Background: an optimization exercise with open tools, aiming at small area and a short achievable clock period. Do not read the settings as production practice. RTL that was checked went through simulation tests only; none was proved equivalent to the original. The series may have gaps, and a smaller design here may also do less where the tests do not look. Function not checked in run 2: the RTL went through the layout flow alone. Power is estimated from default activity; no workload was simulated. No driver is modelled on the clock port, so clocking that relies on it looks cheaper here than on a real chip.

**config.mk**
```make
export PLATFORM = sky130hd
export DESIGN_NAME = pipelined_mips
export DESIGN_NICKNAME = pipelined_mips
export VERILOG_FILES = /design/flow/design.v
export SDC_FILE = /design/flow/constraint.sdc
export NUM_CORES = 4
export LEC_CHECK = 0
export CAP_MARGIN = 20
export CORE_MARGIN = 2
export CORE_UTILIZATION = 40
export PLACE_DENSITY = 0.6
export SLEW_MARGIN = 20
```
**constraint.sdc**
```tcl
create_clock -name core_clock -period 17.0 [get_ports {clk}]
set_input_delay 3.4000 -clock core_clock [delete_from_list [all_inputs] [get_ports {clk}]]
set_output_delay 3.4000 -clock core_clock [all_outputs]
set_load 0.01 [all_outputs]
```
**design.v**
```verilog
module PC (
    input rst,
    input clk,
    input En,
    input [31:0] PCNext,
    output reg [31:0] PC
);
  always @(posedge clk) begin
    if (rst) begin
      PC <= 32'b0;
    end else if (En == 1'b1) begin
      PC <= PCNext;
    end else begin
      PC <= PC;
    end
  end
endmodule
module cla_4_bit (
    input [3:0] A,
    input [3:0] B,
    input Cin,
    output [3:0] S,
    output Cout
);
  wire G[3:0], P[3:0];
  wire C[3:0];
  assign G[0] = A[0] & B[0];
  assign G[1] = A[1] & B[1];
  assign G[2] = A[2] & B[2];
  assign G[3] = A[3] & B[3];
  assign P[0] = A[0] | B[0];
  assign P[1] = A[1] | B[1];
  assign P[2] = A[2] | B[2];
  assign P[3] = A[3] | B[3];
  assign C[0] = Cin;
  assign C[1] = G[0] | (P[0] & Cin);
  assign C[2] = G[1] | (P[1] & (G[0] | (P[0] & Cin)));
  assign C[3] = G[2] | (P[2] & (G[1] | (P[1] & (G[0] | (P[0] & Cin)))));
  assign Cout = G[3] | (P[3] & (G[2] | (P[2] & (G[1] | (P[1] & (G[0] | (P[0] & Cin)))))));
  assign S[0] = A[0] ^ B[0] ^ C[0];
  assign S[1] = A[1] ^ B[1] ^ C[1];
  assign S[2] = A[2] ^ B[2] ^ C[2];
  assign S[3] = A[3] ^ B[3] ^ C[3];
endmodule
module cla_32_bit (
    input [31:0] A,
    input [31:0] B,
    input Cin,
    output [31:0] S,
    output Cout
);
  wire [3:0] S_in[0:7];
  wire [3:0] Co  [0:7];
  cla_4_bit F0 (
      .A(A[3:0]),
      .B(B[3:0]),
      .Cin(Cin),
      .S(S_in[0]),
      .Cout(Co[0])
  );
  cla_4_bit F1 (
      .A(A[7:4]),
      .B(B[7:4]),
      .Cin(Co[0]),
      .S(S_in[1]),
      .Cout(Co[1])
  );
  cla_4_bit F2 (
      .A(A[11:8]),
      .B(B[11:8]),
      .Cin(Co[1]),
      .S(S_in[2]),
      .Cout(Co[2])
  );
  cla_4_bit F3 (
      .A(A[15:12]),
      .B(B[15:12]),
      .Cin(Co[2]),
      .S(S_in[3]),
      .Cout(Co[3])
  );
  cla_4_bit F4 (
      .A(A[19:16]),
      .B(B[19:16]),
      .Cin(Co[3]),
      .S(S_in[4]),
      .Cout(Co[4])
  );
  cla_4_bit F5 (
      .A(A[23:20]),
      .B(B[23:20]),
      .Cin(Co[4]),
      .S(S_in[5]),
      .Cout(Co[5])
  );
  cla_4_bit F6 (
      .A(A[27:24]),
      .B(B[27:24]),
      .Cin(Co[5]),
      .S(S_in[6]),
      .Cout(Co[6])
  );
  cla_4_bit F7 (
      .A(A[31:28]),
      .B(B[31:28]),
      .Cin(Co[6]),
      .S(S_in[7]),
      .Cout(Co[7])
  );
  assign Cout = Co[7];
  assign S = {S_in[7], S_in[6], S_in[5], S_in[4], S_in[3], S_in[2], S_in[1], S_in[0]};
endmodule
module alu (
    input [31:0] A,
    input [31:0] B,
    input [2:0] ALUControl,
    output [31:0] Result,
    output Zero
);
  wire [31:0] a_and_b;
  wire [31:0] a_or_b;
  wire [31:0] not_b;
  wire [31:0] sum;
  reg [31:0] mux_1, mux_2;
  wire Cout;
  assign a_and_b = A & B;
  assign a_or_b  = A | B;
  assign not_b   = ~B;
  assign mux_1   = (ALUControl[2] == 0) ? B : not_b;
  cla_32_bit ADDER (
      .A(A),
      .B(mux_1),
      .Cin(ALUControl[2]),
      .Cout(Cout),
      .S(sum)
  );
  assign mux_2 = (ALUControl[1:0] == 2'b00) ? a_and_b : 
             (ALUControl[1:0] == 2'b01) ? a_or_b : 
             (ALUControl[1:0] == 2'b10) ? sum : 
             (ALUControl[1:0] == 2'b11) ? {31'b0, sum[31]} : {32'b0};
  assign Result = mux_2;
  assign Zero = &(~Result);
endmodule
module alu_decoder (
    input  [5:0] Funct,
    input  [1:0] ALUOp,
    output [2:0] ALUControl
);
  assign ALUControl = (ALUOp == 2'b00) ? 3'b010: 
                    (ALUOp[0] == 1'b1) ? 3'b110:
                    ((ALUOp[1] == 1'b1) & (Funct == 6'b100000)) ? 3'b010:
                    ((ALUOp[1] == 1'b1) & (Funct == 6'b100010)) ? 3'b110:
                    ((ALUOp[1] == 1'b1) & (Funct == 6'b100100)) ? 3'b000:
                    ((ALUOp[1] == 1'b1) & (Funct == 6'b100101)) ? 3'b001:
                    ((ALUOp[1] == 1'b1) & (Funct == 6'b101010)) ? 3'b111: 3'b000;
endmodule
module main_decoder (
    input [5:0] Opcode,
    output MemtoReg,
    output MemWrite,
    output Branch,
    ALUSrc,
    RegDst,
    RegWrite,
    output [1:0] ALUOp
);
  assign RegWrite = ((Opcode == 6'b000000) || (Opcode == 6'b100011)) ? 1'b1 : 1'b0;
  assign MemWrite = (Opcode == 6'b101011) ? 1'b1 : 1'b0;
  assign ALUSrc = ((Opcode == 6'b101011) || (Opcode == 6'b100011)) ? 1'b1 : 1'b0;
  assign Branch = (Opcode == 6'b000100) ? 1'b1 : 1'b0;
  assign RegDst = (Opcode == 6'b000000) ? 1'b1 : 1'b0;
  assign MemtoReg = (Opcode == 6'b100011) ? 1'b1 : 1'b0;
  assign ALUOp = (Opcode == 6'b000000) ? 2'b10 : (Opcode == 6'b000100) ? 2'b01 : 2'b00;
endmodule
module control_unit (
    input [5:0] Opcode,
    input [5:0] Funct,
    output MemtoReg,
    MemWrite,
    Branch,
    ALUSrc,
    RegDst,
    RegWrite,
    output [2:0] ALUControl
);
  wire [1:0] ALUOp;
  main_decoder MAIN_DECODER (
      .Opcode(Opcode),
      .MemtoReg(MemtoReg),
      .MemWrite(MemWrite),
      .Branch(Branch),
      .ALUSrc(ALUSrc),
      .RegDst(RegDst),
      .RegWrite(RegWrite),
      .ALUOp(ALUOp)
  );
  alu_decoder ALU_DECODER (
      .Funct(Funct),
      .ALUOp(ALUOp),
      .ALUControl(ALUControl)
  );
endmodule
module sign_extend (
    input  [15:0] sign_in,
    output [31:0] SignImm
);
  assign SignImm = {{16{sign_in[15]}}, sign_in};
endmodule
module register_file (
    input clk,
    input rst,
    input [4:0] A1,
    A2,
    A3,
    input [31:0] WD3,
    output [31:0] RD1,
    RD2,
    input WE3
);
  reg [31:0] Registers[31:0];
  assign RD1 = (rst == 1'b1) ? 32'b0 : Registers[A1];
  assign RD2 = (rst == 1'b1) ? 32'b0 : Registers[A2];
  integer i;
  always @(posedge clk) begin
    if (rst) begin
      for (i = 0; i < 32; i = i + 1) begin
        Registers[i] = 32'd0;
      end
    end else if (WE3) begin
      Registers[A3] <= WD3;
    end
  end
endmodule
module fetch_cycle (
    input clk,
    input rst,
    input PCSrcM,
    input StallD,
    input StallF,
    input [31:0] PCBranchM,
    input [31:0] InstrF,
    output [31:0] PCF,
    output reg [31:0] InstructionD,
    output reg [31:0] PCPlus4D
);
  wire [31:0] PCF_Next;
  wire [31:0] PCPlus4F;
  PC PCIns (
      .En(~StallF),
      .rst(rst),
      .clk(clk),
      .PCNext(PCF_Next),
      .PC(PCF)
  );
  assign PCF_Next = (PCSrcM == 1) ? PCBranchM : PCPlus4F;
  assign PCPlus4F = (PCF + 32'd4);
  always @(posedge clk) begin
    if (rst) begin
      InstructionD <= 0;
      PCPlus4D <= 0;
    end else begin
      if (StallD == 1'b1) begin
        PCPlus4D <= PCPlus4D;
        InstructionD <= InstructionD;
      end else begin
        PCPlus4D <= PCPlus4F;
        InstructionD <= InstrF;
      end
    end
  end
endmodule
module decode_cycle (
    input clk,
    input rst,
    input RegWriteW,
    input [31:0] ResultW,
    input [31:0] PCPlus4D,
    input [4:0] WriteRegW,
    input [31:0] InstructionD,
    input FlushE,
    output reg [31:0] PCPlus4E,
    output reg [31:0] SignImmE,
    output reg [31:0] RD1E,
    output reg [31:0] RD2E,
    output reg [4:0] RtE,
    RdE,
    RsE,
    output reg RegWriteE,
    MemtoRegE,
    MemWriteE,
    BranchE,
    ALUSrcE,
    RegDstE,
    output reg [2:0] ALUControlE,
    output [4:0] RsD,
    RtD
);
  wire [31:0] RD1D, RD2D;
  wire [31:0] SignImmD;
  wire RegWriteD, MemtoRegD, MemWriteD, BranchD, ALUSrcD, RegDstD;
  wire [2:0] ALUControlD;
  register_file RF (
      .clk(clk),
      .rst(rst),
      .A1 (InstructionD[25:21]),
      .A2 (InstructionD[20:16]),
      .A3 (WriteRegW),
      .WD3(ResultW),
      .RD1(RD1D),
      .RD2(RD2D),
      .WE3(RegWriteW)
  );
  sign_extend SignExtend (
      .sign_in(InstructionD[15:0]),
      .SignImm(SignImmD)
  );
  control_unit CU (
      .Opcode(InstructionD[31:26]),
      .Funct(InstructionD[5:0]),
      .MemtoReg(MemtoRegD),
      .MemWrite(MemWriteD),
      .Branch(BranchD),
      .ALUSrc(ALUSrcD),
      .RegDst(RegDstD),
      .RegWrite(RegWriteD),
      .ALUControl(ALUControlD)
  );
  assign RsD = InstructionD[25:21];
  assign RtD = InstructionD[20:16];
  always @(posedge clk) begin
    if (rst) begin
      RtE <= 0;
      RdE <= 0;
      RsE <= 0;
      SignImmE <= 0;
      RD1E <= 0;
      RD2E <= 0;
      PCPlus4E <= 0;
      RegWriteE <= 0;
      MemtoRegE <= 0;
      MemWriteE <= 0;
      BranchE <= 0;
      ALUSrcE <= 0;
      RegDstE <= 0;
      ALUControlE <= 0;
    end else begin
      if (FlushE == 1'b1) begin
        RtE <= 0;
        RdE <= 0;
        RsE <= 0;
        SignImmE <= 0;
        RD1E <= 0;
        RD2E <= 0;
        PCPlus4E <= 0;
        RegWriteE <= 0;
        MemtoRegE <= 0;
        MemWriteE <= 0;
        BranchE <= 0;
        ALUSrcE <= 0;
        RegDstE <= 0;
        ALUControlE <= 0;
      end else begin
        RtE <= InstructionD[20:16];
        RdE <= InstructionD[15:11];
        RsE <= InstructionD[25:21];
        SignImmE <= SignImmD;
        PCPlus4E <= PCPlus4D;
        RD1E <= RD1D;
        RD2E <= RD2D;
        RegWriteE <= RegWriteD;
        MemtoRegE <= MemtoRegD;
        MemWriteE <= MemWriteD;
        BranchE <= BranchD;
        ALUSrcE <= ALUSrcD;
        RegDstE <= RegDstD;
        ALUControlE <= ALUControlD;
      end
    end
  end
endmodule
module hazard_unit (
    input [4:0] WriteRegM,
    WriteRegW,
    input RegWriteM,
    RegWriteW,
    input MemtoRegE,
    input [4:0] RsD,
    RtD,
    RsE,
    RtE,
    output [1:0] ForwardAE,
    ForwardBE,
    output StallF,
    StallD,
    FlushE
);
  assign ForwardAE = ((RsE) != 0 && (RsE == WriteRegM) && RegWriteM)  ? 2'b10  : 
                        ((RsE) !=0 && (RsE == WriteRegW) && RegWriteW) ? 2'b01 :  2'b00;
  assign ForwardBE = ((RtE) != 0 && (RtE == WriteRegM) && RegWriteM)  ? 2'b10  : 
                        ((RtE) !=0 && (RtE == WriteRegW) && RegWriteW) ? 2'b01 :  2'b00;
  wire lwstall;
  assign lwstall = (((RsD == RtE) || (RtD == RtE)) && MemtoRegE) ? 1'b1 : 1'b0;
  assign StallF  = lwstall;
  assign StallD  = lwstall;
  assign FlushE  = lwstall;
endmodule
module execute_cycle (
    input clk,
    input rst,
    input RegWriteE,
    MemtoRegE,
    MemWriteE,
    BranchE,
    ALUSrcE,
    RegDstE,
    input [31:0] ALUInFromM,
    input [31:0] ResultW,
    input [2:0] ALUControlE,
    input [31:0] RD1E,
    RD2E,
    input [1:0] ForwardAE,
    ForwardBE,
    input [4:0] RtE,
    RdE,
    input [31:0] SignImmE,
    input [31:0] PCPlus4E,
    output reg ZeroM,
    output reg [31:0] ALUOutM,
    output reg [31:0] WriteDataM,
    output reg [4:0] WriteRegM,
    output reg [31:0] PCBranchM,
    output reg RegWriteM,
    output reg MemtoRegM,
    output reg MemWriteM,
    output reg BranchM
);
  wire [31:0] _SrcBE, SrcBE, SrcAE;
  wire [31:0] WriteDataE;
  wire [4:0] WriteRegE;
  wire [31:0] PCBranchE;
  wire [31:0] ALUResultE;
  wire ZeroE;
  assign SrcAE = (ForwardAE == 2'b00) ? RD1E : (ForwardAE == 2'b01) ? ResultW : ALUInFromM;
  assign _SrcBE = (ForwardBE == 2'b00) ? RD2E : (ForwardBE == 2'b01) ? ResultW : ALUInFromM;
  assign SrcBE = (ALUSrcE == 1) ? SignImmE : _SrcBE;
  assign WriteDataE = RD2E;
  assign WriteRegE = (RegDstE == 1) ? RdE : RtE;
  assign PCBranchE = (PCPlus4E + (SignImmE << 2));
  alu ALU (
      .A(SrcAE),
      .B(SrcBE),
      .ALUControl(ALUControlE),
      .Result(ALUResultE),
      .Zero(ZeroE)
  );
  always @(posedge clk) begin
    if (rst) begin
      ZeroM <= 0;
      ALUOutM <= 0;
      WriteDataM <= 0;
      WriteRegM <= 0;
      PCBranchM <= 0;
      RegWriteM <= 0;
      MemtoRegM <= 0;
      MemWriteM <= 0;
      BranchM <= 0;
    end else begin
      ZeroM <= ZeroE;
      ALUOutM <= ALUResultE;
      WriteDataM <= WriteDataE;
      WriteRegM <= WriteRegE;
      PCBranchM <= PCBranchE;
      RegWriteM <= RegWriteE;
      MemtoRegM <= MemtoRegE;
      MemWriteM <= MemWriteE;
      BranchM <= BranchE;
    end
  end
endmodule
module memory_cycle (
    input clk,
    input rst,
    input RegWriteM,
    input MemtoRegM,
    input MemWriteM,
    input BranchM,
    input ZeroM,
    input [31:0] ALUOutM,
    input [31:0] WriteDataM,
    input [4:0] WriteRegM,
    input [31:0] ReadDataM,
    output reg RegWriteW,
    output reg MemtoRegW,
    output reg [31:0] ALUOutW,
    output reg [31:0] ReadDataW,
    output reg [4:0] WriteRegW,
    output PCSrcM,
    output [31:0] _ALUOutM
);
  assign PCSrcM = BranchM & ZeroM;
  assign _ALUOutM = ALUOutM;
  always @(posedge clk) begin
    if (rst) begin
      RegWriteW <= 0;
      MemtoRegW <= 0;
      ALUOutW   <= 0;
      ReadDataW <= 0;
      WriteRegW <= 0;
    end else begin
      RegWriteW <= RegWriteM;
      MemtoRegW <= MemtoRegM;
      ALUOutW   <= ALUOutM;
      ReadDataW <= ReadDataM;
      WriteRegW <= WriteRegM;
    end
  end
endmodule
module writeback_cycle (
    input clk,
    rst,
    input MemtoRegW,
    input [31:0] ALUOutW,
    input [31:0] ReadDataW,
    output [31:0] ResultW
);
  assign ResultW = (MemtoRegW == 1) ? ReadDataW : ALUOutW;
endmodule
module pipelined_mips (
    input clk,
    input rst,
    output [31:0] imem_addr,
    input [31:0] imem_rdata,
    output [31:0] dmem_addr,
    output [31:0] dmem_wdata,
    output dmem_we,
    output dmem_re,
    input [31:0] dmem_rdata
);
  wire [31:0] PCBranchM, InstructionD, PCPlus4D;
  wire RegWriteW;
  wire [31:0] ResultW, PCPlus4E, SignImmE, RD2E, RD1E;
  wire [4:0] RtE, RdE, RsE, RsD, RtD;
  wire RegWriteE, MemtoRegE, BranchE, ALUSrcE, RegDstE, MemWriteE;
  wire [2:0] ALUControlE;
  wire ZeroM, RegWriteM, MemtoRegM, MemWriteM, BranchM;
  wire [31:0] ALUOutM, WriteDataM;
  wire [4:0] WriteRegM;
  wire [1:0] ForwardAE, ForwardBE;
  wire [31:0] ALUInFromM;
  wire MemtoRegW, PCSrcM;
  wire [31:0] ALUOutW, ReadDataW;
  wire [4:0] WriteRegW;
  wire StallF, StallD, FlushE;
  wire [31:0] PCF;
  assign imem_addr  = PCF;
  assign dmem_addr  = ALUOutM;
  assign dmem_wdata = WriteDataM;
  assign dmem_we    = MemWriteM;
  assign dmem_re    = MemtoRegM;
  fetch_cycle FetchCycle (
      .clk(clk),
      .rst(rst),
      .StallD(StallD),
      .StallF(StallF),
      .PCSrcM(PCSrcM),
      .PCBranchM(PCBranchM),
      .InstrF(imem_rdata),
      .PCF(PCF),
      .InstructionD(InstructionD),
      .PCPlus4D(PCPlus4D)
  );
  decode_cycle DecodeCycle (
      .clk(clk),
      .rst(rst),
      .RegWriteW(RegWriteW),
      .FlushE(FlushE),
      .ResultW(ResultW),
      .PCPlus4D(PCPlus4D),
      .WriteRegW(WriteRegW),
      .InstructionD(InstructionD),
      .PCPlus4E(PCPlus4E),
      .SignImmE(SignImmE),
      .RD1E(RD1E),
      .RD2E(RD2E),
      .RtE(RtE),
      .RdE(RdE),
      .RsE(RsE),
      .RegWriteE(RegWriteE),
      .MemtoRegE(MemtoRegE),
      .MemWriteE(MemWriteE),
      .BranchE(BranchE),
      .ALUSrcE(ALUSrcE),
      .RegDstE(RegDstE),
      .ALUControlE(ALUControlE),
      .RsD(RsD),
      .RtD(RtD)
  );
  hazard_unit HazardUnit (
      .WriteRegM(WriteRegM),
      .WriteRegW(WriteRegW),
      .RegWriteM(RegWriteM),
      .RegWriteW(RegWriteW),
      .MemtoRegE(MemtoRegE),
      .RsE(RsE),
      .RtE(RtE),
      .RsD(RsD),
      .RtD(RtD),
      .ForwardAE(ForwardAE),
      .ForwardBE(ForwardBE),
      .StallF(StallF),
      .StallD(StallD),
      .FlushE(FlushE)
  );
  execute_cycle ExecuteCycle (
      .clk(clk),
      .rst(rst),
      .PCPlus4E(PCPlus4E),
      .SignImmE(SignImmE),
      .ALUInFromM(ALUInFromM),
      .ResultW(ResultW),
      .ForwardAE(ForwardAE),
      .ForwardBE(ForwardBE),
      .RD1E(RD1E),
      .RD2E(RD2E),
      .RtE(RtE),
      .RdE(RdE),
      .RegWriteE(RegWriteE),
      .MemtoRegE(MemtoRegE),
      .MemWriteE(MemWriteE),
      .BranchE(BranchE),
      .ALUSrcE(ALUSrcE),
      .RegDstE(RegDstE),
      .ALUControlE(ALUControlE),
      .ZeroM(ZeroM),
      .ALUOutM(ALUOutM),
      .WriteDataM(WriteDataM),
      .WriteRegM(WriteRegM),
      .PCBranchM(PCBranchM),
      .RegWriteM(RegWriteM),
      .MemtoRegM(MemtoRegM),
      .MemWriteM(MemWriteM),
      .BranchM(BranchM)
  );
  memory_cycle MemoryCycle (
      .clk(clk),
      .rst(rst),
      .RegWriteM(RegWriteM),
      .MemtoRegM(MemtoRegM),
      .MemWriteM(MemWriteM),
      .BranchM(BranchM),
      .ZeroM(ZeroM),
      .ALUOutM(ALUOutM),
      .WriteDataM(WriteDataM),
      .WriteRegM(WriteRegM),
      .ReadDataM(dmem_rdata),
      .RegWriteW(RegWriteW),
      .MemtoRegW(MemtoRegW),
      .ALUOutW(ALUOutW),
      .ReadDataW(ReadDataW),
      .WriteRegW(WriteRegW),
      .PCSrcM(PCSrcM),
      ._ALUOutM(ALUInFromM)
  );
  writeback_cycle WriteBackCycle (
      .clk(clk),
      .rst(rst),
      .MemtoRegW(MemtoRegW),
      .ALUOutW(ALUOutW),
      .ReadDataW(ReadDataW),
      .ResultW(ResultW)
  );
endmodule
```
**run.sh**
```bash
#!/bin/bash
# synth_recipe.tcl (not shown) runs the flow's synth.tcl, then flattens the netlist and writes it again
# the make line also repeats each setting of config.mk as NAME=value (left out here)
make -C /OpenROAD-flow-scripts/flow DESIGN_CONFIG=/design/flow/config.mk WORK_HOME=/design/flow/orfs CLKGATE_MAP_FILE= SYNTH_SCRIPT=/design/flow/synth_recipe.tcl finish
```
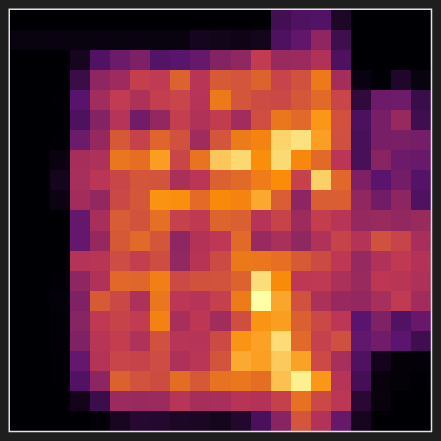
Fig. 1. Wire density map (run 1).
Scale: 1 px per um. The die is cut into 21 by 21 equal tiles; black is low, pale yellow is high, scaled to the fullest tile. Values are wire area over tile area, all layers added.
36% of the tiles are over half the peak. The densest ninth of the die: middle. The mean over all tiles is 0.23.
vias: 46489
Tot GR Track Use: 0.2673
DR WL/cell: 30.81 um
WL final: 235600 um

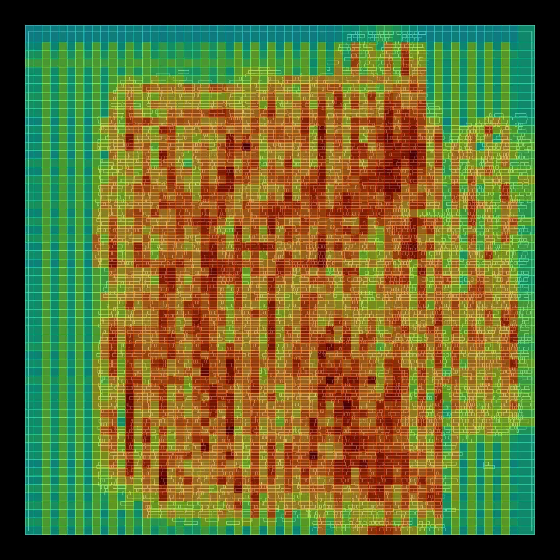
Fig. 2. Routing congestion map (run 1).
GR Layer Usage met3: 0.06312
fin util: 0.4606
met1 Use GR: 0.3374

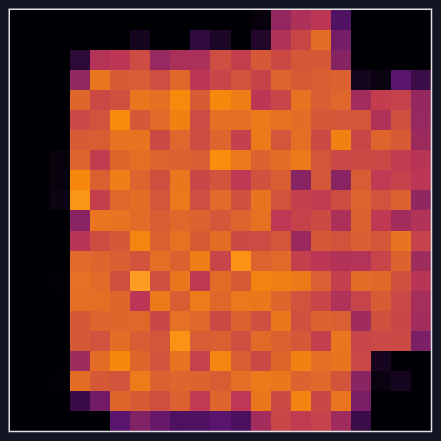
Fig. 3. Cell density map (run 1).
Scale: 1 px per um. The die is cut into 21 by 21 equal tiles; black is low, pale yellow is high, 0 to 100% covered.
The mean over all tiles is 43%. The emptiest ninth of the die: top left. The fullest tile reaches 79%.
initial core utilization: 0.4037
core area: 172100 sq um

==> flow_summary.yaml, run 1 <==
status:
  status: "no timing/DRC/antenna violations"
synthesis:
  synth-edff-count: 1024
  synthCells: 5230
  synth_area_leaders: "edfxtp_1, mux4_2, dfxtp_1, nor2_1, clkbuf_1"
  synth_top_family_by_area: "multiplexers"
  synth-simple-area-share: 0.1153
  avgSynthCellArea_sq_um: 13.29
  synth_top_cell_by_area: "edfxtp_1"
clocking:
  cts_buffers: 155
critical_path:
  worstSetupEndpointType: "flop"
  crit_family: "adder cells"
  crit_start: "DecodeCycle.RtE[2]$_SDFF_PP0_"
  cp_num_cells: 46
  cp-start-kind: "flop"
timing:
  rsz0062_at_grt: "false"
  hold_ws_ns: 0.4350
  setup_viol: 0
  fmaxAchievable_mhz: 60.53
  worstMarginPinSlew_ns: 1.179
  clock_skew_ns: 0.03770
  fin_crit_ns: 16.52
final_layout:
  multiInputGateArea_sq_um: 29060
  bufAreaShareNonClock: 0.03788
  final_common_cell: "nor2_1"
  syn_to_final_growth_pct: 14.08
  stdcell_area_sq_um: 79270
  seq_area_sq_um: 38880
  layout-drive-gt1-share: 0.2250
min_path:
  worstHoldStart: "DecodeCycle.PCPlus4E[0]$_SDFF_PP0_"
  holdPathStages: 1
  min_to: "ExecuteCycle.PCBranchM[0]$_SDFF_PP0_"
  holdCritPathClass: "flop to flop"
global_route:
  grt_pass1_wl_um: 337000
  antenna_found_initial: 4
  first_global_vias: 46592
floorplan:
  die_area_sq_um: 177100
  tap_cells: 2310
  rows: 152
  boundaryPins: 164
detailed_routing:
  drtIter0Drc: 5895
[run 1: cell families (layout without fill, tap and decap cells)]
group,count (synthesis),in the layout
adders and majority gates,82,82
and+or+nand+nor,1881,1881
AOI/OAI and AO/OA,427,427
DFF,1428,1428
buffers and inverters,556,664
other,0,1
muxes,744,744
xor gates and xnor gates,112,112
[run 1: flip-flops by register name, summed over array words and instances (netlist names), 32 cells and up]
register                  cells
ExecuteCycle.WriteDataM      32
DecodeCycle.RF.Registers   1024
MemoryCycle.ALUOutW          32
DecodeCycle.PCPlus4E         32
FetchCycle.PCPlus4D          32
FetchCycle.InstructionD      32
ExecuteCycle.ALUOutM         32
DecodeCycle.RD1E             32
DecodeCycle.RD2E             32
FetchCycle.PCIns.PC          32
MemoryCycle.ReadDataW        32
ExecuteCycle.PCBranchM       32
[run 1: layer usage]
metal	global-route usage	wire length [um]
met2	0.4315	112200
met4	0.1344	12830
met3	0.06312	25000
met5	0	41
met1	0.3374	85580
[run 1: timing repair]
item	4_1_cts	5_1_grt
setup endpoints to repair	0	3
resized for setup	0	9
setup buffers	0	1
hold buffers	0	0
[run 1: where the power goes]
group,switching (mW),internal [mW]
clock,1.44,2.07
sequential,0.104,3.85
combinational,0.485,0.351
Fig. 4: run 1, I/O nets highlighted
Scale: 1 px per um.
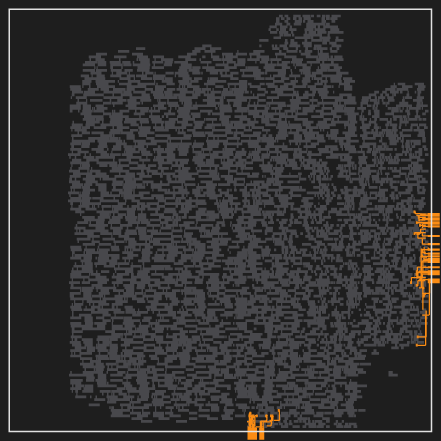

## Run 2: files that changed since run 1, shown whole
==> design.v <==
module register_file (
    input clk,
    input clr,
    input [4:0] A1,
    input [4:0] A2,
    input [4:0] A3,
    input [31:0] WD3,
    input WE3,
    output [31:0] RD1,
    output [31:0] RD2
);
  wire [31:0] wdata = clr ? 32'd0 : WD3;
  reg [31:0] R[0:31];
  genvar i;
  generate
    for (i = 0; i < 32; i = i + 1) begin : g_reg
      wire wen = clr | (WE3 & (A3 == i));
      always @(posedge clk) if (wen) R[i] <= wdata;
    end
  endgenerate
  reg [31:0] rd1, rd2;
  integer k;
  always @(*) begin
    rd1 = 32'd0;
    rd2 = 32'd0;
    for (k = 0; k < 32; k = k + 1) begin
      rd1 = rd1 | (R[k] & {32{A1 == k}});
      rd2 = rd2 | (R[k] & {32{A2 == k}});
    end
  end
  assign RD1 = rd1;
  assign RD2 = rd2;
endmodule
module pipelined_mips (
    input clk,
    input rst,
    output [31:0] imem_addr,
    input [31:0] imem_rdata,
    output [31:0] dmem_addr,
    output [31:0] dmem_wdata,
    output dmem_we,
    output dmem_re,
    input [31:0] dmem_rdata
);
  reg  [31:2] pcF;
  wire [31:2] pcPlus4F = pcF + 30'd1;
  wire        stall;
  reg         pcSrcM;
  reg  [31:0] wdataM;   
  always @(posedge clk) begin
    if (rst) pcF <= 30'd0;
    else if (!stall) pcF <= pcSrcM ? wdataM[31:2] : pcPlus4F;
  end
  assign imem_addr = {pcF, 2'b00};
  wire [5:0] opF = imem_rdata[31:26];
  wire isRF = (opF == 6'b000000);
  wire isLwF = (opF == 6'b100011);
  wire isSwF = (opF == 6'b101011);
  wire isBeqF = (opF == 6'b000100);
  reg isRD, isLwD, isSwD, isBeqD;
  reg [4:0] rsD, rtD;
  reg [15:0] immD;
  reg [31:2] pcPlus4D;
  always @(posedge clk) begin
    if (rst) begin
      isRD   <= 1'b0;
      isLwD  <= 1'b0;
      isSwD  <= 1'b0;
      isBeqD <= 1'b0;
    end else if (!stall) begin
      isRD   <= isRF;
      isLwD  <= isLwF;
      isSwD  <= isSwF;
      isBeqD <= isBeqF;
    end
    if (!stall) begin
      rsD      <= imem_rdata[25:21];
      rtD      <= imem_rdata[20:16];
      immD     <= imem_rdata[15:0];
      pcPlus4D <= pcPlus4F;
    end
  end
  wire [4:0] rdD = immD[15:11];
  wire [5:0] functD = immD[5:0];
  wire [31:0] rd1D, rd2D;
  reg  [31:0] resultW;
  reg  [ 4:0] writeRegW;
  reg         regWriteW;
  reg rstQ;
  always @(posedge clk) rstQ <= rst;
  register_file RF (
      .clk(clk),
      .clr(rstQ),
      .A1 (rsD),
      .A2 (rtD),
      .A3 (writeRegW),
      .WD3(resultW),
      .WE3(regWriteW),
      .RD1(rd1D),
      .RD2(rd2D)
  );
  reg [2:0] aluCtlD;
  always @(*) begin
    if (!isRD) aluCtlD = 3'b010;
    else
      case (functD)
        6'b100000: aluCtlD = 3'b010;
        6'b100010: aluCtlD = 3'b110;
        6'b100101: aluCtlD = 3'b001;
        6'b101010: aluCtlD = 3'b111;
        default:   aluCtlD = 3'b000;
      endcase
  end
  wire [4:0] writeRegD = isRD ? rdD : rtD;
  reg regWriteE, memToRegE, memWriteE, branchE;
  reg [4:0] writeRegE;
  reg regWriteM;
  reg [4:0] writeRegM;
  wire rsHitE = (rsD == writeRegE);
  wire rtHitE = (rtD == writeRegE);
  assign stall = memToRegE & (rsHitE | rtHitE);
  wire rsNZ = |rsD;
  wire rtNZ = |rtD;
  wire fwdAMD = rsNZ & rsHitE & regWriteE;
  wire fwdBMD = rtNZ & rtHitE & regWriteE;
  wire fwdAWD = rsNZ & (rsD == writeRegM) & regWriteM;
  wire fwdBWD = rtNZ & (rtD == writeRegM) & regWriteM;
  reg [31:0] rd1E, rd2E;
  reg [15:0] immE;
  reg [31:2] pcPlus4E;
  reg aluSrcE;
  reg [2:0] aluCtlE;
  reg fwdAME, fwdAWE, fwdBME, fwdBWE;
  always @(posedge clk) begin
    if (rst | stall) begin
      regWriteE <= 1'b0;
      memToRegE <= 1'b0;
      memWriteE <= 1'b0;
      branchE   <= 1'b0;
    end else begin
      regWriteE <= isRD | isLwD;
      memToRegE <= isLwD;
      memWriteE <= isSwD;
      branchE   <= isBeqD;
    end
    writeRegE <= writeRegD;
    rd1E      <= rd1D;
    rd2E      <= rd2D;
    immE      <= immD;
    pcPlus4E  <= pcPlus4D;
    aluSrcE   <= isLwD | isSwD;
    aluCtlE   <= aluCtlD;
    fwdAME    <= fwdAMD;
    fwdAWE    <= fwdAWD;
    fwdBME    <= fwdBMD;
    fwdBWE    <= fwdBWD;
  end
  reg [31:0] aluOutM;
  wire [31:0] srcA = fwdAME ? aluOutM : fwdAWE ? resultW : rd1E;
  wire [31:0] regB = fwdBME ? aluOutM : fwdBWE ? resultW : rd2E;
  wire [31:0] immExtE = {{16{immE[15]}}, immE};
  wire [31:0] srcB = aluSrcE ? immExtE : regB;
  wire [31:0] bIn = aluCtlE[2] ? ~srcB : srcB;
  wire [31:0] sum = srcA + bIn + {31'd0, aluCtlE[2]};
  reg  [31:0] aluRes;
  always @(*) begin
    case (aluCtlE[1:0])
      2'b00: aluRes = srcA & srcB;
      2'b01: aluRes = srcA | srcB;
      2'b10: aluRes = sum;
      default: aluRes = {31'd0, sum[31]};
    endcase
  end
  wire eqE = (srcA == regB);
  wire [31:2] targetE = pcPlus4E + {{14{immE[15]}}, immE};
  reg memToRegM, memWriteM;
  always @(posedge clk) begin
    if (rst) begin
      regWriteM <= 1'b0;
      memToRegM <= 1'b0;
      memWriteM <= 1'b0;
      pcSrcM    <= 1'b0;
    end else begin
      regWriteM <= regWriteE;
      memToRegM <= memToRegE;
      memWriteM <= memWriteE;
      pcSrcM    <= branchE & eqE;
    end
    writeRegM <= writeRegE;
    aluOutM   <= aluRes;
    wdataM    <= branchE ? {targetE, 2'b00} : rd2E;
  end
  assign dmem_addr  = aluOutM;
  assign dmem_wdata = wdataM;
  assign dmem_we    = memWriteM;
  assign dmem_re    = memToRegM;
  always @(posedge clk) begin
    if (rst) regWriteW <= 1'b0;
    else regWriteW <= regWriteM;
    writeRegW <= writeRegM;
    resultW   <= memToRegM ? dmem_rdata : aluOutM;
  end
endmodule
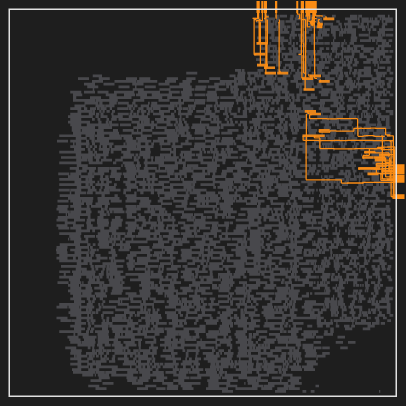
Fig. 5. I/O nets highlighted (run 2).
Scale: 1 px per um.
Key: orange = imem_rdata [bits 32, direction input, end cells 32, wire 1950 um]
number of port buffers: 161
I/O pins: 164

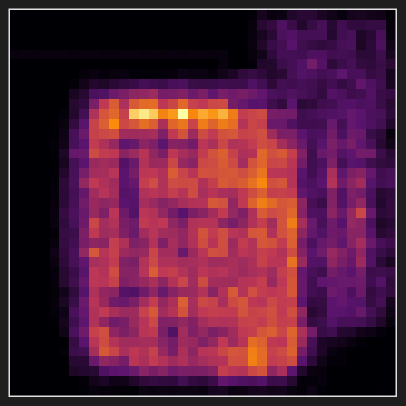
Fig. 6. Wire density map (run 2).
Scale: 1 px per um. The die is cut into 39 by 39 equal tiles; black is low, pale yellow is high, scaled to the fullest tile. Values are wire area over tile area, all layers added.
The mean over all tiles is 0.34. The emptiest ninth of the die: top left. The densest ninth of the die: middle. The fullest tile reaches 1.4. 24% of the tiles are nearly empty.
Tot GR Track Use: 0.3484
WL final: 267600 um
DR WL/cell: 40.92 um

==> run 2 against run 1 <==
Compared with the run above: still clean on timing, DRC and antenna; clock power down 11%; clock skew up 0.0045 ns; routed wire length up 14%; sequential share of layout area up 7.1 points; sequential power up 26%; die area down 16%; count of clock-buffer cells in the layout down 29; hold slack worse by 0.10 ns; combinational power up 65%; maximum frequency rose to 2.8 times the previous value; critical endpoint is now dmem_re; highest routed layer unchanged.
==> flow_summary.yaml, run 2 <==
final_layout:
  final_common_cell: "edfxtp_1"
  num-nets-final: 4624
  top_register: "RF.R"
  largest_reg_flops: 1024
  layout-drive-gt1-share: 0.1189
  stdcell_area_sq_um: 67540
  seq_area_sq_um: 37910
  multiInputGateArea_sq_um: 19840
  mostFrequentLayoutCells: "edfxtp_1, a22oi_1, dfxtp_1"
  syn_to_final_growth_pct: 16.00
clocking:
  post_cts_resized: 0
  postCtsSetupBuffers: 0
  cts_buffers: 141
  cts_sinks: 1353
  cts_max_path_buffers: 3
  cts_hold_buf: 0
critical_path:
  crit_family: "flip-flops"
  cp-start-kind: "flop"
  path_buf_inv: 1
  crit_start: "memToRegM$_SDFF_PP0_"
  rr_worst_depth: 17
  worstPathRequired_ns: 13.60
  cp_num_cells: 1
  worstSetupEndpointType: "output port"
detailed_routing:
  dr_total_vias: 47501
  drtIter0Drc: 9951
min_path:
  worstHoldStart: "pcPlus4D[12]$_DFFE_PN_"
  holdPathStages: 0
  min_to: "pcPlus4E[12]$_DFF_P_"
  holdCritPathClass: "flop to flop"
timing:
  fmaxAchievable_mhz: 170.1
  worstMarginPinSlew_ns: 1.279
  rsz0062_at_grt: "false"
  fin_crit_ns: 5.878
  fin_ws_ns: 11.12
  clock_skew_ns: 0.04219
  hold_ws_ns: 0.3337
  setup_viol: 0
synthesis:
  synth-simple-area-share: 0.07505
  synth_top_family_by_area: "compound AO/OA/AOI/OAI gates"
  avgSynthCellArea_sq_um: 13.34
  synthCells: 4365
  synth-edff-count: 1080
  synth_top_cell_by_area: "edfxtp_1"
  synth_area_leaders: "edfxtp_1, dfxtp_1, a22oi_1, a221oi_1, a22o_1"
  synthFlopType: "edfxtp_1"
  synth_compound_area_frac: 0.1833
floorplan:
  start_util: 0.4043
  die_y_um: 385.5
  die_area_sq_um: 148600
  rows: 139
  coreArea_sq_um: 144000
  die_w_um: 385.5
placed_design:
  dpl.cell_count: 6253
global_route:
  grt_pass1_wl_um: 357000
  grt_overflow: 0
  antenna_found_initial: 14
  first_global_vias: 44131
pwr:
  leakagePower_nw: 23.37
status:
  status: "no timing/DRC/antenna violations"
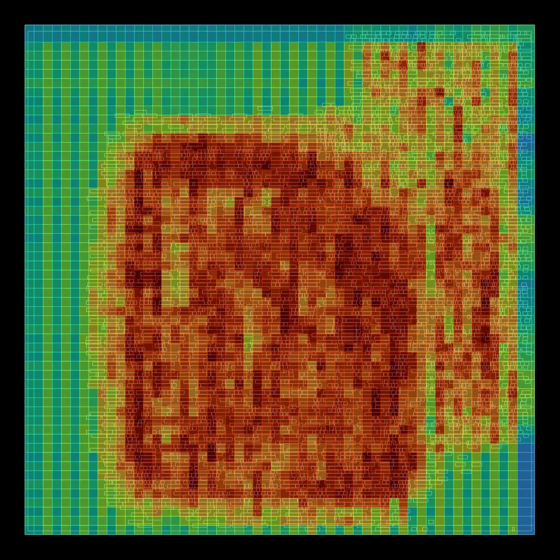
Fig. 7. Routing congestion map (run 2).
GR Util met2: 0.4932
fin util: 0.4690
GRT busiest layer: met2
GR Layer Usage met3: 0.1624

## run 2: logic make-up (layout without fill, tap and decap cells)
| family | after synthesis | after routing |
|---|---|---|
| compound gates | 1420 | 1420 |
| xor+xnor | 161 | 161 |
| fa+ha+maj | 92 | 92 |
| buf+inv | 354 | 598 |
| flops | 1353 | 1353 |
| mux | 134 | 134 |
| other cells | 1 | 28 |
| simple gates | 850 | 850 |
## run 2: cell type report
cell class | instances | share of cell area
clock inverter | 75 | 0.01241
timing repair buffer | 285 | 0.03787
tap | 1903 | 0.03525
sequential | 1353 | 0.5613
inverter | 56 | 0.003112
antenna | 26 | 0.0009633
multi-input combinational | 2659 | 0.2937
clock buffer | 182 | 0.05543
## run 2: where the power goes
group	leakage [nW]	switching (mW)	total (mW)	internal, mW
logic	7.79	0.881	1.38	0.502
registers	13.4	0.571	4.96	4.39
clock network	2.23	1.39	3.12	1.73
total	23.4	2.84	9.47	6.63
## run 2: per-layer routing
layer	vias up	share of wire	GRT usage
met1	22868	0.33	0.4160
li1	18012	-	-
met5	-	0.0011	0.01982
met2	4988	0.40	0.4932
met4	12	0.096	0.2440
met3	1621	0.17	0.1624
Fig. 8: run 2, where the registers sit
Scale: 1 px per um. Other sequential cells in the stronger grey, the rest of the logic in the fainter grey.
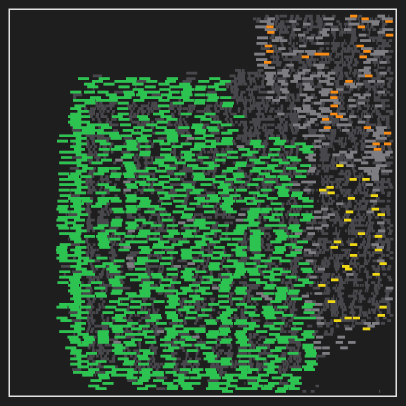

## Run 3: files that changed since run 2, shown whole
removed: run.sh
==> design.v <==
module register_file (
    input clk,
    input clr,
    input [4:0] A1,
    input [4:0] A2,
    input [4:0] A3,
    input [31:0] WD3,
    input WE3,
    output [31:0] RD1,
    output [31:0] RD2
);
  wire [31:0] wdata = clr ? 32'd0 : WD3;
  wire [31:0] q[0:31];
  genvar i, j;
  generate
    for (i = 0; i < 32; i = i + 1) begin : g_reg
      reg [31:0] r;
      wire wen = clr | (WE3 & (A3 == i));
      always @(posedge clk) if (wen) r <= wdata;
      assign q[i] = r;
    end
  endgenerate
  wire [31:0] sel1, sel2;
  generate
    for (i = 0; i < 32; i = i + 1) begin : g_dec
      assign sel1[i] = (A1 == i);
      assign sel2[i] = (A2 == i);
    end
    for (j = 0; j < 32; j = j + 1) begin : g_bit
      wire [31:0] col;
      for (i = 0; i < 32; i = i + 1) begin : g_col
        assign col[i] = q[i][j];
      end
      rf_read_bit P1 (.sel(sel1), .d(col), .y(RD1[j]));
      rf_read_bit P2 (.sel(sel2), .d(col), .y(RD2[j]));
    end
  endgenerate
endmodule
module rf_read_bit (
    input [31:0] sel,
    input [31:0] d,
    output y
);
  wire [10:0] n;
  genvar k;
  generate
    for (k = 0; k < 10; k = k + 1) begin : g_aoi
      rf_aoi222 G (
          .a1(sel[3*k]), .a2(d[3*k]),
          .b1(sel[3*k+1]), .b2(d[3*k+1]),
          .c1(sel[3*k+2]), .c2(d[3*k+2]),
          .y(n[k])
      );
    end
  endgenerate
  rf_aoi22 G10 (.a1(sel[30]), .a2(d[30]), .b1(sel[31]), .b2(d[31]), .y(n[10]));
  wire [2:0] m;
  rf_nand4 N0 (.a(n[0]), .b(n[1]), .c(n[2]), .d(n[3]), .y(m[0]));
  rf_nand4 N1 (.a(n[4]), .b(n[5]), .c(n[6]), .d(n[7]), .y(m[1]));
  rf_nand3 N2 (.a(n[8]), .b(n[9]), .c(n[10]), .y(m[2]));
  rf_or3 O (.a(m[0]), .b(m[1]), .c(m[2]), .y(y));
endmodule
module rf_aoi222 (
    input a1, a2, b1, b2, c1, c2,
    output y
);
  assign y = ~((a1 & a2) | (b1 & b2) | (c1 & c2));
endmodule
module rf_aoi22 (
    input a1, a2, b1, b2,
    output y
);
  assign y = ~((a1 & a2) | (b1 & b2));
endmodule
module rf_nand4 (
    input a, b, c, d,
    output y
);
  assign y = ~(a & b & c & d);
endmodule
module rf_nand3 (
    input a, b, c,
    output y
);
  assign y = ~(a & b & c);
endmodule
module rf_or3 (
    input a, b, c,
    output y
);
  assign y = a | b | c;
endmodule
module pipelined_mips (
    input clk,
    input rst,
    output [31:0] imem_addr,
    input [31:0] imem_rdata,
    output [31:0] dmem_addr,
    output [31:0] dmem_wdata,
    output dmem_we,
    output dmem_re,
    input [31:0] dmem_rdata
);
  reg  [31:2] pcF;
  wire [31:2] pcPlus4F = pcF + 30'd1;
  wire        stall;
  reg         pcSrcM;
  reg  [31:0] wdataM;   
  always @(posedge clk) begin
    if (rst) pcF <= 30'd0;
    else if (!stall) pcF <= pcSrcM ? wdataM[31:2] : pcPlus4F;
  end
  assign imem_addr = {pcF, 2'b00};
  wire [5:0] opF = imem_rdata[31:26];
  wire isRF = (opF == 6'b000000);
  wire isLwF = (opF == 6'b100011);
  wire isSwF = (opF == 6'b101011);
  wire isBeqF = (opF == 6'b000100);
  reg isRD, isLwD, isSwD, isBeqD;
  reg [4:0] rsD, rtD;
  reg [15:0] immD;
  reg [31:2] pcPlus4D;
  always @(posedge clk) begin
    if (rst) begin
      isRD   <= 1'b0;
      isLwD  <= 1'b0;
      isSwD  <= 1'b0;
      isBeqD <= 1'b0;
    end else if (!stall) begin
      isRD   <= isRF;
      isLwD  <= isLwF;
      isSwD  <= isSwF;
      isBeqD <= isBeqF;
    end
    if (!stall) begin
      rsD      <= imem_rdata[25:21];
      rtD      <= imem_rdata[20:16];
      immD     <= imem_rdata[15:0];
      pcPlus4D <= pcPlus4F;
    end
  end
  wire [4:0] rdD = immD[15:11];
  wire [5:0] functD = immD[5:0];
  wire [31:0] rd1D, rd2D;
  reg  [31:0] resultW;
  reg  [ 4:0] writeRegW;
  reg         regWriteW;
  reg rstQ;
  always @(posedge clk) rstQ <= rst;
  register_file RF (
      .clk(clk),
      .clr(rstQ),
      .A1 (rsD),
      .A2 (rtD),
      .A3 (writeRegW),
      .WD3(resultW),
      .WE3(regWriteW),
      .RD1(rd1D),
      .RD2(rd2D)
  );
  reg [2:0] aluCtlD;
  always @(*) begin
    if (!isRD) aluCtlD = 3'b010;
    else
      case (functD)
        6'b100000: aluCtlD = 3'b010;
        6'b100010: aluCtlD = 3'b110;
        6'b100101: aluCtlD = 3'b001;
        6'b101010: aluCtlD = 3'b111;
        default:   aluCtlD = 3'b000;
      endcase
  end
  wire [4:0] writeRegD = isRD ? rdD : rtD;
  reg regWriteE, memToRegE, memWriteE, branchE;
  reg [4:0] writeRegE;
  reg regWriteM;
  reg [4:0] writeRegM;
  wire rsHitE = (rsD == writeRegE);
  wire rtHitE = (rtD == writeRegE);
  assign stall = memToRegE & (rsHitE | rtHitE);
  wire rsNZ = |rsD;
  wire rtNZ = |rtD;
  wire aluSrcD = isLwD | isSwD;
  wire fwdAMD = rsNZ & rsHitE & regWriteE;
  wire fwdBMD = rtNZ & rtHitE & regWriteE;
  wire fwdAWD = rsNZ & (rsD == writeRegM) & regWriteM;
  wire fwdBWD = rtNZ & (rtD == writeRegM) & regWriteM;
  wire [2:0] selAD = fwdAMD ? 3'b001 : fwdAWD ? 3'b010 : 3'b100;
  wire [3:0] selBD = aluSrcD ? 4'b1000 : fwdBMD ? 4'b0001 : fwdBWD ? 4'b0010 : 4'b0100;
  reg [3:0] resSelD;
  always @(*) begin
    case (aluCtlD[1:0])
      2'b00: resSelD = 4'b0001;
      2'b01: resSelD = 4'b0010;
      2'b10: resSelD = 4'b0100;
      default: resSelD = 4'b1000;
    endcase
  end
  reg [31:0] rd1E, rd2E;
  reg [15:0] immE;
  reg [31:2] pcPlus4E;
  reg subE;
  reg [3:0] resSelE;
  reg [2:0] selAE;
  reg [3:0] selBE;
  always @(posedge clk) begin
    if (rst | stall) begin
      regWriteE <= 1'b0;
      memToRegE <= 1'b0;
      memWriteE <= 1'b0;
      branchE   <= 1'b0;
    end else begin
      regWriteE <= isRD | isLwD;
      memToRegE <= isLwD;
      memWriteE <= isSwD;
      branchE   <= isBeqD;
    end
    writeRegE <= writeRegD;
    rd1E      <= rd1D;
    rd2E      <= rd2D;
    immE      <= immD;
    pcPlus4E  <= pcPlus4D;
    subE      <= aluCtlD[2];
    resSelE   <= resSelD;
    selAE     <= selAD;
    selBE     <= selBD;
  end
  reg [31:0] aluOutM;
  wire [31:0] immExtE = {{16{immE[15]}}, immE};
  wire [31:0] srcA = ({32{selAE[0]}} & aluOutM) | ({32{selAE[1]}} & resultW) |
                     ({32{selAE[2]}} & rd1E);
  wire [31:0] srcB = ({32{selBE[0]}} & aluOutM) | ({32{selBE[1]}} & resultW) |
                     ({32{selBE[2]}} & rd2E) | ({32{selBE[3]}} & immExtE);
  wire [31:0] bIn = subE ? ~srcB : srcB;
  wire [31:0] sum = srcA + bIn + {31'd0, subE};
  wire [31:0] aluRes = ({32{resSelE[0]}} & (srcA & srcB)) |
                       ({32{resSelE[1]}} & (srcA | srcB)) |
                       ({32{resSelE[2]}} & sum) |
                       {31'd0, resSelE[3] & sum[31]};
  wire eqE = (srcA == srcB);
  wire [31:2] targetE = pcPlus4E + {{14{immE[15]}}, immE};
  reg memToRegM, memWriteM;
  reg ldM;   
  always @(posedge clk) begin
    if (rst) begin
      regWriteM <= 1'b0;
      memToRegM <= 1'b0;
      memWriteM <= 1'b0;
      pcSrcM    <= 1'b0;
    end else begin
      regWriteM <= regWriteE;
      memToRegM <= memToRegE;
      memWriteM <= memWriteE;
      pcSrcM    <= branchE & eqE;
    end
    ldM       <= memToRegE;
    writeRegM <= writeRegE;
    aluOutM   <= aluRes;
    wdataM    <= branchE ? {targetE, 2'b00} : rd2E;
  end
  assign dmem_addr  = aluOutM;
  assign dmem_wdata = wdataM;
  assign dmem_we    = memWriteM;
  assign dmem_re    = memToRegM;
  always @(posedge clk) begin
    if (rst) regWriteW <= 1'b0;
    else regWriteW <= regWriteM;
    writeRegW <= writeRegM;
    resultW   <= ldM ? dmem_rdata : aluOutM;
  end
endmodule
==> flow/run.sh <==
#!/bin/bash
# Layout flow: the standard flow (standard.sh, unchanged synthesis), with
# two changes to how the layout is made:
#  - every input and output port still gets a buffer, but a buf_2 instead of
#    the delay-cell buffer that buffer_ports picks by default;
#  - timing repair over-fixes setup: it works on every path whose slack is
#    under SETUP_SLACK_MARGIN, so the achieved period shrinks. The clock
#    period and the constraints are the design's, unchanged.
# The make output goes to flow_make.log here; ORFS keeps each step's own log
# under orfs/logs/.
set -euo pipefail
bash standard.sh \
  "BUFFER_PORTS_ARGS=-buffer_cell sky130_fd_sc_hd__buf_2" \
  SETUP_SLACK_MARGIN=12.8 \
  finish > flow_make.log 2>&1
==> standard.sh <==
#!/bin/bash
# synth_recipe.tcl (not shown) runs the flow's synth.tcl, then flattens the netlist and writes it again
# the make line also repeats each setting of config.mk as NAME=value (left out here)
make -C /OpenROAD-flow-scripts/flow DESIGN_CONFIG=/design/flow/config.mk WORK_HOME=/design/flow/orfs CLKGATE_MAP_FILE= SYNTH_SCRIPT=/design/flow/synth_recipe.tcl "${@:-finish}"
==> config.mk <==
export PLATFORM = sky130hd
export DESIGN_NAME = pipelined_mips
export DESIGN_NICKNAME = pipelined_mips
export VERILOG_FILES = /design/flow/design.v
export SDC_FILE = /design/flow/constraint.sdc
export NUM_CORES = 4
export LEC_CHECK = 0
export CAP_MARGIN = 20
export CORE_MARGIN = 2
export CORE_UTILIZATION = 60
export CTS_CLUSTER_DIAMETER = 100
export CTS_CLUSTER_SIZE = 30
export PLACE_DENSITY = 0.75
export SLEW_MARGIN = 20
export SYNTH_HIERARCHICAL = 1
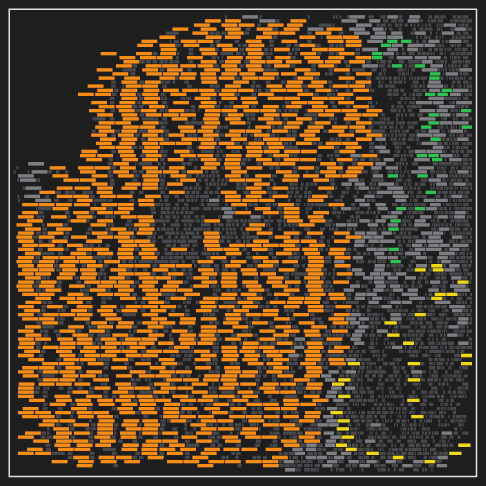
Fig. 9. Where the registers sit (run 3).
Scale: 1.5 px per um. Other sequential cells in the stronger grey, the rest of the logic in the fainter grey.
Key: yellow = aluOutM [sequential cells 32, where bottom right]; orange = RF.g_reg.r [sequential cells 1024]; green = pcPlus4E [sequential cells 30]
fraction of area in registers: 0.6066
Seq group: 4.86 mW

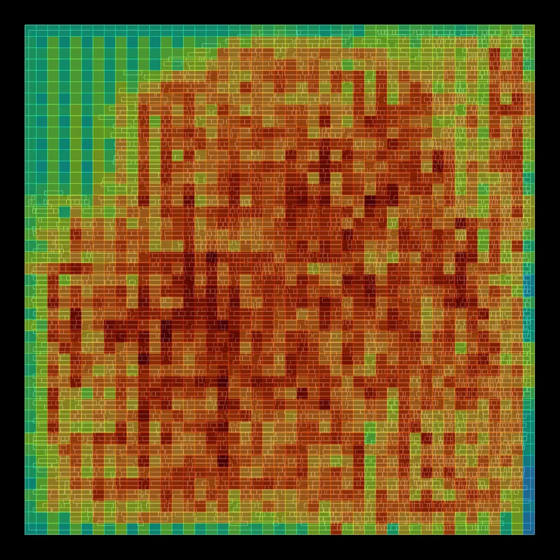
Fig. 10. Routing congestion map (run 3).
Tot GR Track Use: 0.3926
met1 Use GR: 0.5084
DR WL/cell: 36.23 um
GR Layer Usage met3: 0.1228

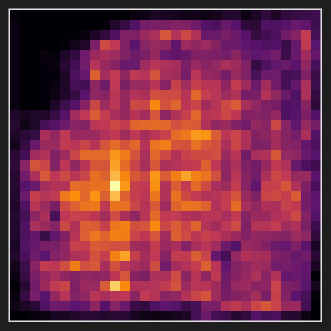
Fig. 11. Wire density map (run 3).
Scale: 1 px per um. The die is cut into 31 by 31 equal tiles; black is low, pale yellow is high, scaled to the fullest tile. Values are wire area over tile area, all layers added.
The densest ninth of the die: middle. 26% of the tiles are over half the peak. The mean over all tiles is 0.38. The fullest tile reaches 1.0. The emptiest ninth of the die: top left.
WL final: 195600 um
vias: 42188

==> run 3 against run 2 <==
Compared with the run above: sequential cell count up 5; die area down 35%; highest routed layer unchanged; clock skew about the same; clock power down 48%; synthesized area down 3.1%; sequential power down 2%; utilization up 21 points; synthesized cell count down 14%; critical path type unchanged; hold slack better by 0.011 ns; first-iteration DRC count up 3.3%.
==> flow_summary.yaml, run 3 <==
critical_path:
  crit_family: "flip-flops"
  worstPathRequired_ns: 13.60
  crit_start: "aluOutM[29]$_DFF_P_"
  cp_num_cells: 1
  path_buf_inv: 1
  worstSetupEndpointType: "output port"
  rr_worst_depth: 6
detailed_routing:
  route.met3.wl_um: 31820
  wl_met1_um: 64380
  drtIter0Drc: 10283
min_path:
  holdPathStages: 0
  worstHoldStart: "immD[9]$_DFFE_PN_"
  holdCritPathClass: "flop to flop"
  min_to: "immE[9]$_DFF_P_"
floorplan:
  coreArea_sq_um: 93190
  boundaryPins: 164
  start_util: 0.6051
  die_w_um: 310.6
  rows: 112
  die_area_sq_um: 96460
  die_y_um: 310.6
timing:
  fmaxAchievable_mhz: 215.9
  fin_ws_ns: 12.37
  setup_viol: 0
  hold_ws_ns: 0.3443
  clock_skew_ns: 0.04178
  worstMarginPinSlew_ns: 1.235
  fin_crit_ns: 4.631
synthesis:
  synth-edff-count: 1080
  synthFlopType: "edfxtp_1"
  avgSynthCellArea_sq_um: 14.99
  synth_compound_area_frac: 0.1782
  synth_top_cell_by_area: "edfxtp_1"
  synth_area_leaders: "edfxtp_1, a222oi_1, dfxtp_1, ha_1, nand4_1"
  synthCells: 3763
clocking:
  cts_sinks: 1358
  cts_hold_buf: 0
  cts_max_path_buffers: 3
  cts_buffers: 52
pwr:
  leakagePower_nw: 22.64
final_layout:
  num-nets-final: 4294
  layout-drive-gt1-share: 0.1927
  stdcell_area_sq_um: 63000
  syn_to_final_growth_pct: 11.72
  top_register: "RF.g.r"
  post-route-util: 0.6761
  final_common_cell: "edfxtp_1"
  mostFrequentLayoutCells: "edfxtp_1, a222oi_1, buf_4"
global_route:
  grt_busiest_layer: "met2"
  first_global_vias: 39474
  antenna_found_initial: 34
  grtUsageMet2: 0.5793
status:
  status: "no timing/DRC/antenna violations"
placed_design:
  numPortBuffers: 161
==> run 3: power by group <==
group	total [mW]	internal, mW	switching, mW	leakage (nW)
Combinational	1.56	0.573	0.982	8.48
Clock	1.61	0.607	1.01	0.736
Sequential	4.86	4.41	0.454	13.4
==> run 3: layout make-up <==
type	instances	area (sq um)
Clock inverter	6	80.08
Tap cell	1254	1569
Inverter	88	331.6
Fill cell	6317	30190
Timing Repair Buffer	375	3082
Antenna cell	10	25.02
Sequential cell	1358	38210
Clock buffer	82	1456
Multi-Input combinational cell	2227	18240
==> run 3: Yosys stat by module, one instance, submodules excluded, a selection <==
| module | area, sq um | copies in the design | flip-flops and latches |
|---|---|---|---|
| rf_aoi22 | 12.51 | 64 | 0 |
| rf_nand3 | 5.005 | 64 | 0 |
| rf_aoi222 | 10.01 | 640 | 0 |
| register_file | 31810 | 1 | 1024 |
| rf_nand4 | 6.256 | 128 | 0 |
| pipelined_mips | 15860 | 1 | 334 |
| rf_or3 | 6.256 | 64 | 0 |
==> run 3: timing repair <==
action	in CTS	in global routing
buffers inserted	63	12
setup endpoints to repair	100	147
resized for setup	226	10
pin swaps	0	1
==> run 4: changes to the inputs <==
--- a/design.v
+++ b/design.v
@@ -1 +1,32 @@
+module bk_add #(
+    parameter N = 32
+) (
+    input [N-1:0] A,
+    input [N-1:0] B,
+    input CI,
+    output [N-1:0] S
+);
+  wire [N-1:0] p = A ^ B;
+  wire [N-1:0] g0 = A & B;
+  reg [N-1:0] G, P;
+  integer l, i;
+  always @(*) begin
+    G = g0;
+    P = p;
+    G[0] = g0[0] | (p[0] & CI);
+    for (l = 0; (1 << l) < N; l = l + 1)
+      for (i = 0; i < N; i = i + 1)
+        if (((i + 1) % (2 << l)) == 0) begin
+          G[i] = G[i] | (P[i] & G[i-(1<<l)]);
+          P[i] = P[i] & P[i-(1<<l)];
+        end
+    for (l = 5; l >= 0; l = l - 1)
+      for (i = 0; i < N; i = i + 1)
+        if ((2 << l) <= i && ((i + 1) % (2 << l)) == (1 << l) && (1 << l) < N) begin
+          G[i] = G[i] | (P[i] & G[i-(1<<l)]);
+          P[i] = P[i] & P[i-(1<<l)];
+        end
+  end
+  assign S = p ^ {G[N-2:0], CI};
+endmodule
 module register_file (
@@ -234,3 +265,4 @@
   wire [31:0] bIn = subE ? ~srcB : srcB;
-  wire [31:0] sum = srcA + bIn + {31'd0, subE};
+  wire [31:0] sum;
+  bk_add #(.N(32)) ALU_ADD (.A(srcA), .B(bIn), .CI(subE), .S(sum));
   wire [31:0] aluRes = ({32{resSelE[0]}} & (srcA & srcB)) |
@@ -240,3 +272,4 @@
   wire eqE = (srcA == srcB);
-  wire [31:2] targetE = pcPlus4E + {{14{immE[15]}}, immE};
+  wire [31:2] targetE;
+  bk_add #(.N(30)) BR_ADD (.A(pcPlus4E), .B({{14{immE[15]}}, immE}), .CI(1'b0), .S(targetE));
   reg memToRegM, memWriteM;
==> flow/run.sh (replaced) <==
#!/bin/bash
# Layout flow: the standard flow (standard.sh, unchanged synthesis), with
# three changes to how the layout is made:
#  - every input and output port still gets a buffer, but a buf_2 instead of
#    the delay-cell buffer that buffer_ports picks by default;
#  - timing repair over-fixes setup: it works on every path whose slack is
#    under SETUP_SLACK_MARGIN, so the achieved period shrinks. The clock
#    period and the constraints are the design's, unchanged;
#  - clock tree synthesis clusters up to 30 sinks per leaf buffer and adds
#    no dummy loads.
# The make output goes to flow_make.log here; ORFS keeps each step's own log
# under orfs/logs/.
set -euo pipefail
bash standard.sh \
  "BUFFER_PORTS_ARGS=-buffer_cell sky130_fd_sc_hd__buf_2" \
  SETUP_SLACK_MARGIN=12.4 \
  "CTS_ARGS=-sink_clustering_enable -repair_clock_nets -sink_clustering_size 30 -sink_clustering_max_diameter 100 -dont_use_dummy_load" \
  finish > flow_make.log 2>&1
==> run 4 against run 3 <==
Compared with the run above: synthesized area down 0.41%; largest cell class unchanged; synthesized cell count fell by 4.1%; combinational power decreased by 11%; hold slack better by 0.0027 ns; critical path depth did not move; count of clock-buffer cells in the layout shrank 30; routed wire length increased by 0.75%; clock power decreased by 6%; worst setup slack better by 0.041 ns.
==> flow_summary.yaml, run 4 <==
status:
  status: "no timing/DRC/antenna violations"
final_layout:
  syn_to_final_growth_pct: 10.05
  multi_input_gates: 2037
  n_clock_buffer: 52
  top_register: "RF.g.r"
  antennaDiodeCount: 20
  largest_reg_flops: 1024
  num-nets-final: 4125
  n_all_inverters: 134
  dominant_cells: "flip-flops and latches"
  seq_area_sq_um: 38230
  mostFrequentLayoutCells: "edfxtp_1, a222oi_1, dfxtp_1"
  clock_cell_area_share: 0.02105
critical_path:
  cp_num_cells: 1
  rr_worst_depth: 17
  path_buf_inv: 1
  crit_family: "flip-flops"
  worstSetupEndpointType: "output port"
  worstPathRequired_ns: 13.60
  cp-start-kind: "flop"
timing:
  fin_ws_ns: 12.41
  setup_viol: 0
  fin_crit_ns: 4.589
  rsz0062_at_grt: "false"
global_route:
  grtUsageMet2: 0.5821
  met3_usage: 0.1796
  first_global_vias: 38557
  grt_overflow: 0
  antenna_found_initial: 41
  grt_pass1_wl_um: 272500
floorplan:
  boundaryPins: 164
  die_y_um: 309.9
  tap_cells: 1254
  die_area_sq_um: 96060
clocking:
  cts_buffers: 52
  post_cts_resized: 136
  postCtsSetupBuffers: 33
  cts_hold_buf: 0
synthesis:
  synth-edff-count: 1080
  synth-simple-area-share: 0.06684
  synth_area_leaders: "edfxtp_1, a222oi_1, dfxtp_1, ha_1, nand4_1"
  synth_top_family_by_area: "compound AO/OA/AOI/OAI gates"
  synth_compound_area_frac: 0.1715
  synthCells: 3609
min_path:
  worstHoldStart: "pcPlus4D[13]$_DFFE_PN_"
detailed_routing:
  drtIter0Drc: 10859
  highest_layer: "met5"
  wl_met1_um: 62020
  dr_total_vias: 41064
  route.met3.wl_um: 35990
  wl_per_cell_um: 38.06
placed_design:
  dpl.cell_count: 5059
## run 4: changes by cell type after synthesis, moves of 17 or more
| cell | before | now |
|---|---|---|
| a21oi_1 | 91 | 37 |
| nor2_1 | 150 | 101 |
| inv_1 | 87 | 133 |
| nand2_1 | 145 | 107 |
| fa_1 | 2 | 33 |
| o221ai_1 | 25 | 0 |
| nand3_1 | 123 | 100 |
| o21ai_0 | 50 | 30 |
| xnor2_1 | 56 | 36 |
| clkbuf_1 | 79 | 62 |
## run 4: modules after synthesis (local to each module, per instance), a selection
| module | cell area [sq um] | flops+latches | times used |
|---|---|---|---|
| pipelined_mips | 13050 | 334 | 1 |
| register_file | 31810 | 1024 | 1 |
| rf_aoi22 | 12.51 | 0 | 64 |
| rf_aoi222 | 10.01 | 0 | 640 |
| rf_nand3 | 5.005 | 0 | 64 |
| rf_nand4 | 6.256 | 0 | 128 |
| rf_or3 | 6.256 | 0 | 64 |
## run 4: where the power goes
group          leakage, nW  switching [mW]  total (mW)  internal, mW
Clock                0.641           0.958        1.51         0.551
Combinational         8.23           0.929        1.39         0.460
Sequential            13.4           0.439        4.85          4.41
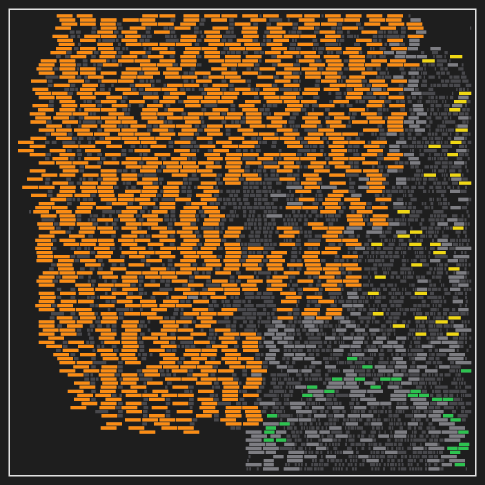
Fig. 12. Where the registers sit (run 4).
Scale: 1.5 px per um. Other sequential cells in the stronger grey, the rest of the logic in the fainter grey.
Key: yellow = aluOutM [sequential cells 32]; orange = RF.g_reg.r [sequential cells 1024]; green = pcPlus4E [sequential cells 30, where bottom right]
Another 272 sequential cells are not coloured.
Seq group: 4.85 mW
fraction of area in registers: 0.6186
fin util: 0.6642

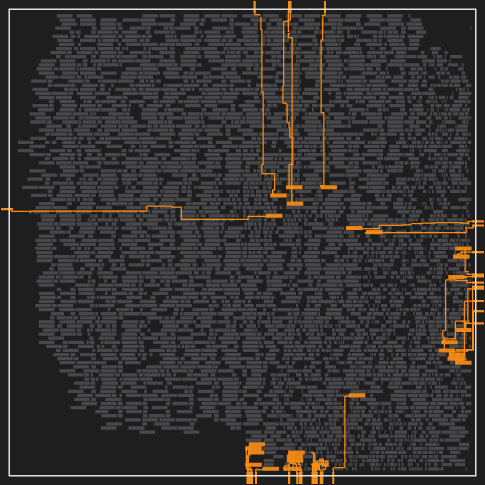
Fig. 13. I/O nets highlighted (run 4).
Scale: 1.5 px per um.
Key: orange = imem_rdata [bits 32, direction input, end cells 31, wire 1600 um]

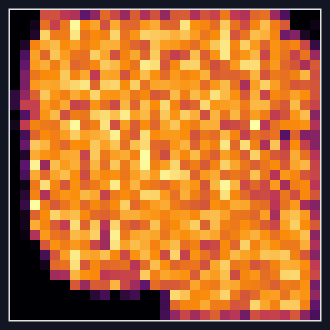
Fig. 14. Cell density map (run 4).
Scale: 1 px per um. The die is cut into 31 by 31 equal tiles; black is low, pale yellow is high, 0 to 100% covered.
The fullest tile reaches 100%. 9.4% of the tiles are nearly empty. The mean over all tiles is 63%.
initial core utilization: 0.6036
core area: 93050 sq um

==> run 5: changes to the inputs <==
--- a/design.v
+++ b/design.v
@@ -74,3 +74,3 @@
 );
-  wire [10:0] n;
+  wire [9:0] n;
   genvar k;
@@ -86,8 +86,9 @@
   endgenerate
-  rf_aoi22 G10 (.a1(sel[30]), .a2(d[30]), .b1(sel[31]), .b2(d[31]), .y(n[10]));
   wire [2:0] m;
+  wire o;
   rf_nand4 N0 (.a(n[0]), .b(n[1]), .c(n[2]), .d(n[3]), .y(m[0]));
   rf_nand4 N1 (.a(n[4]), .b(n[5]), .c(n[6]), .d(n[7]), .y(m[1]));
-  rf_nand3 N2 (.a(n[8]), .b(n[9]), .c(n[10]), .y(m[2]));
-  rf_or3 O (.a(m[0]), .b(m[1]), .c(m[2]), .y(y));
+  rf_nand2 N2 (.a(n[8]), .b(n[9]), .y(m[2]));
+  rf_or3 O (.a(m[0]), .b(m[1]), .c(m[2]), .y(o));
+  rf_ao221 L (.a1(sel[30]), .a2(d[30]), .b1(sel[31]), .b2(d[31]), .c(o), .y(y));
 endmodule
@@ -99,7 +100,7 @@
 endmodule
-module rf_aoi22 (
-    input a1, a2, b1, b2,
+module rf_ao221 (
+    input a1, a2, b1, b2, c,
     output y
 );
-  assign y = ~((a1 & a2) | (b1 & b2));
+  assign y = (a1 & a2) | (b1 & b2) | c;
 endmodule
@@ -111,7 +112,7 @@
 endmodule
-module rf_nand3 (
-    input a, b, c,
+module rf_nand2 (
+    input a, b,
     output y
 );
-  assign y = ~(a & b & c);
+  assign y = ~(a & b);
 endmodule
==> run.sh (new file) <==
#!/bin/bash
# synth_recipe.tcl (not shown) runs the flow's synth.tcl, then flattens the netlist and writes it again
# the make line also repeats each setting of config.mk as NAME=value (left out here)
make -C /OpenROAD-flow-scripts/flow DESIGN_CONFIG=/design/flow/config.mk WORK_HOME=/design/flow/orfs CLKGATE_MAP_FILE= SYNTH_SCRIPT=/design/flow/synth_recipe.tcl finish
removed: flow/run.sh
removed: standard.sh
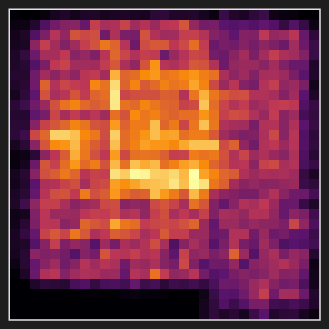
Fig. 15. Wire density map (run 5).
Scale: 1 px per um. The die is cut into 31 by 31 equal tiles; black is low, pale yellow is high, scaled to the fullest tile. Values are wire area over tile area, all layers added.
The densest ninth of the die: middle. The emptiest ninth of the die: bottom left. 6.8% of the tiles are nearly empty. The fullest tile reaches 0.95. The mean over all tiles is 0.38. 33% of the tiles are over half the peak.
vias: 41109
Tot GR Track Use: 0.3983

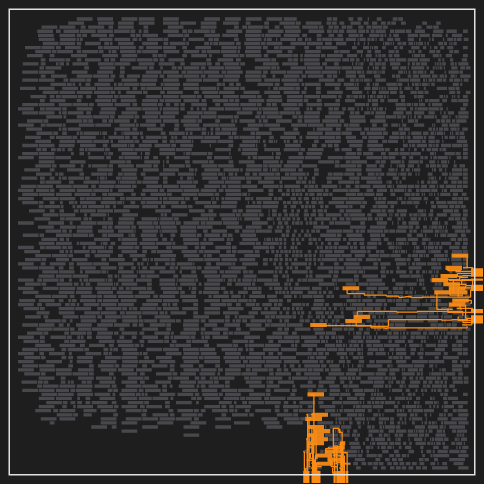
Fig. 16. I/O nets highlighted (run 5).
Scale: 1.5 px per um.
Key: orange = imem_rdata [bits 32, direction input, end cells 31, wire 1250 um]

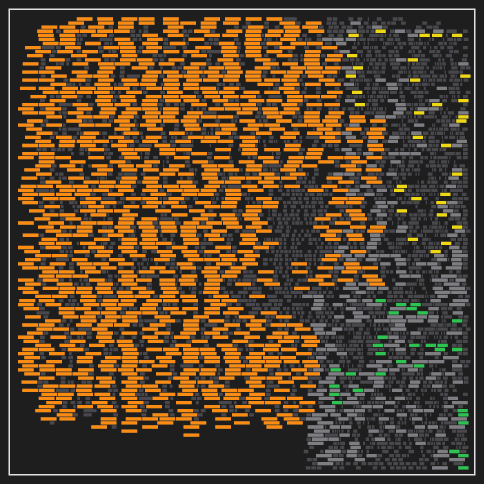
Fig. 17. Where the registers sit (run 5).
Scale: 1.5 px per um. Other sequential cells in the stronger grey, the rest of the logic in the fainter grey.
Key: orange = RF.g_reg.r [sequential cells 1024]; green = pcPlus4E [sequential cells 30, where bottom right]; yellow = aluOutM [sequential cells 32]
Another 272 sequential cells are not coloured.
Seq group: 4.81 mW
fin util: 0.6711
Reg area: 38000 sq um
fraction of area in registers: 0.6150

==> run 5 against run 4 <==
Compared with the run above: hold slack improved by 0.0025 ns; clock skew fell by 0.051 ns; via count rose by 0.11%; sequential share of layout area fell by 0.36 points; first-iteration DRC count fell by 9.6%; clock power rose by 5%; cell count fell by 0.70%; combinational power rose by 3%; maximum frequency fell by 13%; critical path depth did not move; non-clock buffer count fell by 35; largest power group unchanged; highest routed layer unchanged.
==> flow_summary.yaml, run 5 <==
detailed_routing:
  wl_per_cell_um: 37.73
  highest_layer: "met5"
  route.met3.wl_um: 32370
  wl_met1_um: 60880
floorplan:
  tap_cells: 1243
  die_w_um: 309.3
  die_area_sq_um: 95660
  start_util: 0.6073
synthesis:
  synth_compound_area_frac: 0.1694
  synth_area_leaders: "edfxtp_1, a222oi_1, dfxtp_1, ha_1, nand4_1"
  synthCells: 3609
  synth_top_family_by_area: "compound AO/OA/AOI/OAI gates"
  synth-simple-area-share: 0.06569
final_layout:
  syn_to_final_growth_pct: 10.50
  multi_input_gates: 2037
  multiInputGateArea_sq_um: 17670
  nFlopsAndLatches: 1358
  n_all_inverters: 134
  top_register: "RF.g.r"
  multi_input_area_share: 0.2860
  dominant_cells: "flip-flops and latches"
critical_path:
  worstSetupEndpointType: "output port"
  cp-start-kind: "flop"
global_route:
  grt_pass1_wl_um: 271400
  met3_usage: 0.1479
  grt_busiest_layer: "met2"
  grtUsageMet2: 0.6008
clocking:
  cts_hold_buf: 0
  postCtsSetupBuffers: 0
status:
  status: "no timing/DRC/antenna violations"
pwr:
  leakagePower_nw: 22.25
timing:
  setup_viol: 0
  fmaxAchievable_mhz: 189.2
min_path:
  holdCritPathClass: "flop to flop"
run 5: path summary, 6_finish.rpt:
kind	startpoint	to	slack, ns	cells after the start
setup / recovery	pcF[4]$_SDFFE_PP0N_	imem_addr[4]	11.72	1
hold / removal	pcPlus4D[17]$_DFFE_PN_	pcPlus4E[17]$_DFF_P_	0.35	0
setup reg to reg	selBE[3]$_SDFF_PP1_	aluOutM[0]$_DFF_P_	12.34	13
hold reg to reg	pcPlus4D[17]$_DFFE_PN_	pcPlus4E[17]$_DFF_P_	0.35	0
run 5: report_power, final:
part	internal (mW)	leakage [nW]	switching (mW)
Clock	0.583	0.717	0.996
Sequential	4.39	13.4	0.413
Combinational	0.512	8.14	0.913
run 5: metrics by stage:
step | hold WS [ns] | cells | setup slack, ns | utilization
after floorplan | 0.3233 | 3611 | 12.30 | -
after detailed placement | 0.3269 | 5061 | 11.30 | 0.6549
after global placement | 0.3233 | 5061 | 11.37 | 0.6549
after CTS | 0.3521 | 5137 | 11.71 | 0.6709
after global routing | 0.3500 | 5138 | 11.66 | 0.6709
final | 0.3495 | 5143 | 11.72 | 0.6711
==> run 6: changes to the inputs <==
--- a/design.v
+++ b/design.v
@@ -6,3 +6,5 @@
     input CI,
-    output [N-1:0] S
+    output [N-1:0] S,
+    output [N-1:0] PX,
+    output [N-1:0] GX
 );
@@ -10,2 +12,4 @@
   wire [N-1:0] g0 = A & B;
+  assign PX = p;
+  assign GX = g0;
   reg [N-1:0] G, P;
@@ -192,14 +196,20 @@
   );
-  reg [2:0] aluCtlD;
+  reg [4:0] aluFnD;   
   always @(*) begin
-    if (!isRD) aluCtlD = 3'b010;
-    else
+    if (isRD)
       case (functD)
-        6'b100000: aluCtlD = 3'b010;
-        6'b100010: aluCtlD = 3'b110;
-        6'b100101: aluCtlD = 3'b001;
-        6'b101010: aluCtlD = 3'b111;
-        default:   aluCtlD = 3'b000;
+        6'b100000: aluFnD = 5'b00010;
+        6'b100010: aluFnD = 5'b10010;
+        6'b100101: aluFnD = 5'b01100;
+        6'b101010: aluFnD = 5'b10001;
+        default:   aluFnD = 5'b01000;
       endcase
+    else if (isBeqD) aluFnD = 5'b10010;
+    else aluFnD = 5'b00010;
   end
+  wire subD = aluFnD[4];
+  wire selGD = aluFnD[3];
+  wire selPD = aluFnD[2];
+  wire selSD = aluFnD[1];
+  wire selLtD = aluFnD[0];
   wire [4:0] writeRegD = isRD ? rdD : rtD;
@@ -221,11 +231,2 @@
   wire [3:0] selBD = aluSrcD ? 4'b1000 : fwdBMD ? 4'b0001 : fwdBWD ? 4'b0010 : 4'b0100;
-  reg [3:0] resSelD;
-  always @(*) begin
-    case (aluCtlD[1:0])
-      2'b00: resSelD = 4'b0001;
-      2'b01: resSelD = 4'b0010;
-      2'b10: resSelD = 4'b0100;
-      default: resSelD = 4'b1000;
-    endcase
-  end
   reg [31:0] rd1E, rd2E;
@@ -233,4 +234,3 @@
   reg [31:2] pcPlus4E;
-  reg subE;
-  reg [3:0] resSelE;
+  reg subE, selGE, selPE, selSE, selLtE;
   reg [2:0] selAE;
@@ -254,4 +254,7 @@
     pcPlus4E  <= pcPlus4D;
-    subE      <= aluCtlD[2];
-    resSelE   <= resSelD;
+    subE      <= subD;
+    selGE     <= selGD;
+    selPE     <= selPD;
+    selSE     <= selSD;
+    selLtE    <= selLtD;
     selAE     <= selAD;
@@ -266,11 +269,9 @@
   wire [31:0] bIn = subE ? ~srcB : srcB;
-  wire [31:0] sum;
-  bk_add #(.N(32)) ALU_ADD (.A(srcA), .B(bIn), .CI(subE), .S(sum));
-  wire [31:0] aluRes = ({32{resSelE[0]}} & (srcA & srcB)) |
-                       ({32{resSelE[1]}} & (srcA | srcB)) |
-                       ({32{resSelE[2]}} & sum) |
-                       {31'd0, resSelE[3] & sum[31]};
-  wire eqE = (srcA == srcB);
+  wire [31:0] sum, pE, gE;
+  bk_add #(.N(32)) ALU_ADD (.A(srcA), .B(bIn), .CI(subE), .S(sum), .PX(pE), .GX(gE));
+  wire [31:0] aluRes = ({32{selGE}} & gE) | ({32{selPE}} & pE) | ({32{selSE}} & sum) |
+                       {31'd0, selLtE & sum[31]};
+  wire eqE = &pE;
   wire [31:2] targetE;
-  bk_add #(.N(30)) BR_ADD (.A(pcPlus4E), .B({{14{immE[15]}}, immE}), .CI(1'b0), .S(targetE));
+  bk_add #(.N(30)) BR_ADD (.A(pcPlus4E), .B({{14{immE[15]}}, immE}), .CI(1'b0), .S(targetE), .PX(), .GX());
   reg memToRegM, memWriteM;
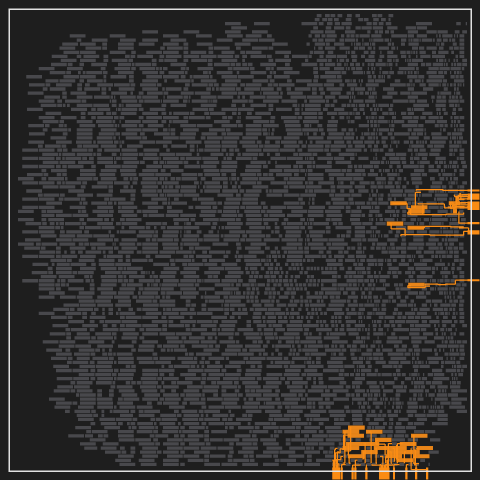
Fig. 18. I/O nets highlighted (run 6).
Scale: 1.5 px per um.
Key: orange = imem_rdata [bits 32, direction input, end cells 34, wire 896 um]

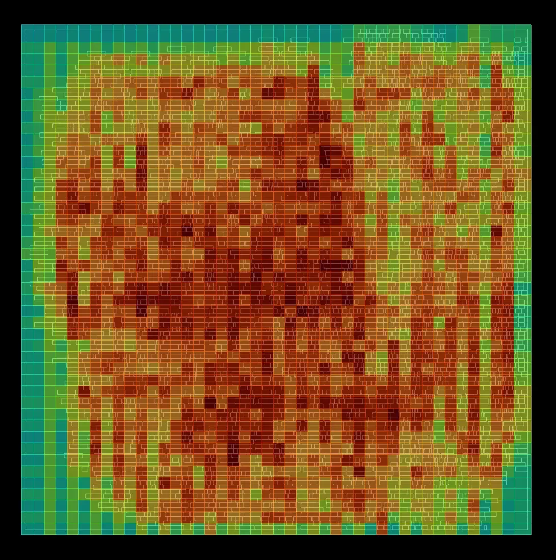
Fig. 19. Routing congestion map (run 6).
DR WL/cell: 37.02 um
fin util: 0.6658
GR Util met2: 0.5819
GR Layer Usage met3: 0.1361

==> run 6 against run 5 <==
Compared with the run above: still clean; clock skew is 0.0025 ns lower; synthesized cell count is 2.3% lower; utilization is 0.53 points lower; clock power about the same; critical path depth unchanged; via count down 2.7%; sequential power hardly changed; synthesized area down 1.5%; cell area shrank 1.5%; combinational power decreased by 6%.
==> flow_summary.yaml, run 6 <==
final_layout:
  largest_reg_flops: 1024
  stdcell_count: 5000
  fillCellCount: 6266
  seq-cell-share: 0.6246
  bufAreaShareNonClock: 0.04306
  num-nets-final: 3948
  layout-drive-gt1-share: 0.1118
  n_all_buffers: 296
  seq_area_sq_um: 38000
  stdcell_area_sq_um: 60840
  mostFrequentLayoutCells: "edfxtp_1, a222oi_1, dfxtp_1"
timing:
  worstMarginPinSlew_ns: 1.148
  setup_viol: 0
  clock_skew_ns: 0.03475
  fmaxAchievable_mhz: 191.1
pwr:
  leakagePower_nw: 21.44
  p_clk_mw: 1.57
  power_leader: "registers"
  powerSeq_mw: 4.78
  comb_power_mw: 1.35
  seqPwrFrac: 0.620
critical_path:
  crit_family: "buffers and inverters"
floorplan:
  die_w_um: 307.0
  rows: 111
  boundaryPins: 164
  die_y_um: 307.0
  tap_cells: 1186
placed_design:
  numPortBuffers: 161
  dpl.cell_count: 4921
detailed_routing:
  routed_wirelength_um: 185100
  dr_total_vias: 40016
clocking:
  cts_sinks: 1358
  cts_hold_buf: 0
status:
  status: "no timing/DRC/antenna violations"
synthesis:
  synthCells: 3525
  avgSynthCellArea_sq_um: 15.63
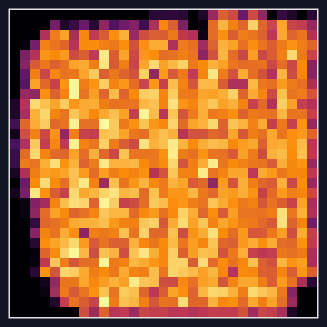
Fig. 20. Cell density map (run 6).
Scale: 1 px per um. The die is cut into 31 by 31 equal tiles; black is low, pale yellow is high, 0 to 100% covered.
The fullest tile reaches 99%. The mean over all tiles is 63%. 7.4% of the tiles are nearly empty. 36% of the tiles are over 75% full.
initial core utilization: 0.6027
core area: 91390 sq um

[run 6: changes by cell type in the layout (fill, tap and decap cells not counted), moves of 10 or more]
cell	delta
ha_1	-59
a22oi_1	-48
a222oi_1	+31
xnor2_1	+22
xor2_1	-22
nand2_1	-16
a221oi_1	+14
a21oi_1	+12
a21o_1	-10
a22o_1	+10
nor2b_2	+10
nor2b_4	-10
[run 6: final timing paths]
path                        start                   to  slack [ns]  cells past startpoint
max          pcF[17]$_SDFFE_PP0N_        imem_addr[17]       11.77                      1
min reg2reg     immD[7]$_DFFE_PN_      immE[7]$_DFF_P_        0.34                      0
max reg2reg   selBE[2]$_SDFF_PP0_  aluOutM[31]$_DFF_P_       12.50                     18
min             immD[7]$_DFFE_PN_      immE[7]$_DFF_P_        0.34                      0
[run 6: routing by layer]
metal | up-vias | track usage | share of wire
met1 | 19346 | 0.4698 | 0.32
met5 | - | 0.01292 | 0.0017
met4 | 32 | 0.2457 | 0.080
li1 | 16119 | - | -
met2 | 3780 | 0.5819 | 0.44
met3 | 739 | 0.1361 | 0.16
Fig. 21: run 6, wire density map
Scale: 1 px per um. The die is cut into 31 by 31 equal tiles; black is low, pale yellow is high, scaled to the fullest tile. Values are wire area over tile area, all layers added.
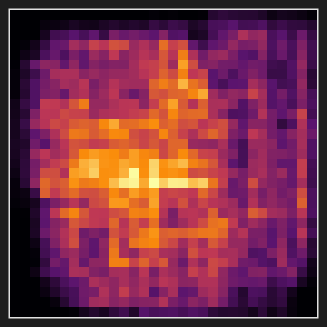

==> run 7: changes to the inputs <==
==> flow/run.sh (new file) <==
#!/bin/bash
# Layout flow: the standard flow (standard.sh, unchanged synthesis), with
# three changes to how the layout is made:
#  - every input and output port still gets a buffer, but a buf_2 instead of
#    the delay-cell buffer that buffer_ports picks by default;
#  - timing repair over-fixes setup: it works on every path whose slack is
#    under SETUP_SLACK_MARGIN, so the achieved period shrinks. The clock
#    period and the constraints are the design's, unchanged;
#  - clock tree synthesis clusters up to 30 sinks per leaf buffer and adds
#    no dummy loads.
# The make output goes to flow_make.log here; ORFS keeps each step's own log
# under orfs/logs/.
set -euo pipefail
bash standard.sh \
  "BUFFER_PORTS_ARGS=-buffer_cell sky130_fd_sc_hd__buf_2" \
  SETUP_SLACK_MARGIN=12.4 \
  "CTS_ARGS=-sink_clustering_enable -repair_clock_nets -sink_clustering_size 30 -sink_clustering_max_diameter 100 -dont_use_dummy_load" \
  finish > flow_make.log 2>&1
==> standard.sh (new file) <==
#!/bin/bash
# synth_recipe.tcl (not shown) runs the flow's synth.tcl, then flattens the netlist and writes it again
# the make line also repeats each setting of config.mk as NAME=value (left out here)
make -C /OpenROAD-flow-scripts/flow DESIGN_CONFIG=/design/flow/config.mk WORK_HOME=/design/flow/orfs CLKGATE_MAP_FILE= SYNTH_SCRIPT=/design/flow/synth_recipe.tcl "${@:-finish}"
removed: run.sh
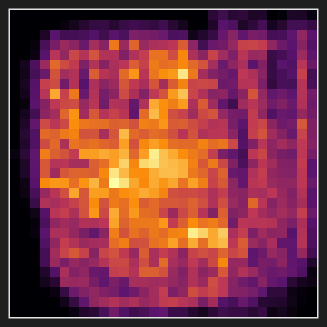
Fig. 22. Wire density map (run 7).
Scale: 1 px per um. The die is cut into 31 by 31 equal tiles; black is low, pale yellow is high, scaled to the fullest tile. Values are wire area over tile area, all layers added.
34% of the tiles are over half the peak. The densest ninth of the die: middle. 9.8% of the tiles are nearly empty. The mean over all tiles is 0.37. The emptiest ninth of the die: bottom left.
Tot GR Track Use: 0.3816
WL final: 184800 um
vias: 40266

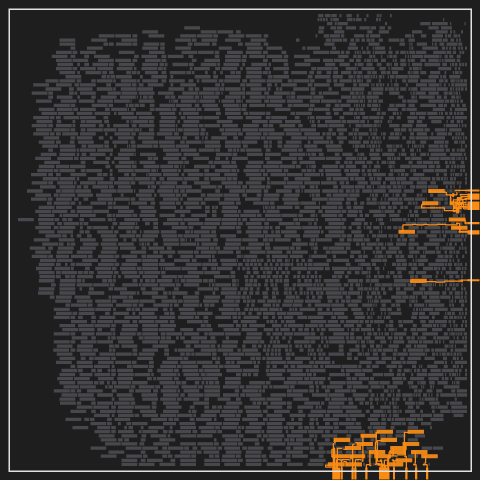
Fig. 23. I/O nets highlighted (run 7).
Scale: 1.5 px per um.
Key: orange = imem_rdata [bits 32, direction input, end cells 34, wire 720 um]

==> run 7 against run 6 <==
Compared with the run above: non-clock buffer count is 43 higher; sequential power hardly changed; hold slack better by 0.0054 ns; sequential share of layout area is 0.76 points higher; largest cell class unchanged; via count is 0.62% higher.
==> flow_summary.yaml, run 7 <==
final_layout:
  layout-drive-gt1-share: 0.1809
  multi_input_area_share: 0.2772
  antennaDiodeCount: 3
  n_clock_buffer: 52
  seq_area_sq_um: 38210
  top_register: "RF.g.r"
  syn_to_final_growth_pct: 9.727
detailed_routing:
  wl_met2_um: 79730
  wl_met1_um: 58510
  highest_layer: "met5"
pwr:
  pwr-share-comb: 0.175
  power.share.clock: 0.197
  seqPwrFrac: 0.627
  power_leader: "registers"
critical_path:
  path_buf_inv: 1
  timing.rr.start: "selBE[2]$_SDFF_PP0_"
  r2r_end: "aluOutM[31]$_DFF_P_"
  cp-start-kind: "flop"
  crit_start: "aluOutM[9]$_DFF_P_"
  worstPathRequired_ns: 13.60
min_path:
  holdPathStages: 0
  holdCritPathClass: "flop to flop"
timing:
  fin_crit_ns: 4.585
  setup_viol: 0
status:
  status: "no timing/DRC/antenna violations"
synthesis:
  avgSynthCellArea_sq_um: 15.63
floorplan:
  die_area_sq_um: 94240
  die_w_um: 307.0
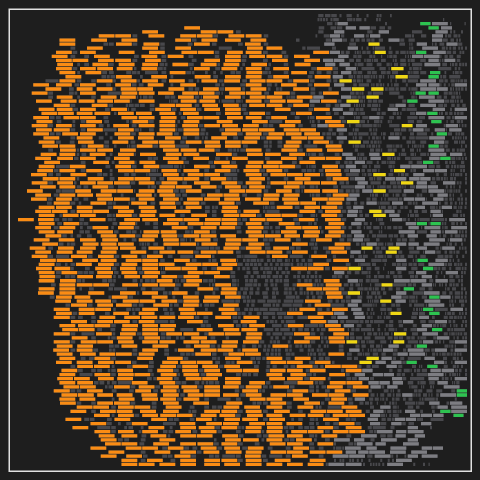
Fig. 24. Where the registers sit (run 7).
Scale: 1.5 px per um. Other sequential cells in the stronger grey, the rest of the logic in the fainter grey.
Key: orange = RF.g_reg.r [sequential cells 1024]; green = pcPlus4E [sequential cells 30, where a vertical strip on the right]; yellow = aluOutM [sequential cells 32]
Another 272 sequential cells are not coloured.
fraction of area in registers: 0.6322
Seq group: 4.79 mW
fin util: 0.6613

-- run 7: cell types whose count changed in the layout (fill, tap and decap cells not counted), sizes merged --
cell / previous run / this run
clkinv: 6 / 1
buf: 136 / 339
clkinvlp: 1 / 0
inv: 130 / 128
clkdlybuf4s50: 160 / 0
bufinv: 1 / 0
clkbuf: 67 / 52
-- run 7: repair_timing --
action	in CTS	in global routing
endpoints found under the setup margin	68	15
resized for setup	118	12
hold endpoints to repair	0	0
gates cloned	0	0
setup buffers	34	4
-- run 7: stage by stage --
| step | instances | area, sq um | utilization | hold WS (ns) | setup slack [ns] |
|---|---|---|---|---|---|
| after floorplan | 3527 | 55090 | - | 0.3233 | 12.59 |
| after global placement | 4926 | 58560 | 0.6408 | 0.3240 | 12.22 |
| after detailed placement | 4926 | 58570 | 0.6409 | 0.3278 | 12.20 |
| after CTS | 5012 | 60360 | 0.6605 | 0.3513 | 12.35 |
| after global routing | 5016 | 60430 | 0.6613 | 0.3606 | 12.40 |
| final | 5019 | 60440 | 0.6613 | 0.3502 | 12.42 |
==> run 8: changes to the inputs <==
--- a/flow/run.sh
+++ b/flow/run.sh
@@ -15,3 +15,3 @@
   "BUFFER_PORTS_ARGS=-buffer_cell sky130_fd_sc_hd__buf_2" \
-  SETUP_SLACK_MARGIN=12.4 \
+  SETUP_SLACK_MARGIN=12.5 \
   "CTS_ARGS=-sink_clustering_enable -repair_clock_nets -sink_clustering_size 30 -sink_clustering_max_diameter 100 -dont_use_dummy_load" \
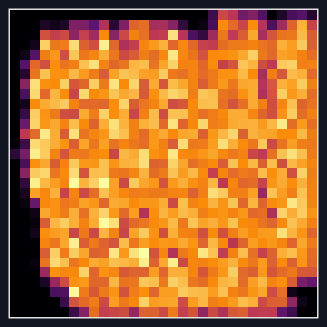
Fig. 25. Cell density map (run 8).
Scale: 1 px per um. The die is cut into 31 by 31 equal tiles; black is low, pale yellow is high, 0 to 100% covered.
The mean over all tiles is 63%. 39% of the tiles are over 75% full. 8.8% of the tiles are nearly empty. The fullest tile reaches 100%.
fin util: 0.6703

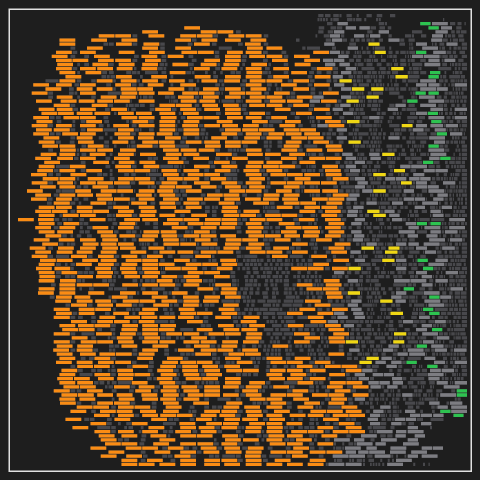
Fig. 26. Where the registers sit (run 8).
Scale: 1.5 px per um. Other sequential cells in the stronger grey, the rest of the logic in the fainter grey.
Key: orange = RF.g_reg.r [sequential cells 1024]; green = pcPlus4E [sequential cells 30, where a vertical strip on the right]; yellow = aluOutM [sequential cells 32]
Reg area: 38250 sq um
fraction of area in registers: 0.6244
Seq group: 4.80 mW

==> run 8 against run 7 <==
Compared with the run above: clock skew fell by 0.00091 ns; non-clock buffer count rose by 31; still clean on timing, DRC and antenna; sequential power barely moved; largest power group unchanged; highest routed layer unchanged.
==> flow_summary.yaml, run 8 <==
detailed_routing:
  drtIter0Drc: 10018
  route.met3.wl_um: 30980
  wl_met2_um: 80180
final_layout:
  num-nets-final: 4022
  syn_to_final_growth_pct: 11.21
  layout-drive-gt1-share: 0.1935
  final_common_cell: "edfxtp_1"
floorplan:
  die_w_um: 307.0
global_route:
  first_global_vias: 39010
  antenna_found_initial: 14
  grt_overflow: 0
  grt_pass1_wl_um: 262600
  use_met1: 0.4747
  grt_busiest_layer: "met2"
pwr:
  seqPwrFrac: 0.619
  pwr-share-comb: 0.187
clocking:
  cts_buffers: 52
synthesis:
  synthCells: 3525
placed_design:
  place_area_sq_um: 58570
  dp_slack_ns: 12.20
critical_path:
  reg2reg_slack_ns: 12.72
status:
  status: "no timing/DRC/antenna violations"
timing:
  setup_viol: 0
  fin_crit_ns: 4.583
  rsz0062_at_grt: "true"
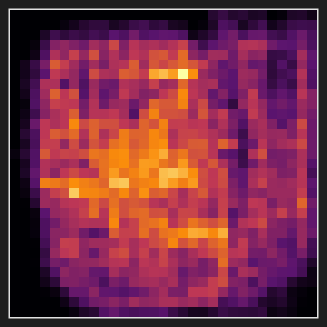
Fig. 27. Wire density map (run 8).
Scale: 1 px per um. The die is cut into 31 by 31 equal tiles; black is low, pale yellow is high, scaled to the fullest tile. Values are wire area over tile area, all layers added.
The fullest tile reaches 1.0. 26% of the tiles are over half the peak. The densest ninth of the die: middle.
WL final: 186100 um
vias: 40312
DR WL/cell: 36.86 um
Tot GR Track Use: 0.3860

==> run 8: power by group through the flow <==
stage               Sequential [mW]  Clock, mW  Combinational (mW)
detailed placement             4.84          0                1.21
CTS                            4.78       1.49                1.38
finish                         4.80       1.51                1.45
floorplan                      4.72          0               0.673
global route                   4.85       1.60                1.52
global placement               4.79          0                1.19
==> run 8: repair_timing <==
item,in CTS,in global routing
gates resized for setup,246,3
endpoints found under the setup margin,96,97
hold buffers,0,0
buffers inserted,63,6
pin swaps,0,4
==> run 8: worst paths after layout <==
kind | endpoint | cells after the start | startpoint
setup / recovery | dmem_addr[23] | 1 | aluOutM[23]$_DFF_P_
hold / removal | pcPlus4E[10]$_DFF_P_ | 0 | pcPlus4D[10]$_DFFE_PN_
setup reg to reg | aluOutM[25]$_DFF_P_ | 20 | selBE[2]$_SDFF_PP0_
hold reg to reg | pcPlus4E[10]$_DFF_P_ | 0 | pcPlus4D[10]$_DFFE_PN_
==> run 8: final cells by class <==
class	instances	area, sq um	share of cell area
inverter	129	485.5	0.007926
tap	1186	1484	0.02423
clock buffer	52	1301	0.02124
sequential	1358	38250	0.6244
timing repair buffer	370	2973	0.04854
antenna	2	5.005	0.00008171
multi-input combinational	1952	16750	0.2735

## re-timing with driven ports
In the flow no input, the clock included, has a driving cell. The finished layouts below were timed again as built, in two steps. Step 1 (the two cells are an assumption about what drives the block):
set clk [get_ports {clk}]
set_driving_cell -lib_cell sky130_fd_sc_hd__clkbuf_16 $clk
set_driving_cell -lib_cell sky130_fd_sc_hd__buf_2 [delete_from_list [all_inputs] $clk]
Step 2 moves the port delays by t, midway between the first and last clock arrival at a register: inputs arrive t later, outputs are due t later. That takes back most of the time a late clock gives input paths. a / b / c = ideal ports / drivers / drivers and shift; a / b = the first two.
run	t (ns)	slack for setup (ns)	worst setup path after step 2
run 1	0.875	0.479 / 0.479 / 0.479	register to register
run 2	0.873	11.122 / 11.047 / 11.920	register to output
run 3	0.781	12.369 / 12.300 / 12.251	input to register
run 4	0.725	12.411 / 12.341 / 11.823	input to register
run 5	0.778	11.715 / 11.644 / 11.241	input to register
run 6	0.764	11.768 / 11.687 / 12.203	input to register
run 7	0.744	12.415 / 12.337 / 12.202	input to register
run 8	0.748	12.417 / 12.337 / 12.199	input to register
After both steps setup and hold are still met in every run listed. The setup slack of run 4, which loses most, moves by -0.070 ns with the drivers and by -0.588 ns with both steps.
